Context: an optimization exercise on an open-source flow, tuned for small area and a short achievable clock period. The choices shown serve that exercise and are no tape-out recipe. Only simulation tests tie the RTL to the original design; equivalence was not proved. Not every run is shown, and edits may drop behaviour that the tests do not exercise. No activity file was given, so power comes from the tool's default toggle rates.

--- design.v ---
module i3c_regs #(
    parameter ENA_ID48B       = 3'd1,  
    parameter  ID_48B         = 48'h0,   
    parameter ID_AS_REGS      = 12'd0,   
    parameter  ID_BCR         = 8'd0,    
    parameter  ID_DCR         = 8'd0,    
    parameter ENA_SADDR       = 2'd0,  
    parameter  SADDR_P        = 0,       
    parameter ENA_MAPPED      = 5'd0,    
    parameter  MAP_CNT        = 4'd1,    
    parameter  MAP_I2CID      = 24'd0, 
    parameter  MAP_DA_AUTO    = {5'd0,1'b0,1'b0,3'd0,1'b0,1'b0,1'b0},
    parameter  MAP_DA_DAA     = 0,       
    parameter ENA_IBI_MR_HJ   = 0,       
    parameter  CLK_SLOW_BITS  = 6,       
    parameter  CLK_SLOW_MATCH = 6'd47,   
    parameter  CLK_SLOW_HJMUL = 10'd1000, 
    parameter  ERROR_HANDLING = 3'd0,
    parameter ENA_CCC_HANDLING= 6'd0,    
    parameter RSTACT_CONFIG   = 26'd0,   
    parameter MAX_RDLEN       = 0,       
    parameter MAX_WRLEN       = 0,       
    parameter MAX_DS_WR       = 0,       
    parameter MAX_DS_RD       = 0,       
    parameter MAX_DS_RDTURN   = 0,       
    parameter SEL_BUS_IF      = 0,       
    parameter FIFO_TYPE       = 0,       
    parameter  EXT_FIFO       = 3'd0,    
    parameter  ENA_TOBUS_FIFO = 0,       
    parameter  ENA_FROMBUS_FIFO=0,       
    parameter ENA_HDR         = 0,       
    parameter ENA_TIMEC       = 6'b000010,     
    parameter TIMEC_FREQ_ACC  = {8'd24,8'd10}, 
    parameter BLOCK_ID        = 0,       
    parameter ENA_MASTER      = 0,       
    parameter [7:0] PID_CNT   = MAP_DA_AUTO[8+4:8]  
  )
  (
  input               PRESETn,           
  input               PCLK,              
  input               PSEL,              
  input               PENA,              
  input        [11:2] PADDR,             
  input               PWRITE,            
  output       [31:0] PRDATA,            
  input        [31:0] PWDATA,            
  output              PREADY,            
  output              wr_err,            
  input         [1:0] ign_mwrite,        
  output              cf_SlvEna,         
  output              cf_SlvNack,        
  output        [7:0] cf_SlvSA,          
  output        [3:0] cf_IdInst,         
  output              cf_IdRand,         
  output              cf_Offline,        
  output       [31:0] cf_Partno,         
  output        [7:0] cf_IdBcr,          
  output        [7:0] cf_IdDcr,          
  output       [14:0] cf_IdVid,          
  output              cf_DdrOK,          
  output              cf_TspOK,          
  output              cf_TslOK,          
  output       [11:0] cf_MaxRd,          
  output       [11:0] cf_MaxWr,          
  output       [23:0] cf_RstActTim,      
  output        [7:0] cf_BAMatch,        
  output       [15:0] cf_TCclk,          
  output              cf_s0ignore,       
  output              cf_matchss,        
  output              cf_IbiExtData,     
  output        [3:0] cf_IbiMapIdx,      
  output        [2:0] cf_i2c_dev_rev,    
  output        [1:0] cf_HdrCmd,         
  output        [8:0] cf_vgpio,          
  output        [6:0] cf_CccMask,        
  output  [MAP_CNT-1:0] map_daa_use,       
  output[(MAP_CNT*8)-1:0] map_daa_dcr,       
  output[(MAP_CNT*PID_CNT)-1:0] map_daa_pid,  
  output        [7:0] SetDA,             
  output [(MAP_CNT*10)-1:0] SetMappedDASA,  
  output        [2:0] SetSA10b,          
  input               is_slave,          
  input               master_comp,       
  input       [29:28] raw_ActState,      
  input       [27:24] raw_EvState,       
  input         [2:0] raw_TimeC,         
  input         [6:0] raw_Request,       
  input         [7:0] raw_DynAddr,       
  input         [2:0] raw_DynChgCause,   
  input        [12:0] raw_match_idx,     
  output       [19:8] reg_IntEna,        
  output        [5:0] reg_DmaCtrl,       
  input        [19:8] inp_IntStates,     
  output        [2:0] reg_EvPend,        
  output        [7:0] reg_EvIbiByte,     
  input               inp_EvNoCancel,    
  input       [22:20] inp_EvDet,         
  input         [5:0] inp_GenErr,        
  input        [11:8] inp_DataErr,       
  output        [5:0] msk_GenErr,        
  output       [11:8] msk_DataErr,       
  input               inp_err_loc,       
  output       [19:8] reg_clrIntStates,  
  output        [5:0] reg_clrGenErr,     
  output       [11:8] reg_clrDataErr,    
  output              reg_holdOErr,      
  input               inpflg_MaxRd,      
  input               inpflg_MaxWr,      
  input        [11:0] inp_MaxRW,         
  output              reg_TbEnd,         
  output              reg_TbFlush,       
  output              reg_FbFlush,       
  input               inp_dma_last_tb,   
  output        [5:4] reg_TxTrig,        
  output        [7:6] reg_RxTrig,        
  input       [20:16] inp_TxCnt,         
  input       [28:24] inp_RxCnt,         
  input               inp_TxFull,        
  input               inp_RxEmpty,       
  output        [1:0] regflg_wr_cnt,     
  output        [7:0] reg_wdata,         
  output        [1:0] regflg_rd_cnt,     
  input         [7:0] inp_fb_data,       
  output        [8:7] reg_ActMode,       
  output        [3:0] reg_PendInt,       
  output       [15:8] reg_StatusRes,     
  input               hdr_new_cmd,       
  input         [7:0] raw_hdr_cmd,       
  input               map_rstdaa,        
  input               map_setaasa,       
  input               map_daa_ena,       
  input         [3:0] map_sa_idx,        
  input         [7:1] map_daa_da,        
  output       [10:0] ibi_wr_fifo,       
  input               ibi_wr_ack,        
  output              exp_owrite_err,
  output              exp_oread_err
  );
  wire                is_read, is_pre_read, is_write;
  reg          [14:0] pre_reg;           
  wire                ma_config, ma_stat, ma_ctrl, ma_intset, ma_intclr;
  wire                ma_intmasked, ma_errwarn, ma_dmactrl, ma_datactrl;
  wire                ma_wdatab, ma_wdatabe, ma_rdatab, ma_capable, ma_capable2;
  wire                ma_dynaddr, ma_maxlimits, ma_idpartno, ma_idext, ma_idvid;
  wire                ma_wdatah, ma_wdatahe, ma_rdatah;  
  wire                ma_wibidata, ma_wdatab1, ma_tcclk, ma_msgmap, ma_rsttim, ma_id;
  wire                ma_vgpio, ma_hdrcmd, ma_cccmask, ma_errwarnmask;
  wire                ma_mapctrl0, ma_mapctrln;
  wire                ma_merrwarn;       
  wire         [31:0] dmac, maxl, idpart, idext;
  wire         [14:0] idvid;
  reg                 slv_ena;
  reg                 slv_nack;
  wire        [31:25] opt_slv_saddr;     
  reg                 s0ignore_r;
  reg                 matchss_r;
  wire                opt_idrand;
  reg                 slv_offline;
  wire                opt_ddrok, opt_tspok, opt_tslok;
  wire          [2:0] opt_ctrl_ev;
  wire         [15:8] opt_ctrl_ibidata;
  wire        [19:16] opt_pendint;
  wire        [21:20] opt_actmode;
  wire        [31:24] opt_statusres;
  wire          [7:0] opt_bamatch;
  wire         [15:0] opt_tcclk;
  wire          [5:4] opt_txtrig;
  wire          [7:6] opt_rxtrig;
  wire                opt_ibi_wr_empty;
  wire         [23:0] opt_rsttimes;
  wire          [1:0] opt_hdrcmd;
  wire          [1:0] hdr_cmd;
  wire         [15:8] opt_vgpio_match;
  wire                opt_vgpio_ccc;
  wire          [7:0] write_data;        
  wire          [7:0] read_buff;         
  wire          [7:0] read_buff2;
  wire         [19:8] int_ena;
  reg                 tb_end_r;          
  reg                 tb_flush_r;
  reg                 fb_flush_r;
  wire         [31:0] capable;           
  wire         [31:0] capable2;          
  reg                 oread_err;
  reg                 owrite_err;
  wire          [3:0] MapLastIdx;
  wire          [4:0] MapLastDet;        
  wire          [7:0] MapLastDA;
  wire         [31:0] mapctrl_reg;       
  assign is_read     = PSEL & PENA  & ~PWRITE;
  assign is_pre_read = PSEL & ~PENA & ~PWRITE;
  assign is_write    = PSEL & PENA  & PWRITE;
  assign PREADY  = 1;                    
  generate                               
    assign ma_config     = PADDR == (12'h004>>2);
    assign ma_stat       = PADDR == (12'h008>>2);
    assign ma_ctrl       = PADDR == (12'h00C>>2);
    if (SEL_BUS_IF[2]) begin : allow_irq
      assign ma_intset   = PADDR == (12'h010>>2);
      assign ma_intclr   = PADDR == (12'h014>>2);
      assign ma_intmasked= PADDR == (12'h018>>2);
    end else begin
      assign ma_intset   = 1'b0;
      assign ma_intclr   = 1'b0;
      assign ma_intmasked= 1'b0;
    end
    assign ma_errwarn    = PADDR == (12'h01C>>2);
    assign ma_merrwarn   = ENA_MASTER[0]&(PADDR == (12'h09C>>2));
    assign ma_dmactrl    = SEL_BUS_IF[3] &
                           ((PADDR == (12'h020>>2)) | (ENA_MASTER[0]&(PADDR == (12'hA0>>2))));
    assign ma_datactrl   = (PADDR == (12'h02C>>2)) | (ENA_MASTER[0]&(PADDR == (12'hAC>>2)));
    assign ma_wdatab     = (PADDR == (12'h030>>2)) | (ENA_MASTER[0]&(PADDR == (12'hB0>>2)));
    assign ma_wdatab1    = (PADDR == (12'h054>>2)) | (ENA_MASTER[0]&(PADDR == (12'hCC>>2)));
    assign ma_wdatabe    = (PADDR == (12'h034>>2)) | (ENA_MASTER[0]&(PADDR == (12'hB4>>2)));
    assign ma_rdatab     = (PADDR == (12'h040>>2)) | (ENA_MASTER[0]&(PADDR == (12'hC0>>2)));
    assign ma_wdatah     = (SEL_BUS_IF[4] & (PADDR == (12'h038>>2))) | 
                           (ENA_MASTER[0]&(PADDR == (12'hB8>>2))) |
                           (ENA_MASTER[0]&(PADDR == (12'hD0>>2))) |
                           (ENA_MASTER[0]&(PADDR == (12'hD8>>2)));
    assign ma_wdatahe    = (SEL_BUS_IF[4] & (PADDR == (12'h03C>>2)))|
                           (ENA_MASTER[0]&(PADDR == (12'hBC>>2)));
    assign ma_rdatah     = (SEL_BUS_IF[4] & (PADDR == (12'h048>>2))) | 
                           (ENA_MASTER[0]&(PADDR == (12'hC8>>2))) |
                           (ENA_MASTER[0]&(PADDR == (12'hD4>>2))) |
                           (ENA_MASTER[0]&(PADDR == (12'hDC>>2)));
    assign ma_wibidata   = (ENA_IBI_MR_HJ[5]&(PADDR == (12'h050>>2)));
    assign ma_capable    = PADDR == (12'h060>>2);
    assign ma_capable2   = PADDR == (12'h05C>>2);
    assign ma_dynaddr    = PADDR == (12'h064>>2);
    assign ma_maxlimits  = ENA_CCC_HANDLING[1] & (PADDR == (12'h068>>2));
    assign ma_idpartno   = ((ENA_ID48B == 3'd3) |
                            (ENA_ID48B == 3'd4)) &
                           (PADDR == (12'h06C>>2));
    assign ma_idext      = (ID_AS_REGS[3] | ID_AS_REGS[2] |
                            (ENA_ID48B == 3'd2) | (|MAP_I2CID)) &
                           (PADDR == (12'h070>>2));
    assign ma_rsttim     = RSTACT_CONFIG[1] & (PADDR == (12'h100>>2));
    assign ma_idvid      = ID_AS_REGS[4] & (PADDR == (12'h074>>2));
    assign ma_tcclk      = ENA_TIMEC[5] & (PADDR == (12'h078>>2));
    assign ma_msgmap     = ENA_MAPPED[0] & (PADDR == (12'h07C>>2));
    assign ma_vgpio      = ID_AS_REGS[8] & (PADDR == (12'h104>>2));
    assign ma_hdrcmd     = ID_AS_REGS[7] & (PADDR == (12'h108>>2));
    assign ma_cccmask    = ID_AS_REGS[9] & (PADDR == (12'h10C>>2));
    assign ma_errwarnmask= ID_AS_REGS[10] & (PADDR == (12'h110>>2));
    localparam MPMX = 12'h11C+(MAP_CNT*4);
    assign ma_mapctrln   = ENA_MAPPED[0] & 
                             ((PADDR >= (12'h120>>2)) & (PADDR <= (MPMX>>2)));
    assign ma_mapctrl0   = ENA_MAPPED[0] & (PADDR == (12'h11C>>2));
    assign ma_id         = PADDR == (12'hFFC>>2);
  endgenerate
  assign wr_err = is_write & 
                  (ma_intmasked | ma_rdatab | ma_rdatah | ma_capable | ma_capable2 |
                   ma_msgmap | ma_id);
  assign PRDATA = {32{is_read}} & (
    ({32{ma_config}}   & {cf_SlvSA[7:1],1'b0,cf_BAMatch,4'd0,hdr_cmd,cf_Offline,
                          cf_IdRand,1'b0,cf_TslOK,cf_TspOK,cf_DdrOK,cf_s0ignore,
                          cf_matchss,cf_SlvNack,cf_SlvEna}) |
    ({32{ma_stat}}     & {pre_reg[14:7],2'd0,inp_EvDet[21:20],inp_IntStates[19:8],
                          1'b0,pre_reg[6:0]}) |
    ({32{ma_ctrl}}     & {opt_statusres,2'b00,opt_actmode, opt_pendint,
                          opt_ctrl_ibidata[15:8],cf_IbiMapIdx,cf_IbiExtData,1'b0,
                          opt_ctrl_ev[1:0]}) |
    ({32{ma_intset}}   & {12'd0,int_ena,8'd0}) |
    ({32{ma_intclr}}   & {12'd0,int_ena,8'd0}) |
    ({32{ma_intmasked}}& {12'd0,int_ena[19:8]&inp_IntStates[19:8],8'd0}) |
    ({32{ma_errwarn}}  & {14'd0,owrite_err,oread_err,4'd0,inp_DataErr,2'd0,inp_GenErr}) |
    ({32{ma_datactrl}} & {inp_RxEmpty,inp_TxFull,1'b0,inp_RxCnt,3'd0,inp_TxCnt, 
                          8'd0,opt_rxtrig,opt_txtrig, 2'b00,2'b00}) |
    ({32{ma_rdatab}}   & {24'd0,read_buff}) |
    ({32{ma_rdatah}}   & {16'd0,read_buff,read_buff2}) |
    ({32{ma_wibidata}} & {31'd0, opt_ibi_wr_empty}) |
    ({32{ma_capable}}  & {capable}) |
    ({32{ma_capable2}} & {capable2}) |
    ({32{ma_dynaddr}}  & (|MapLastIdx ?
                          {15'd0,MapLastDet,MapLastIdx,MapLastDA} :
                          {15'd0,SetDA[0],5'd0, 
                           SetDA[0]?{3'd0,SetDA[7:0]} :
                                    {pre_reg[10:8],{8{pre_reg[0]}} & pre_reg[7:0]}})) |
    ({32{ma_dmactrl}}  & {dmac}) |
    ({32{ma_maxlimits}}& {maxl}) |
    ({32{ma_idpartno}} & {idpart}) |
    ({32{ma_idext}}    & {idext}) |
    ({32{ma_idvid}}    & {17'd0,idvid}) |
    ({32{ma_tcclk}}    & {16'd0,opt_tcclk}) |
    ({32{ma_msgmap}}   & {12'd0,pre_reg[11:8],4'd0,pre_reg[7:4],3'd0,pre_reg[12],pre_reg[3:0]}) |
    ({32{ma_rsttim}}   & {8'd0,opt_rsttimes[23:0]}) |
    ({32{ma_vgpio}}    & {16'd0,opt_vgpio_match[15:8],7'd0,opt_vgpio_ccc}) |
    ({32{ma_hdrcmd}}   & {opt_hdrcmd[1:0],22'd0,raw_hdr_cmd[7:0]}) |  
    ({32{ma_cccmask}}  & {25'd0,cf_CccMask[6:0]}) |
    ({32{ma_errwarnmask}}&{14'd0,6'd0,msk_DataErr,2'd0,msk_GenErr}) |
    ({32{ma_mapctrl0}} & {15'd0,SetDA[0],5'd0, 
                           SetDA[0]?{3'd0,SetDA[7:0]} :
                                    {pre_reg[10:8],{8{pre_reg[0]}} & pre_reg[7:0]}}) |
    ({32{ma_mapctrln}} & mapctrl_reg) |
    ({32{ma_id}}       & {BLOCK_ID})     
    );
  wire [1:0] timec = raw_TimeC[0] ? (|raw_TimeC[2:1] ? 2'd3 : 2'd1) : 
                     |raw_TimeC[2:1] ? 2'd2 : 2'd0;
  always @ (posedge PCLK or negedge PRESETn)
    if (!PRESETn) 
      pre_reg   <= 15'd0;                
    else if (is_pre_read)
      if (ma_stat)                       
        pre_reg[14:0] <= {timec,raw_ActState[29:28],
                          ~raw_EvState[27:24] & 4'b1011,  
                          raw_Request[6:0]};
      else if (ma_dynaddr | ma_mapctrl0)
        pre_reg[10:0]  <= {raw_DynChgCause,raw_DynAddr};
      else if (ma_msgmap)
        pre_reg[12:0] <= raw_match_idx;
  assign cf_SlvEna    = slv_ena;
  assign cf_SlvNack   = slv_nack;
  assign cf_SlvSA[7:1]= opt_slv_saddr;   
  assign cf_SlvSA[0]  = |opt_slv_saddr;  
  assign cf_IdInst    = idext[3:0];
  assign cf_i2c_dev_rev= idext[6:4];
  assign cf_IdRand    = opt_idrand;
  assign cf_Offline   = slv_offline;
  assign cf_Partno    = idpart;
  assign cf_IdBcr     = idext[23:16];
  assign cf_IdDcr     = idext[15:8];
  assign cf_IdVid     = idvid;
  assign cf_DdrOK     = opt_ddrok;
  assign cf_TspOK     = opt_tspok;
  assign cf_TslOK     = opt_tslok;
  assign cf_MaxRd     = maxl[11:0];
  assign cf_MaxWr     = maxl[27:16];
  assign cf_RstActTim = opt_rsttimes;
  assign cf_BAMatch   = opt_bamatch;
  assign cf_TCclk     = opt_tcclk;
  assign cf_s0ignore  = s0ignore_r;
  assign cf_matchss   = matchss_r;
  assign cf_vgpio     = {opt_vgpio_ccc,opt_vgpio_match[15:8]};
  assign reg_IntEna   = int_ena;
  assign reg_DmaCtrl  = dmac[5:0];
  assign reg_TbEnd    = tb_end_r;        
  assign reg_TbFlush  = tb_flush_r;      
  assign reg_FbFlush  = fb_flush_r;      
  assign reg_TxTrig   = opt_txtrig;
  assign reg_RxTrig   = opt_rxtrig;
  assign reg_wdata    = write_data;      
  assign reg_clrGenErr  = (is_write & ma_errwarn) ? PWDATA[5:0]  : 6'd0;
  assign reg_clrDataErr = (is_write & ma_errwarn) ? PWDATA[11:8] : 4'd0;
  assign reg_holdOErr = oread_err | owrite_err;
  assign reg_EvPend   = slv_ena ? opt_ctrl_ev : 3'd0;
  assign reg_EvIbiByte= opt_ctrl_ibidata;
  assign reg_PendInt  = opt_pendint;
  assign reg_ActMode  = opt_actmode;
  assign reg_StatusRes= opt_statusres;
  generate 
    if (ENA_SADDR == 2'd3) begin : saddr_reg
      reg       [7:1] saddr_r;
      assign opt_slv_saddr = saddr_r;
      always @ (posedge PCLK or negedge PRESETn)
        if (!PRESETn)                  saddr_r <= 7'd0;
        else if (0)             saddr_r <= 7'd0;
        else if (is_write & ma_config) saddr_r <= PWDATA[31:25];
    end else begin
      assign opt_slv_saddr = 7'd0;
    end
    if (ENA_IBI_MR_HJ[4]) begin : bamatch_reg
      reg [CLK_SLOW_BITS-1:0] bamatch_r;
      assign opt_bamatch = bamatch_r;  
      always @ (posedge PCLK or negedge PRESETn)
        if (!PRESETn)                  bamatch_r <= CLK_SLOW_MATCH[CLK_SLOW_BITS-1:0]; 
        else if (0)             bamatch_r <= CLK_SLOW_MATCH[CLK_SLOW_BITS-1:0]; 
        else if (is_write & ma_config) bamatch_r <= PWDATA[(16+CLK_SLOW_BITS-1):16];
    end else begin
      assign opt_bamatch = 0;
    end
    if (ENA_TIMEC[5]) begin : tcclk_reg
      reg [15:0] tcclk_r;
      assign opt_tcclk = tcclk_r;
      always @ (posedge PCLK or negedge PRESETn)
        if (!PRESETn)                 tcclk_r <= TIMEC_FREQ_ACC[15:0]; 
        else if (0)            tcclk_r <= TIMEC_FREQ_ACC[15:0]; 
        else if (is_write & ma_tcclk) tcclk_r <= PWDATA[15:0];
    end else begin
      assign opt_tcclk = 16'd0;
    end
    if (ID_AS_REGS[1]) begin : rand_reg
      reg             idrand_r;
      assign opt_idrand = idrand_r;
      always @ (posedge PCLK or negedge PRESETn)
        if (!PRESETn)                  idrand_r <= 1'b0; 
        else if (0)             idrand_r <= 1'b0; 
        else if (is_write & ma_config) idrand_r <= PWDATA[8];
    end else begin
      assign opt_idrand = 1'b0;
    end
    if (ENA_HDR[0]) begin : ddr_reg
      reg               ddr_ok_r;
      assign opt_ddrok = ddr_ok_r;
      always @ (posedge PCLK or negedge PRESETn)
        if (!PRESETn)                  ddr_ok_r <= 1'b0; 
        else if (0)             ddr_ok_r <= 1'b0; 
        else if (is_write & ma_config) ddr_ok_r <= PWDATA[4];
    end else begin
      assign opt_ddrok = 1'b0;
    end
    if (0  ) begin : tsp_reg
      reg               tsp_ok_r;
      assign opt_tspok = tsp_ok_r;
      always @ (posedge PCLK or negedge PRESETn)
        if (!PRESETn)                  tsp_ok_r <= 1'b0; 
        else if (0)             tsp_ok_r <= 1'b0; 
        else if (is_write & ma_config) tsp_ok_r <= PWDATA[5];
    end else begin
      assign opt_tspok = 1'b0;
    end
    if (0  ) begin : tsl_reg
      reg               tsl_ok_r;
      assign opt_tslok = tsl_ok_r;
      always @ (posedge PCLK or negedge PRESETn)
        if (!PRESETn)                  tsl_ok_r <= 1'b0; 
        else if (0)             tsl_ok_r <= 1'b0; 
        else if (is_write & ma_config) tsl_ok_r <= PWDATA[6];
    end else begin
      assign opt_tslok = 1'b0;
    end
    if (ENA_IBI_MR_HJ != 0) begin : ctrl_reg
      reg         [3:0] ctrl_ev_r;  
      reg               is_da;
      wire ev_chg_ok = ~|PWDATA[1:0] |
                       (~|ctrl_ev_r[1:0] &
                          (((PWDATA[1:0]==2'd1)&ENA_IBI_MR_HJ[0]) |
                           ((PWDATA[1:0]==2'd2)&ENA_IBI_MR_HJ[2])  |
                           ((PWDATA[1:0]==2'd3)&ENA_IBI_MR_HJ[3])));
      wire ev_allowed = ~|PWDATA[1:0] | (&PWDATA[1:0] & ~is_da) | (^PWDATA[1:0] & is_da);
      always @ (posedge PCLK or negedge PRESETn)
        if (!PRESETn)
          ctrl_ev_r        <= 4'd0;  
        else if (0)
          ctrl_ev_r        <= 4'd0;  
        else if (inp_EvDet[22:20] == 3'd3)  
          ctrl_ev_r        <= 4'd0;         
        else if (is_write & ma_ctrl) begin  
          if (ev_chg_ok & ~inp_EvNoCancel & ev_allowed)
            ctrl_ev_r[3:0] <= {2'b10,PWDATA[1:0]};  
        end else if (ctrl_ev_r[3])
          ctrl_ev_r[3:2]   <= 2'b01;     
      assign opt_ctrl_ev      = ctrl_ev_r[2:0];
      always @ (posedge PCLK or negedge PRESETn)
        if (!PRESETn)
          is_da <= 1'b0;  
        else if (0)
          is_da <= 1'b0;  
        else if (PSEL & ~PENA & PWRITE)
          is_da <= raw_DynAddr[0];
      if (ENA_MAPPED[0]) begin : ibi_map_idx
        reg       [7:0] midx_r;  
        wire [((MAP_CNT+1)*8)-1:0] addrs = {SetMappedDASA[(MAP_CNT*10)-1:(MAP_CNT*2)],raw_DynAddr};
        wire      [3:0] idx = (PWDATA[7:4]>MAP_CNT) ? 4'd0 : PWDATA[7:4];
        wire      [3:0] vidx = addrs[idx<<3] ? idx : 4'd0;
        always @ (posedge PCLK or negedge PRESETn)
          if (!PRESETn)
            midx_r <= 4'd0;  
          else if (0)
            midx_r <= 4'd0;  
          else if (is_write & ma_ctrl) 
            midx_r <= vidx;
        assign cf_IbiMapIdx = midx_r;
      end else begin
        assign cf_IbiMapIdx = 4'd0;
      end
    end else begin
      assign opt_ctrl_ev   = 3'd0;
      assign cf_IbiMapIdx  = 4'd0;
    end
    if (ENA_IBI_MR_HJ[1]) begin : ibidata_reg
      reg        [15:8] ctrl_ibidata_r;
      reg               ctrl_extd_r;
      assign opt_ctrl_ibidata = ctrl_ibidata_r;
      assign cf_IbiExtData    = ctrl_extd_r;
      always @ (posedge PCLK or negedge PRESETn)
        if (!PRESETn) begin
          ctrl_ibidata_r   <= 8'd0;
          ctrl_extd_r      <= 1'b0;
        end else if (0) begin
          ctrl_ibidata_r   <= 8'd0;
          ctrl_extd_r      <= 1'b0;
        end else if (is_write & ma_ctrl) begin
          if (~inp_EvNoCancel)
            ctrl_ibidata_r <= PWDATA[15:8];
          ctrl_extd_r      <= PWDATA[3];
        end
    end else begin
      assign opt_ctrl_ibidata = 8'd0;
      assign cf_IbiExtData    = 1'b0;
    end
    if (ENA_CCC_HANDLING[2]) begin : status_fields
      reg       [19:16] ctrl_pendint_r;
      reg       [21:20] ctrl_actmode_r;
      assign opt_pendint = ctrl_pendint_r;
      assign opt_actmode = ctrl_actmode_r;
      always @ (posedge PCLK or negedge PRESETn)
        if (!PRESETn) begin
          ctrl_pendint_r <= 4'd0;
          ctrl_actmode_r <= 2'd0;
        end else if (0) begin
          ctrl_pendint_r <= 4'd0;
          ctrl_actmode_r <= 2'd0;
        end else if (is_write & ma_ctrl) begin
          ctrl_pendint_r <= PWDATA[19:16];
          ctrl_actmode_r <= PWDATA[21:20];
        end
    end else begin
      assign opt_pendint = 4'd0;
      assign opt_actmode = 2'd0;
    end
    if (ENA_CCC_HANDLING[3]) begin : status_vend
      reg       [31:24] ctrl_statusres_r;
      assign opt_statusres = ctrl_statusres_r;
      always @ (posedge PCLK or negedge PRESETn)
        if (!PRESETn) 
          ctrl_statusres_r <= 8'd0;
        else if (0) 
          ctrl_statusres_r <= 8'd0;
        else if (is_write & ma_ctrl) 
          ctrl_statusres_r <= PWDATA[31:24];
    end else begin
      assign opt_statusres = 8'd0;
    end
    if (SEL_BUS_IF[3]) begin : dma_reg
      reg         [5:0] dma_r;
      wire              is_slv_done = is_slave & inp_IntStates[9] & 
                                      (inp_IntStates[10] | inp_IntStates[8]);
      wire              is_mst_done = ~is_slave & master_comp;
      assign dmac = {26'd0, dma_r};
      always @ (posedge PCLK or negedge PRESETn)
        if (!PRESETn)
          dma_r        <= 6'h10;
        else if (0)
          dma_r        <= 6'h10;
        else if (is_write & ma_dmactrl) begin
          dma_r[3:0]   <= PWDATA[3:0];   
          if (SEL_BUS_IF[4])
            dma_r[5:4] <= &PWDATA[5:4] ? 2'd0 : PWDATA[5:4];
        end else if (is_slv_done | is_mst_done | inp_err_loc) begin
          dma_r[3:2] <= (dma_r[3:2]==2'd1) ? 2'd0 : dma_r[3:2];
          dma_r[1:0] <= (dma_r[1:0]==2'd1) ? 2'd0 : dma_r[1:0];
        end
    end else begin
      assign dmac = 32'd0;                 
    end
    if (ENA_CCC_HANDLING[1]) begin : ccc_max
      reg        [11:0] maxrd_r, maxwr_r;
      assign maxl = {4'd0,maxwr_r,4'd0,maxrd_r};
      always @ (posedge PCLK or negedge PRESETn)
        if (!PRESETn) begin
          maxrd_r <= MAX_RDLEN;
          maxwr_r <= MAX_WRLEN;
        end else if (0) begin
          maxrd_r <= MAX_RDLEN;
          maxwr_r <= MAX_WRLEN;
        end else if (inpflg_MaxRd)       
          maxrd_r <= inp_MaxRW;
        else if (inpflg_MaxWr)           
          maxwr_r <= inp_MaxRW;
        else if (is_write & ma_maxlimits) begin
          maxrd_r <= PWDATA[11:0];
          maxwr_r <= PWDATA[27:16];
        end
    end else begin
      assign maxl = 32'd0;
    end
    wire [7:0] custim = RSTACT_CONFIG[2] ? 
                        RSTACT_CONFIG[11:4] :  
                        8'd0;
    if (RSTACT_CONFIG[1]) begin : rstact_tim
      reg   [23:0] rsttimes_r;
      assign opt_rsttimes = rsttimes_r;
      always @ (posedge PCLK or negedge PRESETn)
        if (!PRESETn)                    
          rsttimes_r <= {custim, 
                         RSTACT_CONFIG[19:12], 
                         RSTACT_CONFIG[11:4]};
        else if (0)             
          rsttimes_r <= {custim, 
                         RSTACT_CONFIG[19:12], 
                         RSTACT_CONFIG[11:4]};
        else if (is_write & ma_rsttim) 
          rsttimes_r <= PWDATA[23:0];
    end else begin
      assign opt_rsttimes = {custim, 
                             RSTACT_CONFIG[19:12], 
                             RSTACT_CONFIG[11:4]};
    end
    if (ID_AS_REGS[8] & ENA_MAPPED[4]) begin : vpgio_reg
      reg [7:0] vgpio_match_r;           
      reg       vgpio_ccc_r;             
      assign opt_vgpio_match = vgpio_match_r;
      assign opt_vgpio_ccc   = vgpio_ccc_r;
      always @ (posedge PCLK or negedge PRESETn)
        if (!PRESETn) begin
          vgpio_match_r <= 8'd0;
          vgpio_ccc_r   <= 1'b0;
        end else if (0) begin
          vgpio_match_r <= 8'd0;
          vgpio_ccc_r   <= 1'b0;
        end else if (is_write & ma_vgpio) begin
          vgpio_match_r <= PWDATA[15:8];
          vgpio_ccc_r   <= PWDATA[0];
        end
    end else begin
      assign opt_vgpio_match[15:8] = 8'd0;
      assign opt_vgpio_ccc         = 1'b0;  
    end
    if (ID_AS_REGS[7]) begin : hdrcmd_reg
      reg  [1:0] hdr_cmd_r;
      reg   hdr_new_r, hdr_oflow_r;
      assign hdr_cmd   = hdr_cmd_r;
      assign cf_HdrCmd = ~^hdr_cmd_r  ? 2'b00 :  
                         hdr_cmd_r[0] ? 2'b11 :  
                                        2'b10;   
      assign opt_hdrcmd = {hdr_new_r, hdr_oflow_r};
      always @ (posedge PCLK or negedge PRESETn)
        if (!PRESETn) begin
          hdr_new_r     <= 1'b0;
          hdr_oflow_r   <= 1'b0;
        end else if (0) begin
          hdr_new_r     <= 1'b0;
          hdr_oflow_r   <= 1'b0;
        end else if (hdr_new_cmd) begin
          hdr_new_r     <= 1'b1;
          if (hdr_new_r)
            hdr_oflow_r <= 1'b1;
        end else if (is_read & ma_hdrcmd) begin
          hdr_new_r     <= 1'b0;
          hdr_oflow_r   <= 1'b0;
        end
      always @ (posedge PCLK or negedge PRESETn)
        if (!PRESETn)
          hdr_cmd_r <= 2'b00;
        else if (0)
          hdr_cmd_r <= 2'b00;
        else if (is_write & ma_config) 
          hdr_cmd_r <= ~&PWDATA[11:10] ? PWDATA[11:10] : 2'b00;
    end else begin
      assign cf_HdrCmd  = 1'b0;          
      assign opt_hdrcmd = 2'd0;
      assign hdr_cmd    = 2'd0;
    end
    if (ID_AS_REGS[9]) begin : cccmask_reg
      reg [6:0] ccc_mask_r;
      assign cf_CccMask = ccc_mask_r;
      always @ (posedge PCLK or negedge PRESETn)
        if (!PRESETn) 
          ccc_mask_r <= 7'h7F;           
        else if (0) 
          ccc_mask_r <= 7'h7F;
        else if (is_write & ma_cccmask) 
          ccc_mask_r <= PWDATA[6:0];
    end else begin
      assign cf_CccMask = 7'h7F;         
    end
    if (ID_AS_REGS[10]) begin : ewmask_reg
      reg [5:0]  msk_gen_r;
      reg [11:8] msk_data_r;
      assign msk_GenErr  = msk_gen_r;
      assign msk_DataErr = msk_data_r;
      always @ (posedge PCLK or negedge PRESETn)
        if (!PRESETn) begin
          msk_gen_r  <= 6'h3F;           
          msk_data_r <= 4'hF;            
        end else if (0) begin
          msk_gen_r  <= 6'h3F;
          msk_data_r <= 4'hF;
        end else if (is_write & ma_errwarnmask) begin
          msk_gen_r  <= PWDATA[5:0];
          msk_data_r <= PWDATA[11:8];
        end
    end else begin
      assign msk_GenErr  = 6'h3F;
      assign msk_DataErr = 4'hF;
    end
    if ((ENA_ID48B == 3'd3) |
        (ENA_ID48B == 3'd4)) begin : partno_reg
      reg        [31:0] partno_r;
      assign idpart = partno_r;
      always @ (posedge PCLK or negedge PRESETn)
        if (!PRESETn)                    partno_r   <= 32'd0;
        else if (0)               partno_r   <= 32'd0;
        else if (is_write & ma_idpartno) partno_r <= PWDATA;
    end else begin
      assign idpart = 32'd0;
    end
    assign idext[31:24] = 8'd0;
    if (ID_AS_REGS[3]) begin : bcr_reg
      reg         [7:0] bcr_r;
      assign idext[23:16] = bcr_r;
      always @ (posedge PCLK or negedge PRESETn)
        if (!PRESETn)                  bcr_r <= 8'd0;
        else if (0)             bcr_r <= 8'd0;
        else if (is_write & ma_idext)  bcr_r <= PWDATA[23:16];
    end else begin
      assign idext[23:16] = 8'h0;
    end
    if (ID_AS_REGS[2]) begin : dcr_reg
      reg         [7:0] dcr_r;
      assign idext[15:8] = dcr_r;
      always @ (posedge PCLK or negedge PRESETn)
        if (!PRESETn)                  dcr_r <= 8'd0;
        else if (0)             dcr_r <= 8'd0;
        else if (is_write & ma_idext)  dcr_r <= PWDATA[15:8];
    end else begin
      assign idext[15:8] = 8'h0;
    end
    if (ENA_ID48B == 3'd2) begin : inst_reg
      reg         [3:0] inst_r;
      assign idext[3:0] = inst_r;
      always @ (posedge PCLK or negedge PRESETn)
        if (!PRESETn)                  inst_r <= 8'd0;
        else if (0)             inst_r <= 8'd0;
        else if (is_write & ma_idext)  inst_r <= PWDATA[3:0];
    end else begin
      assign idext[3:0] = 4'd0;
    end
    if (|MAP_I2CID) begin : i2c_revision
      reg [2:0] i2c_rev_r;
      assign idext[7:4] = {1'b0,i2c_rev_r};
      always @ (posedge PCLK or negedge PRESETn)
        if (!PRESETn)                  i2c_rev_r <= 3'd0;
        else if (0)             i2c_rev_r <= 3'd0;
        else if (is_write & ma_idext)  i2c_rev_r <= PWDATA[6:4];
    end else begin
      assign idext[7:4] = 4'd0;
    end
    if (ID_AS_REGS[4]) begin : vid_reg
      reg          [14:0] vid_r;
      assign idvid [14:0] = vid_r;
      always @ (posedge PCLK or negedge PRESETn)
        if (!PRESETn)                  vid_r <= ID_48B[47:33];  
        else if (0)             vid_r <= ID_48B[47:33];  
        else if (is_write & ma_idvid)  vid_r <= PWDATA[14:0];
    end else begin
      assign idvid = 15'd0;
    end
    if (ID_AS_REGS[5]) begin : wrda_reg
      reg [7:1] wr_da;
      reg       hold_wr_da;              
      reg       force_rst;
      assign SetDA = force_rst ? 8'hFF : {wr_da, hold_wr_da};
      always @ (posedge PCLK or negedge PRESETn)
        if (!PRESETn) begin
          wr_da      <= 7'd0;
          hold_wr_da <= 1'b0;
          force_rst  <= 1'b0;
        end else if (0) begin
          wr_da      <= 7'd0;
          hold_wr_da <= 1'b0;
          force_rst  <= 1'b0;
        end else if (is_write & ma_dynaddr & ~|PWDATA[11:8] & 
                     (~slv_ena | ENA_MAPPED[0]) & 
                     PWDATA[0] & (PWDATA[31:16]==16'hA4D9)) begin
          wr_da      <= PWDATA[7:1];
          hold_wr_da <= 1'b1;
        end else if (is_write & ma_dynaddr & ENA_MAPPED[0] & 
                     ~|PWDATA[15:0] & (PWDATA[31:16]==16'hCB19))
          force_rst  <= 1'b1;
        else if (inp_IntStates[13])
          hold_wr_da <= 1'b0;
        else if (force_rst)
          force_rst  <= 1'b0;
    end else begin
      assign SetDA = 8'd0;
    end
    if (ENA_MAPPED[0]) begin : wrda_map
      reg [(MAP_CNT*8)-1:0] map_regs_ad;
      reg [(MAP_CNT*2)-1:0] map_regs_det;
      reg             [3:0] map_last_idx;  
      assign SetMappedDASA = {map_regs_ad,map_regs_det};
      genvar i;
      for (i = 1; i <= MAP_CNT; i = i + 1) begin : map_writes
        always @ (posedge PCLK or negedge PRESETn)
          if (!PRESETn) begin
            map_regs_ad[((i*8)-1) -: 8]  <= 0;
            map_regs_det[((i*2)-1) -: 2] <= 0;
          end else if (0) begin
            map_regs_ad[((i*8)-1) -: 8]  <= 0;
            map_regs_det[((i*2)-1) -: 2] <= 0;
          end else if (map_rstdaa) begin  
            if (~map_regs_det[((i*2)-2)])
              map_regs_ad[((i*8)-8)]<= 1'b0;  
          end else if (map_setaasa) begin  
            map_regs_det[((i*2)-2)] <= 1'b0;  
          end else if (map_daa_ena & (map_sa_idx==i)) begin  
            map_regs_det[((i*2)-2)] <= 1'b0;  
            map_regs_ad[((i*8)-1) -: 8]  <= {map_daa_da,1'b1};
          end else if (is_write & ma_dynaddr & (PWDATA[11:8]==i) &
                     (PWDATA[31:16]==16'hA4D9)) begin
            map_regs_ad[((i*8)-1) -: 8]  <= PWDATA[7:0];
            map_regs_det[((i*2)-1) -: 2] <= {1'b0,PWDATA[12]};
          end else if (is_write & ma_dynaddr & (PWDATA[11:8]==i) &
                      (PWDATA[31:16]==16'hA731)) begin
            map_regs_det[((i*2)-1) -: 1] <= ~PWDATA[0];  
          end else if (is_write & ma_mapctrln & (PADDR[4:2]==(i-1))) begin
            map_regs_ad[((i*8)-1) -: 8]  <= PWDATA[7:0];
            map_regs_det[((i*2)-1) -: 2] <= {PWDATA[12],PWDATA[8]};
          end
      end
      if (ENA_MAPPED[1]) begin : static_10b
      end else begin
        assign SetSA10b = 3'd0;
      end
      always @ (posedge PCLK or negedge PRESETn)
        if (!PRESETn) 
          map_last_idx <= 4'd0;
        else if (0) 
          map_last_idx <= 4'd0;
        else if (is_write & ma_dynaddr)  
          map_last_idx <= {4{|PWDATA[11:8] & ~|PWDATA[31:16]}} & PWDATA[11:8];
      wire [1:0] last_ns= map_regs_det[(map_last_idx<<1)-1 -: 2];
      assign MapLastIdx = map_last_idx;
      assign MapLastDet = {last_ns[1],{3{map_last_idx==4'd1}}&SetSA10b,last_ns[0]};
      assign MapLastDA  = map_regs_ad[(map_last_idx<<3)-1 -: 8];
      wire [5:0] mapr   = PADDR[4:2];  
      wire [7:0] mapp   = (mapr * PID_CNT);
      wire [1:0] mapns  = map_regs_det[(mapr<<1) +: 2];
      wire [7:0] maddr  =  map_regs_ad[(mapr<<3) +: 8];
      wire [31:14] mpid;
      wire [31:24] mdcr;
      wire       mdause;
      if (MAP_DA_AUTO[6]) begin : daa_mrr_rd
      end else begin
        assign mpid     = 0; 
        assign mdcr     = 0;
        assign mdause   = 1'b0;
      end
      assign mapctrl_reg= {mdcr,mpid[23:14],mdause,mapns[1],
                           {3{mapr==4'd0}}&SetSA10b,mapns[0],maddr};
      if (MAP_DA_AUTO[6]) begin : map_daa_mmr
      end else begin
        assign map_daa_use = 0;
        assign map_daa_dcr = 0;
        assign map_daa_pid = 0;
      end
    end else begin
      assign SetMappedDASA = 0;
      assign SetSA10b      = 0;
      assign MapLastIdx    = 0;
      assign MapLastDet    = 0;
      assign MapLastDA     = 0;
      assign mapctrl_reg   = 0;
      assign map_daa_use   = 0;
      assign map_daa_dcr   = 0;
      assign map_daa_pid   = 0;
    end
    if (SEL_BUS_IF[2]) begin : int_reg
      reg        [19:8] int_ena_r;
      assign int_ena          = int_ena_r;
      always @ (posedge PCLK or negedge PRESETn)
        if (!PRESETn) begin
          int_ena_r[18:8]   <= 11'd0;
          int_ena_r[19]     <= RSTACT_CONFIG[0];  
        end else if (0) begin
          int_ena_r[18:8]   <= 11'd0;
          int_ena_r[19]     <= RSTACT_CONFIG[0];  
        end else if (is_write)
          if (ma_intset) begin
            int_ena_r[18:8] <= int_ena_r[18:8] | PWDATA[18:8];
            int_ena_r[19]   <= int_ena_r[19] | (PWDATA[19]&RSTACT_CONFIG[0]);
          end else if (ma_intclr) 
            int_ena_r       <= int_ena_r & ~PWDATA[19:8];
    end else begin
      assign int_ena          = 12'd0;
    end
    assign reg_clrIntStates = (is_write & ma_stat) ? PWDATA[19:8] : 12'd0;
    reg       [5:4] txtrig_r;
    assign opt_txtrig = txtrig_r;
    always @ (posedge PCLK or negedge PRESETn)
      if (!PRESETn)
        txtrig_r <= 2'd3;              
      else if (0)
        txtrig_r <= 2'd3;
      else if (is_write & ma_datactrl & PWDATA[3])  
        txtrig_r <= PWDATA[5:4];
    reg       [7:6] rxtrig_r;
    assign opt_rxtrig = rxtrig_r;
    always @ (posedge PCLK or negedge PRESETn)
      if (!PRESETn) 
        rxtrig_r <= 2'd0;
      else if (0) 
        rxtrig_r <= 2'd0;
      else if (is_write & ma_datactrl & PWDATA[3])  
        rxtrig_r <= PWDATA[7:6];
  endgenerate
  always @ (posedge PCLK or negedge PRESETn)
    if (!PRESETn) begin
      slv_ena    <= ID_AS_REGS[6];  
      slv_nack   <= 1'b0;
      s0ignore_r <= 1'b0;
      matchss_r  <= 1'b0;
      slv_offline<= 1'b0;
    end else if (0) begin
      slv_ena    <= ID_AS_REGS[6]; 
      slv_nack   <= 1'b0;
      s0ignore_r <= 1'b0;
      matchss_r  <= 1'b0;
      slv_offline<= 1'b0;
    end else if (is_write & ma_config) begin
      slv_ena    <= PWDATA[0];
      slv_nack   <= PWDATA[1];
      matchss_r  <= PWDATA[2];
      s0ignore_r <= PWDATA[3];
      slv_offline<= PWDATA[9];
    end 
  reg           [7:0] write_data_r;
  reg           [7:0] write_data2_r;
  reg           [1:0] rd_cnt;
  reg           [1:0] wr_cnt;
  reg           [1:0] wr_again;
  assign write_data = wr_again[0] ? write_data2_r : write_data_r;
  always @ (posedge PCLK or negedge PRESETn)
    if (!PRESETn) begin
      write_data_r   <= 0;
      write_data2_r  <= 0;
      wr_again       <= 2'b00;
      wr_cnt         <= 2'b00;
      owrite_err     <= 1'b0;
    end else if (0) begin
      write_data_r   <= 0;
      write_data2_r  <= 0;
      wr_again       <= 2'b00;
      wr_cnt         <= 2'b00;
      owrite_err     <= 1'b0;
    end else if (is_write & (ma_wdatab | ma_wdatabe | ma_wdatab1 | &ign_mwrite)) begin
      if (inp_TxFull)
        owrite_err   <= 1'b1;
      else begin 
        write_data_r <= PWDATA[7:0];
        wr_cnt       <= 2'b01;
      end
    end else if (is_write & ~ign_mwrite[0] & (ma_wdatah | ma_wdatahe)) begin
      if (inp_TxFull)
        owrite_err   <= 1'b1;
      else begin
        write_data2_r<= PWDATA[7:0];
        write_data_r <= PWDATA[15:8];
        wr_cnt       <= 2'b01;
        wr_again     <= {ma_wdatahe|PWDATA[16]|inp_dma_last_tb,1'b1};
      end
    end else if (is_write & (ma_errwarn|ma_merrwarn) & PWDATA[17])
      owrite_err     <= 1'b0;            
    else if (wr_again[0]) begin
      if (inp_TxFull)                    
        owrite_err   <= 1'b1;
      wr_again[0]    <= 1'b0;
    end else begin
      wr_cnt         <= 2'b00;           
      if (is_pre_read & ma_rdatah & ~inp_RxEmpty)
        write_data2_r<= read_buff;       
    end
  assign regflg_wr_cnt = wr_cnt;
  assign regflg_rd_cnt = (((is_read | is_pre_read) & ma_rdatah & ~inp_RxEmpty) |
                          (is_read & ma_rdatab & ~inp_RxEmpty)) ? 2'd1 : 2'd0;
  assign read_buff     = inp_RxEmpty ? 8'd0 : inp_fb_data[7:0];
  assign read_buff2    = write_data2_r;    
  assign exp_owrite_err= owrite_err;
  assign exp_oread_err = oread_err;
  always @ (posedge PCLK or negedge PRESETn)
    if (!PRESETn) begin
      rd_cnt      <= 2'b00;
      oread_err   <= 1'b0;
    end else if (0) begin
      rd_cnt      <= 2'b00;
      oread_err   <= 1'b0;
    end else if (is_read & ma_rdatab) begin
      if (inp_RxEmpty)
        oread_err <= 1'b1;
      else
        rd_cnt    <= 2'b01;
    end else if ((is_read | is_pre_read) & ma_rdatah) begin
      if (inp_RxEmpty)
        oread_err <= 1'b1;
      else
        rd_cnt    <= 2'b01;
    end else if (is_write & (ma_errwarn|ma_merrwarn) & PWDATA[16])
      oread_err   <= 1'b0;               
    else
      rd_cnt      <= 2'b00;
  always @ (posedge PCLK or negedge PRESETn)
    if (!PRESETn) 
      tb_end_r     <= 1'b0;
    else if (0) 
      tb_end_r     <= 1'b0;
    else if (is_write) begin
      if (ma_wdatabe)                    
        tb_end_r   <= 1'b1;
      else if (ma_wdatab & (PWDATA[8] | PWDATA[16] | inp_dma_last_tb))
        tb_end_r   <= 1'b1;              
      else if (ma_wdatab1 & inp_dma_last_tb)
        tb_end_r   <= 1'b1;              
      else
        tb_end_r   <= 1'b0;
    end else if (wr_again == 2'b11)      
      tb_end_r     <= 1'b1;              
    else
      tb_end_r     <= 1'b0; 
  always @ (posedge PCLK or negedge PRESETn)
    if (!PRESETn) 
      tb_flush_r <= 1'b0;
    else if (0) 
      tb_flush_r <= 1'b0;
    else if (is_write & ma_datactrl & PWDATA[0])
      tb_flush_r <= 1'b1;
    else if (tb_flush_r)
      tb_flush_r <= 1'b0;
  always @ (posedge PCLK or negedge PRESETn)
    if (!PRESETn) 
      fb_flush_r <= 1'b0;
    else if (0) 
      fb_flush_r <= 1'b0;
    else if (is_write & ma_datactrl & PWDATA[1])
      fb_flush_r <= 1'b1;
    else if (fb_flush_r)
      fb_flush_r <= 1'b0;
  generate if (ENA_IBI_MR_HJ[5]) begin : ibi_fifo_mux
    reg       rdy_r, valid_r, end_r, flush_r;
    reg [7:0] data_r;
    assign ibi_wr_fifo      = {flush_r, end_r, valid_r, data_r};
    assign opt_ibi_wr_empty = ~rdy_r;
    always @ (posedge PCLK or negedge PRESETn)
      if (!PRESETn)  begin
        rdy_r     <= 1'b0;               
        end_r     <= 1'b0;
        flush_r   <= 1'b0;
        data_r    <= 8'd0;
      end else if (0)  begin
        rdy_r     <= 1'b0;
        end_r     <= 1'b0;
        flush_r   <= 1'b0;
        data_r    <= 8'd0;
      end else if (is_write & ma_wibidata) begin
        if (PWDATA[31])
          flush_r <= 1'b1;
        else begin
          rdy_r   <= 1'b1;
          end_r   <= PWDATA[8] | PWDATA[16];
          data_r  <= PWDATA[7:0];
          flush_r <= 1'b0;
        end
      end else if (rdy_r & ibi_wr_ack)   
        rdy_r     <= 1'b0;
      else if (flush_r)
        flush_r   <= 1'b0;
    always @ (posedge PCLK or negedge PRESETn)
      if (!PRESETn)
        valid_r   <= 1'b0;               
      else if (0)
        valid_r   <= 1'b0;
      else if (is_write & ma_wibidata) 
        valid_r   <= 1'b1;
      else
        valid_r   <= 1'b0;
  end else begin
    assign ibi_wr_fifo      = 11'd0;
    assign opt_ibi_wr_empty = 1'b0;
  end endgenerate
  assign capable[1:0]   = ENA_ID48B[1:0];  
  assign capable[5:2]   = ID_AS_REGS[3:0];
  assign capable[8:6]   = ENA_HDR[2:0];  
  assign capable[9]     = ENA_MASTER[0];
  assign capable[11:10] = ENA_SADDR[1:0];
  assign capable[15:12] = ENA_CCC_HANDLING[3:0];
  assign capable[20:16] = ENA_IBI_MR_HJ[4:0];
  assign capable[21]    = |ENA_TIMEC;
  assign capable[22]    = 1'b0;
  assign capable[25:23] = EXT_FIFO[2:0];
  wire [2:0] tmptb, tmpfb;
  assign tmptb          = ENA_TOBUS_FIFO[2:0]-2'd1;
  assign capable[27:26] = |ENA_TOBUS_FIFO[2:0] ? tmptb[1:0] : 2'd0;
  assign tmpfb          = ENA_FROMBUS_FIFO[2:0]-2'd1;
  assign capable[29:28] = |ENA_FROMBUS_FIFO[2:0] ? tmpfb[1:0] : 2'd0;
  assign capable[30]    = SEL_BUS_IF[2];
  assign capable[31]    = SEL_BUS_IF[3];
  assign capable2[3:0]  = ENA_MAPPED ? MAP_CNT[3:0] : 4'd0;
  assign capable2[4]    = ENA_MAPPED[1];
  assign capable2[5]    = ENA_MAPPED[2];
  assign capable2[6]    = |MAP_I2CID; 
  assign capable2[7]    = 1'b0;
  assign capable2[8]    = 1'b1;  
  assign capable2[9]    = ENA_IBI_MR_HJ[5];
  assign capable2[15:10]= 0;
  assign capable2[16]   = ENA_CCC_HANDLING[5];
  assign capable2[17]   = RSTACT_CONFIG[0];
  assign capable2[19:18]= 2'd0;  
  assign capable2[20]   = 1'b0; 
  assign capable2[21]   = ENA_CCC_HANDLING[4];
  assign capable2[22]   = 1'b0;
  assign capable2[23]   = 1'b0;
  assign capable2[31:24]= 0;
endmodule
module i3c_slave_regs (
  input               PRESETn,
  input               PCLK,
  input               PSEL,
  input               PENA,
  input        [11:2] PADDR,
  input               PWRITE,
  output       [31:0] PRDATA,
  input        [31:0] PWDATA,
  output              wr_err,
  output              cf_SlvEna,
  output              cf_SlvNack,
  output        [7:0] cf_SlvSA,
  output              cf_IdRand,
  output              cf_Offline,
  output       [31:0] cf_Partno,
  output        [7:0] cf_IdBcr,
  output        [7:0] cf_IdDcr,
  output       [14:0] cf_IdVid,
  output              cf_DdrOK,
  output       [11:0] cf_MaxRd,
  output       [11:0] cf_MaxWr,
  output       [23:0] cf_RstActTim,
  output        [7:0] cf_BAMatch,
  output       [15:0] cf_TCclk,
  output              cf_s0ignore,
  output              cf_matchss,
  output              cf_IbiExtData,
  output        [1:0] cf_HdrCmd,
  output        [6:0] cf_CccMask,
  output        [7:0] SetDA,
  input       [29:28] raw_ActState,
  input       [27:24] raw_EvState,
  input         [2:0] raw_TimeC,
  input         [6:0] raw_Request,
  input         [7:0] raw_DynAddr,
  input         [2:0] raw_DynChgCause,
  input        [12:0] raw_match_idx,
  output       [19:8] reg_IntEna,
  output        [5:0] reg_DmaCtrl,
  input        [19:8] inp_IntStates,
  output        [2:0] reg_EvPend,
  output        [7:0] reg_EvIbiByte,
  input               inp_EvNoCancel,
  input       [22:20] inp_EvDet,
  input         [5:0] inp_GenErr,
  input        [11:8] inp_DataErr,
  output        [5:0] msk_GenErr,
  output       [11:8] msk_DataErr,
  output       [19:8] reg_clrIntStates,
  output        [5:0] reg_clrGenErr,
  output       [11:8] reg_clrDataErr,
  output              reg_holdOErr,
  input               inpflg_MaxRd,
  input               inpflg_MaxWr,
  input        [11:0] inp_MaxRW,
  output              reg_TbEnd,
  output              reg_TbFlush,
  output              reg_FbFlush,
  input               inp_dma_last_tb,
  output        [5:4] reg_TxTrig,
  output        [7:6] reg_RxTrig,
  input       [20:16] inp_TxCnt,
  input       [28:24] inp_RxCnt,
  input               inp_TxFull,
  input               inp_RxEmpty,
  output        [1:0] regflg_wr_cnt,
  output        [7:0] reg_wdata,
  output        [1:0] regflg_rd_cnt,
  input         [7:0] inp_fb_data,
  output        [8:7] reg_ActMode,
  output        [3:0] reg_PendInt,
  output       [15:8] reg_StatusRes,
  input               hdr_new_cmd,
  input         [7:0] raw_hdr_cmd,
  output       [10:0] ibi_wr_fifo,
  input               ibi_wr_ack
  );
  wire        unused_PREADY, unused_TspOK, unused_TslOK;
  wire  [3:0] unused_IdInst, unused_IbiMapIdx;
  wire  [2:0] unused_dev_rev;
  wire  [8:0] unused_vgpio;
  wire        unused_daa_use;
  wire  [7:0] unused_daa_dcr;
  wire  [1:0] unused_daa_pid;
  wire  [9:0] unused_MappedDASA;
  wire  [2:0] unused_SA10b;
  wire        unused_owrite_err, unused_oread_err;
  i3c_regs #(
    .ENA_ID48B        (3'd3),
    .ID_48B           ({15'h011B, 1'b0, 32'h0}),
    .ID_AS_REGS       (12'h6BE),
    .ID_BCR           (8'h66),
    .ID_DCR           (8'h44),
    .ENA_SADDR        (2'd3),
    .ENA_MAPPED       (5'd0),
    .ENA_IBI_MR_HJ    (6'h3F),
    .CLK_SLOW_BITS    (6),
    .CLK_SLOW_MATCH   (6'd47),
    .ERROR_HANDLING   (3'd3),
    .ENA_CCC_HANDLING (6'h3F),
    .RSTACT_CONFIG    (26'h0020103),
    .MAX_RDLEN        (12'd256),
    .MAX_WRLEN        (12'd256),
    .SEL_BUS_IF       (5'h1F),
    .FIFO_TYPE        (4'b0001),
    .ENA_TOBUS_FIFO   (3),
    .ENA_FROMBUS_FIFO (3),
    .ENA_HDR          (1),
    .ENA_TIMEC        (6'b100010),
    .TIMEC_FREQ_ACC   ({8'd24,8'd10}),
    .BLOCK_ID         (32'h4933_0101)
  ) regs (
    .PRESETn          (PRESETn),
    .PCLK             (PCLK),
    .PSEL             (PSEL),
    .PENA             (PENA),
    .PADDR            (PADDR),
    .PWRITE           (PWRITE),
    .PRDATA           (PRDATA),
    .PWDATA           (PWDATA),
    .PREADY           (unused_PREADY),
    .wr_err           (wr_err),
    .ign_mwrite       (2'b00),
    .cf_SlvEna        (cf_SlvEna),
    .cf_SlvNack       (cf_SlvNack),
    .cf_SlvSA         (cf_SlvSA),
    .cf_IdInst        (unused_IdInst),
    .cf_IdRand        (cf_IdRand),
    .cf_Offline       (cf_Offline),
    .cf_Partno        (cf_Partno),
    .cf_IdBcr         (cf_IdBcr),
    .cf_IdDcr         (cf_IdDcr),
    .cf_IdVid         (cf_IdVid),
    .cf_DdrOK         (cf_DdrOK),
    .cf_TspOK         (unused_TspOK),
    .cf_TslOK         (unused_TslOK),
    .cf_MaxRd         (cf_MaxRd),
    .cf_MaxWr         (cf_MaxWr),
    .cf_RstActTim     (cf_RstActTim),
    .cf_BAMatch       (cf_BAMatch),
    .cf_TCclk         (cf_TCclk),
    .cf_s0ignore      (cf_s0ignore),
    .cf_matchss       (cf_matchss),
    .cf_IbiExtData    (cf_IbiExtData),
    .cf_IbiMapIdx     (unused_IbiMapIdx),
    .cf_i2c_dev_rev   (unused_dev_rev),
    .cf_HdrCmd        (cf_HdrCmd),
    .cf_vgpio         (unused_vgpio),
    .cf_CccMask       (cf_CccMask),
    .map_daa_use      (unused_daa_use),
    .map_daa_dcr      (unused_daa_dcr),
    .map_daa_pid      (unused_daa_pid),
    .SetDA            (SetDA),
    .SetMappedDASA    (unused_MappedDASA),
    .SetSA10b         (unused_SA10b),
    .is_slave         (1'b1),
    .master_comp      (1'b0),
    .raw_ActState     (raw_ActState),
    .raw_EvState      (raw_EvState),
    .raw_TimeC        (raw_TimeC),
    .raw_Request      (raw_Request),
    .raw_DynAddr      (raw_DynAddr),
    .raw_DynChgCause  (raw_DynChgCause),
    .raw_match_idx    (raw_match_idx),
    .reg_IntEna       (reg_IntEna),
    .reg_DmaCtrl      (reg_DmaCtrl),
    .inp_IntStates    (inp_IntStates),
    .reg_EvPend       (reg_EvPend),
    .reg_EvIbiByte    (reg_EvIbiByte),
    .inp_EvNoCancel   (inp_EvNoCancel),
    .inp_EvDet        (inp_EvDet),
    .inp_GenErr       (inp_GenErr),
    .inp_DataErr      (inp_DataErr),
    .msk_GenErr       (msk_GenErr),
    .msk_DataErr      (msk_DataErr),
    .inp_err_loc      (inp_IntStates[15]),
    .reg_clrIntStates (reg_clrIntStates),
    .reg_clrGenErr    (reg_clrGenErr),
    .reg_clrDataErr   (reg_clrDataErr),
    .reg_holdOErr     (reg_holdOErr),
    .inpflg_MaxRd     (inpflg_MaxRd),
    .inpflg_MaxWr     (inpflg_MaxWr),
    .inp_MaxRW        (inp_MaxRW),
    .reg_TbEnd        (reg_TbEnd),
    .reg_TbFlush      (reg_TbFlush),
    .reg_FbFlush      (reg_FbFlush),
    .inp_dma_last_tb  (inp_dma_last_tb),
    .reg_TxTrig       (reg_TxTrig),
    .reg_RxTrig       (reg_RxTrig),
    .inp_TxCnt        (inp_TxCnt),
    .inp_RxCnt        (inp_RxCnt),
    .inp_TxFull       (inp_TxFull),
    .inp_RxEmpty      (inp_RxEmpty),
    .regflg_wr_cnt    (regflg_wr_cnt),
    .reg_wdata        (reg_wdata),
    .regflg_rd_cnt    (regflg_rd_cnt),
    .inp_fb_data      (inp_fb_data),
    .reg_ActMode      (reg_ActMode),
    .reg_PendInt      (reg_PendInt),
    .reg_StatusRes    (reg_StatusRes),
    .hdr_new_cmd      (hdr_new_cmd),
    .raw_hdr_cmd      (raw_hdr_cmd),
    .map_rstdaa       (1'b0),
    .map_setaasa      (1'b0),
    .map_daa_ena      (1'b0),
    .map_sa_idx       (4'd0),
    .map_daa_da       (7'd0),
    .ibi_wr_fifo      (ibi_wr_fifo),
    .ibi_wr_ack       (ibi_wr_ack),
    .exp_owrite_err   (unused_owrite_err),
    .exp_oread_err    (unused_oread_err)
  );
endmodule
--- run.sh ---
#!/bin/bash
# synth_recipe.tcl (not shown) runs the flow's synth.tcl, then flattens the netlist and writes it again
# the make line also repeats each setting of config.mk as NAME=value (left out here)
make -C /OpenROAD-flow-scripts/flow DESIGN_CONFIG=/design/flow/config.mk WORK_HOME=/design/flow/orfs CLKGATE_MAP_FILE= SYNTH_SCRIPT=/design/flow/synth_recipe.tcl finish
--- config.mk ---
export PLATFORM = sky130hd
export DESIGN_NAME = i3c_slave_regs
export DESIGN_NICKNAME = i3c_slave_regs
export VERILOG_FILES = /design/flow/design.v
export SDC_FILE = /design/flow/constraint.sdc
export NUM_CORES = 4
export LEC_CHECK = 0
export CAP_MARGIN = 20
export CORE_MARGIN = 2
export CORE_UTILIZATION = 40
export SLEW_MARGIN = 20
--- constraint.sdc ---
create_clock -name core_clock -period 8.0 [get_ports {PCLK}]
set_input_delay 1.6000 -clock core_clock [delete_from_list [all_inputs] [get_ports {PCLK}]]
set_output_delay 1.6000 -clock core_clock [all_outputs]
set_load 0.01 [all_outputs]
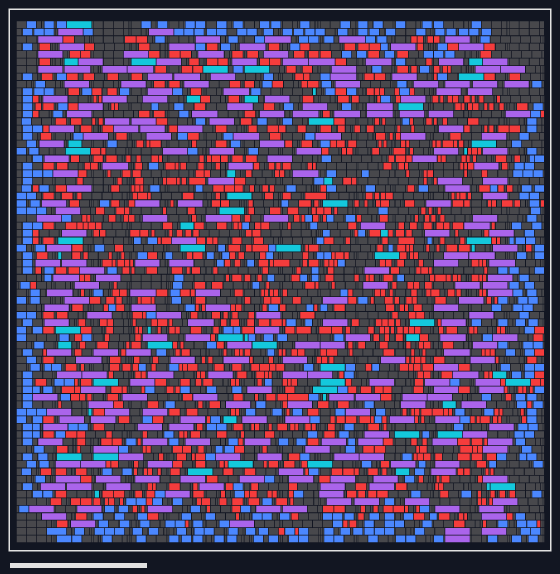
run_1/class_map.png
The bar under the picture is 50 µm long. Fill, decap, tap and diode cells in grey.
legend:
  purple:
    class: registers
    cells: 278
    share_of_their_area: 34%
  red:
    class: remaining logic cells
    cells: 1018
    share_of_their_area: 36%
  cyan:
    class: clock drivers and dummy loads
    cells: 60
    share_of_their_area: 5.4%
  blue:
    class: remaining buffers and delay cells
    cells: 504
    share_of_their_area: 24%
post-route cell area: 21000 µm²
Seq area share: 0.333
final core occ: 0.573
Core Area: 36700 µm²

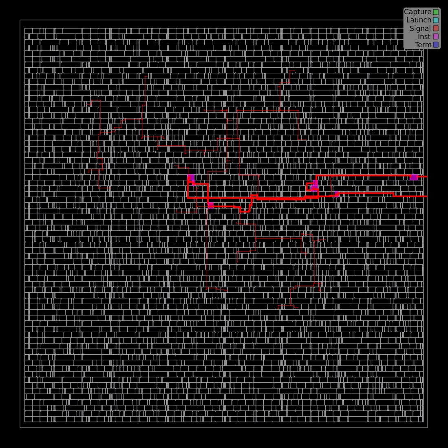
run_1/critical_path.png
setup TNS: 0 ps
Final Non-Filler Cells: 2334

==> flow_metrics.env, run 1 <==
export IMPL_worst_pin_slew_ps=1100
export IMPL_worstSetupPathType="input pin to primary output"
export IMPL_pg_comb_uw=386
export IMPL_synth_most_common_cell="dfrtp_1"
export IMPL_worstReg2RegStart="regs.slv_ena"
export IMPL_synth_ff_type="dfrtp_1"
export IMPL_seq_cell_power_uw=1460
export IMPL_place_ws_ps=1440
export IMPL_hold_end="regs.dma_reg.dma_r[4]"
export IMPL_grt_util_met3=0.0983
export IMPL_met1_usage=0.499
export IMPL_grt_start_max_net_pins=144
export IMPL_min_from="regs.dma_reg.dma_r[4]"
export IMPL_grt_overflow=0
export IMPL_multi_input_area_um2=7310
export IMPL_post_cts_buffers=0
export IMPL_syn_cell_area_um2=14900
export IMPL_ys_top_cells_by_count="239 x dfrtp_1, 194 x mux2_2, 97 x nand2_1"
export IMPL_p_leak_uw=0.00897
export IMPL_seq_area_frac_synth=0.470
export IMPL_switching_share=0.259
export IMPL_ys_top_cells_by_area="dfrtp_1 40%, mux2_2 15%, dfstp_2 6.9%"
export IMPL_cellPowerDensity_nw_per_um2=161
export IMPL_required_ps=6400
export IMPL_yosysTopAreaCellShare=0.401
export IMPL_synth_compound_area_frac=0.139
export IMPL_wl_met1_mm=29.9
export IMPL_ant_nets=0
export IMPL_top_level_ports=465
export IMPL_seqPwrFrac=0.431
export IMPL_synthMuxAreaShare=0.200
export IMPL_cts_hold_buffers=0
export IMPL_drt_iter0_markers=1638
export IMPL_cp_startpoint="PADDR[3]"
export IMPL_finalHoldViolations=0
export IMPL_finalWeightedCongestion=0.963
export IMPL_p_int_uw=2500
export IMPL_io_buffers=447
export IMPL_fp_dieArea_um2=38800
export IMPL_synth_edf_count=0
export IMPL_rsz0062_at_grt="false"
export IMPL_worstSkewPairLatency_ps=510
export IMPL_die_w_um=197
export IMPL_dpl_hpwl_mm=53.8
export IMPL_worst_slack_ps=1130
export IMPL_synthAdderAreaFrac=0.00336
export IMPL_ff_latch_area_um2=7010
export IMPL_cp_arrival_ps=5270
export IMPL_clock_sink_count=278
export IMPL_rows=70
export IMPL_wl_met3_mm=7.74
export IMPL_ir_drop_v=0.000130
export IMPL_grt_pass1_wl_mm=103
export IMPL_finalSetupViolCount=0
export IMPL_synthSimpleGateAreaFrac=0.145
export IMPL_antenna_found_initial=17
export IMPL_nets=1998
export IMPL_clk_path_buf_depth=3
export IMPL_synthCells=1416
export IMPL_path_clk_slew_ps=60
export IMPL_power_leader="clock"
export IMPL_ys_seq_elements=278
export IMPL_synth_top_family_by_area="multiplexers"
export IMPL_max_freq_mhz=146
export IMPL_status="complete, no violations"
export IMPL_crit_end="PRDATA[4]"
export IMPL_clockRootBuffer="clkbuf_16"
export IMPL_largest_register="regs.partno_reg.partno_r"
export IMPL_wl_met2_mm=33.2
export IMPL_power_uw=3380
export IMPL_worstSetupStartpointType="input pin"
export IMPL_post_cts_resized=0
export IMPL_dp_cells=2268
export IMPL_grt_pass1_vias=14047
export IMPL_cp_max_fo=40
export IMPL_maxSlewViolCount=0
export IMPL_start_util=0.406
export IMPL_endpoint_kind="primary output"
export IMPL_synth_top_area_cell="dfrtp_1"
export IMPL_ys_async_sr_fraction=1.00
export IMPL_area_growth_pct=40.9
export IMPL_yosys_warnings=1
export IMPL_switching_power_uw=876
export IMPL_maxSlewHeadroom=0.264
export IMPL_cts_tree="yes"
export IMPL_ys_types=77
export IMPL_largest_reg_flops=32
export IMPL_cts_buffers=34
export IMPL_hold_path_depth=2
export IMPL_grt_busiest_layer="met2"
export IMPL_avgSynthCellArea_um2=10.5
export IMPL_htreeDepth=2
export IMPL_hp_class="flip-flop to flip-flop"
export IMPL_met2_usage=0.575
export IMPL_top_layer_used="met5"
export IMPL_die_y_um=197
export IMPL_first_pass_iters=6
export IMPL_reg_top3="regs.partno_reg.partno_r (32), regs.rstact_tim.rsttimes_r (24), regs.tcclk_reg.tcclk_r (16)"
export IMPL_placed_cell_area_um2=19900
export IMPL_clkPwrFrac=0.455
export IMPL_skew_ps=4.29
export IMPL_comb_power_share=0.114
export IMPL_reg2regPathDepth=4
export IMPL_drc=0
export IMPL_p_clk_uw=1540
export IMPL_drive_gt1_frac=0.204
export IMPL_fillers=3224
export IMPL_finalCritPeriodShare=0.859
export IMPL_drt_vias_per_instance=6.16
export IMPL_worstReg2RegEnd="regs.wrda_reg.wr_da[7]"
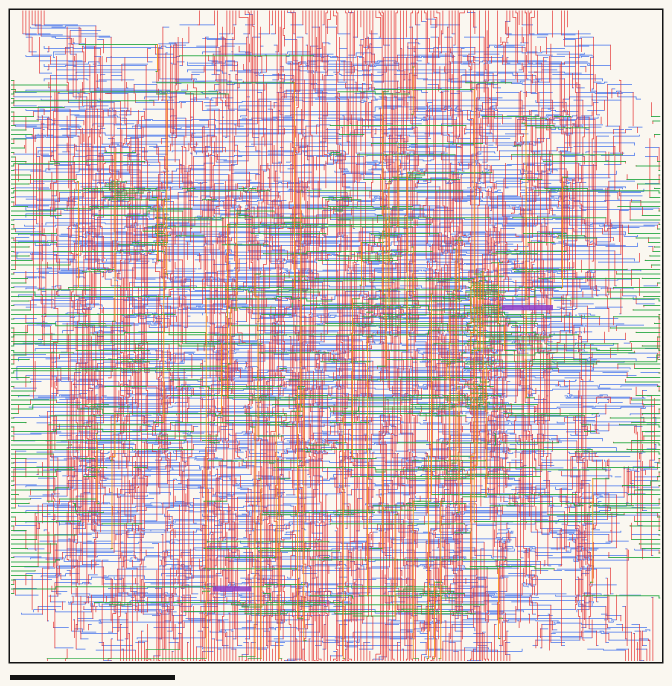
run_1/layers.png
The bar under the picture is 50 µm long.
legend:
  green:
    layer: M3
    wire_length: 7740 µm
  blue:
    layer: M1
    wire_length: 29.9 mm
  orange:
    layer: M4
    wire_length: 2520 µm
  red:
    layer: M2
    wire_length: 33.2 mm
  purple:
    layer: M5
    wire_length: 23.9 µm
final wirelength: 73.4 mm
gr usage total: 0.369
Vias: 14381
Wirelength per Cell: 31.4 µm

## run 1: cells in the final DEF (no fill, tap or decap), types with 27 or more instances in the layout
cell	Yosys	layout
clkdlybuf4s50_1	0	442
dfrtp_1	239	239
mux2_2	194	194
nand2_1	97	96
nor2_1	88	88
a21oi_1	79	79
mux2i_1	68	68
buf_4	7	56
o21ai_0	48	48
a22oi_1	40	40
nor3_1	40	39
dfstp_2	39	39
clkbuf_16	0	35
and3_1	27	27
## run 1: per-stage QoR
| step | hold slack (ps) | utilization |
|---|---|---|
| CTS | 478 | 0.572 |
| floorplan | 450 | - |
| finish | 477 | 0.573 |
| global route | 522 | 0.572 |
| detailed placement | 470 | 0.542 |
| global placement | 471 | 0.542 |
## run 1: area by class of cell
type | instances | share of cell area
timing repair buffer | 504 | 0.233
sequential | 278 | 0.333
inverter | 25 | 0.00447
clock buffer | 56 | 0.0511
multi-input combinational | 993 | 0.348
tap | 468 | 0.0279
antenna | 6 | 0.000715
clock inverter | 4 | 0.00143
## run 1: critical path: stages
cell,delay (ps)
buf_2,730
nor2b_1,780
nand2_1,220
nor4b_1,770
a2111oi_0,190
a31oi_1,360
clkdlybuf4s50_1,600
run_1/ff_map.png
Other sequential cells in the stronger grey, the rest of the logic in the fainter grey.
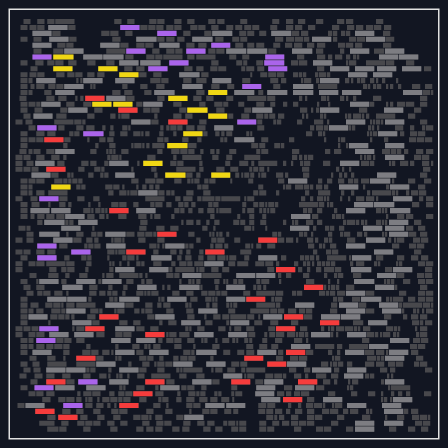

## Run 2: what changed since run 1
==> flow/run.sh (new file) <==
#!/bin/bash
set -euo pipefail
export BUFFER_PORTS_ARGS="-buffer_cell sky130_fd_sc_hd__buf_1"
bash standard.sh finish > flow_standard.log 2>&1
==> standard.sh (new file) <==
#!/bin/bash
# synth_recipe.tcl (not shown) runs the flow's synth.tcl, then flattens the netlist and writes it again
# the make line also repeats each setting of config.mk as NAME=value (left out here)
make -C /OpenROAD-flow-scripts/flow DESIGN_CONFIG=/design/flow/config.mk WORK_HOME=/design/flow/orfs CLKGATE_MAP_FILE= SYNTH_SCRIPT=/design/flow/synth_recipe.tcl "${@:-finish}"
removed: run.sh
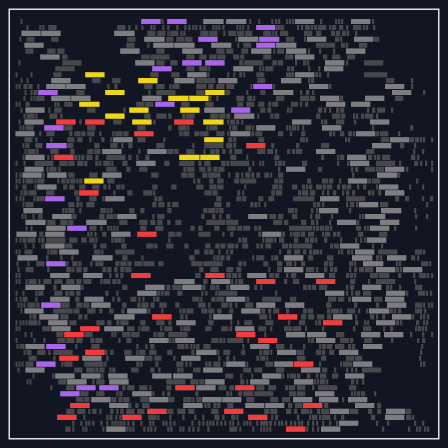
run_2/ff_map.png
Other sequential cells in the stronger grey, the rest of the logic in the fainter grey.
legend:
  red:
    netlist_name: regs.partno_reg.partno_r
    placed_flops: 32
  yellow:
    netlist_name: regs.tcclk_reg.tcclk_r
    placed_flops: 16
  purple:
    netlist_name: regs.rstact_tim.rsttimes_r
    placed_flops: 24
final core occ: 0.494
Reg area: 7010 µm²
Seq area share: 0.386
Seq. pwr: 1460 µW

==> run 2 against run 1 <==
Net effect: sequential power barely moved; critical path depth rose by 2; register-to-register slack got worse by 30 ps; sequential share of layout area rose by 5.3 points; critical endpoint unchanged; largest power group is now registers; highest routed layer unchanged.
==> flow_metrics.env, run 2 <==
export IMPL_required_ps=6400
export IMPL_vias=14523
export IMPL_synth_top_area_cell="dfrtp_1"
export IMPL_skew_ps=18.0
export IMPL_drive_gt1_frac=0.203
export IMPL_ff2ff_setup_slack_ps=5640
export IMPL_finalHoldViolations=0
export IMPL_pg_comb_uw=316
export IMPL_cts_tree="yes"
export IMPL_nets=1993
export IMPL_drc=0
export IMPL_met2_usage=0.552
export IMPL_drt_wl_total_mm=72.4
export IMPL_dpl_hpwl_mm=52.8
export IMPL_synthCells=1416
export IMPL_grt_util_met3=0.0831
export IMPL_cts_hold_buffers=0
export IMPL_fin_setup_tns_ps=0
export IMPL_avgSynthCellArea_um2=10.5
export IMPL_p_clk_uw=1460
export IMPL_grt_busiest_layer="met2"
export IMPL_fp_dieArea_um2=38800
export IMPL_ir_drop_v=0.000153
export IMPL_switching_share=0.272
export IMPL_cts_buffers=31
export IMPL_cp_arrival_ps=4890
export IMPL_comb_power_share=0.098
export IMPL_htreeDepth=1
export IMPL_hp_class="flip-flop to flip-flop"
export IMPL_clockRootBuffer="clkbuf_16"
export IMPL_cp_startpoint="PADDR[3]"
export IMPL_max_freq_mhz=154
export IMPL_instances_no_fill=2329
export IMPL_rsz0062_at_grt="false"
export IMPL_finalWeightedCongestion=0.957
export IMPL_wl_met3_mm=7.64
export IMPL_reg_top3="regs.partno_reg.partno_r (32), regs.rstact_tim.rsttimes_r (24), regs.tcclk_reg.tcclk_r (16)"
export IMPL_post_cts_resized=0
export IMPL_seq_area_frac_synth=0.470
export IMPL_area_growth_pct=21.6
export IMPL_min_period_ps=6490
export IMPL_grt_start_max_net_pins=153
export IMPL_cellPowerDensity_nw_per_um2=178
export IMPL_power_leader="registers"
export IMPL_layout_commonest_cell="buf_1"
export IMPL_crit_end="PRDATA[4]"
export IMPL_maxSlewHeadroom=0.228
export IMPL_cp_max_fo=34
export IMPL_worstSkewPairLatency_ps=590
export IMPL_top_level_ports=465
export IMPL_post_cts_buffers=0
export IMPL_dp_cells=2266
export IMPL_fillers=3524
export IMPL_endpoint_kind="primary output"
export IMPL_ys_async_sr_fraction=1.00
export IMPL_wl_met1_mm=29.4
export IMPL_start_util=0.406
export IMPL_drt_vias_per_instance=6.24
export IMPL_io_buffers=447
export IMPL_finalCritPeriodShare=0.811
export IMPL_switching_power_uw=880
export IMPL_worstReg2RegStart="regs.slv_ena"
export IMPL_yosysTopAreaCellShare=0.401
export IMPL_worstSetupStartpointType="input pin"
export IMPL_synth_edf_count=0
export IMPL_ant_nets=0
export IMPL_clkPwrFrac=0.452
export IMPL_clk_path_buf_depth=3
export IMPL_seqPwrFrac=0.451
export IMPL_ys_top_cells_by_area="dfrtp_1 40%, mux2_2 15%, dfstp_2 6.9%"
export IMPL_synth_most_common_cell="dfrtp_1"
export IMPL_p_leak_uw=0.00784
export IMPL_maxSlewViolCount=0
export IMPL_grt_pass1_vias=13924
export IMPL_drt_iter0_markers=1771
export IMPL_synth_ff_type="dfrtp_1"
export IMPL_power_uw=3230
export IMPL_reg2regPathDepth=4
export IMPL_rows=70
export IMPL_clock_sink_count=278
export IMPL_ys_seq_elements=278
export IMPL_met1_usage=0.497
export IMPL_worstReg2RegEnd="regs.wrda_reg.wr_da[6]"
export IMPL_antenna_found_initial=10
export IMPL_grt_pass1_wl_mm=101
export IMPL_largest_reg_flops=32
export IMPL_worstSetupPathType="input pin to primary output"
export IMPL_largest_register="regs.partno_reg.partno_r"
export IMPL_most_common_layout_cells="441 x buf_1, 239 x dfrtp_1, 194 x mux2_2"
export IMPL_p_int_uw=2350
export IMPL_wl_met2_mm=32.0
export IMPL_syn_cell_area_um2=14900
export IMPL_top_layer_used="met5"
export IMPL_status="complete, no violations"
export IMPL_die_w_um=197
export IMPL_worst_pin_slew_ps=1150
export IMPL_core_um2=36700
export IMPL_ys_top_cells_by_count="239 x dfrtp_1, 194 x mux2_2, 97 x nand2_1"
export IMPL_yosys_warnings=1
export IMPL_hold_path_depth=2
export IMPL_path_clk_slew_ps=70
export IMPL_ys_types=77
export IMPL_cap_violations=0
export IMPL_finalSetupViolCount=0
export IMPL_die_y_um=197
export IMPL_first_pass_iters=8
export IMPL_grt_overflow=0
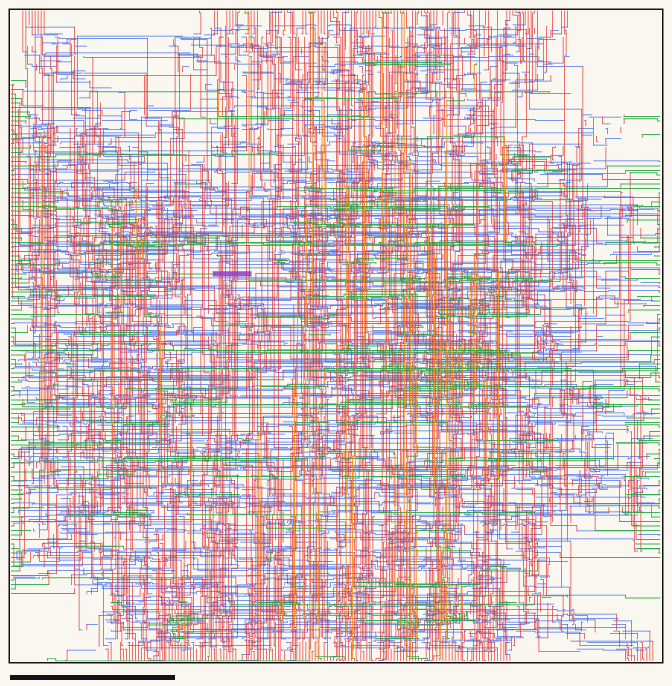
run_2/layers.png
The bar under the picture is 50 µm long.
legend:
  purple:
    layer: M5
    wire_length: 10.1 µm
  red:
    layer: M2
    wire_length: 32.0 mm
  orange:
    layer: M4
    wire_length: 3350 µm
  green:
    layer: M3
    wire_length: 7640 µm
  blue:
    layer: M1
    wire_length: 29.4 mm
gr usage total: 0.363
Wirelength per Cell: 31.1 µm

run 2: cell type report:
class                           instances  area [µm²]  share of cell area
Clock inverter                         12         119             0.00655
Inverter                               25        93.8             0.00517
Timing Repair Buffer                  502        2110               0.117
Multi-Input combinational cell        993        7320               0.403
Clock buffer                           46         892              0.0492
Antenna cell                            5        12.5            0.000690
Tap cell                              468         586              0.0323
Sequential cell                       278        7010               0.386
run 2: cells by family after synthesis:
kind of cell               synth area share
DFF                                   0.470
adders and majority gates           0.00336
and+or+nand+nor                       0.145
buffers and inverters                0.0431
other                              0.000251
muxes                                 0.200
AOI/OAI and AO/OA                     0.139
run 2: per-stage QoR:
step | hold slack (ps) | setup slack [ps] | instance area (µm²) | util
final | 485 | 1510 | 18100 | 0.494
after global routing | 512 | 1530 | 18100 | 0.494
after CTS | 484 | 1730 | 18100 | 0.493
after detailed placement | 474 | 1750 | 17100 | 0.466
after global placement | 471 | 1770 | 17100 | 0.466
after floorplan | 450 | 3110 | 14900 | -
run 2: worst max-delay path: stages:
cell and delay (ps):
clkbuf_2 590, buf_4 520, nor2b_1 420, buf_4 330, nand2_1 120, nor4b_1 650, a2111oi_0 160, a31oi_1 230
buf_1 230

-- static timing again, ports no longer ideal --
Ports are ideal in the flow. The routed layouts listed here were re-timed in OpenROAD.
Step 1: set_driving_cell puts a clkbuf_16 on PCLK and a buf_2 on each other input, an assumption about the parent block.
Step 2, shift: input delay + t, output delay - t, t = (earliest + latest rising clock arrival at the registers) / 2. This alone moves slack from input paths to output paths.
Three values: no drivers, after step 1, after step 2; two values: the first two.
run | shift t [ns] | slack for setup (ns) | worst setup path at the end | latest minus earliest clock arrival (ns)
run 1 | 0.573 | 1.129 / 1.060 / 1.060 | input to output | 0.018 / 0.019
run 2 | 0.627 | 1.510 / 1.458 / 1.458 | input to output | 0.027 / 0.027
After both steps setup and hold are still met in every run listed. For run 1, which loses most, drivers alone change the setup slack by -0.069 ns; drivers and shift together by -0.069 ns.
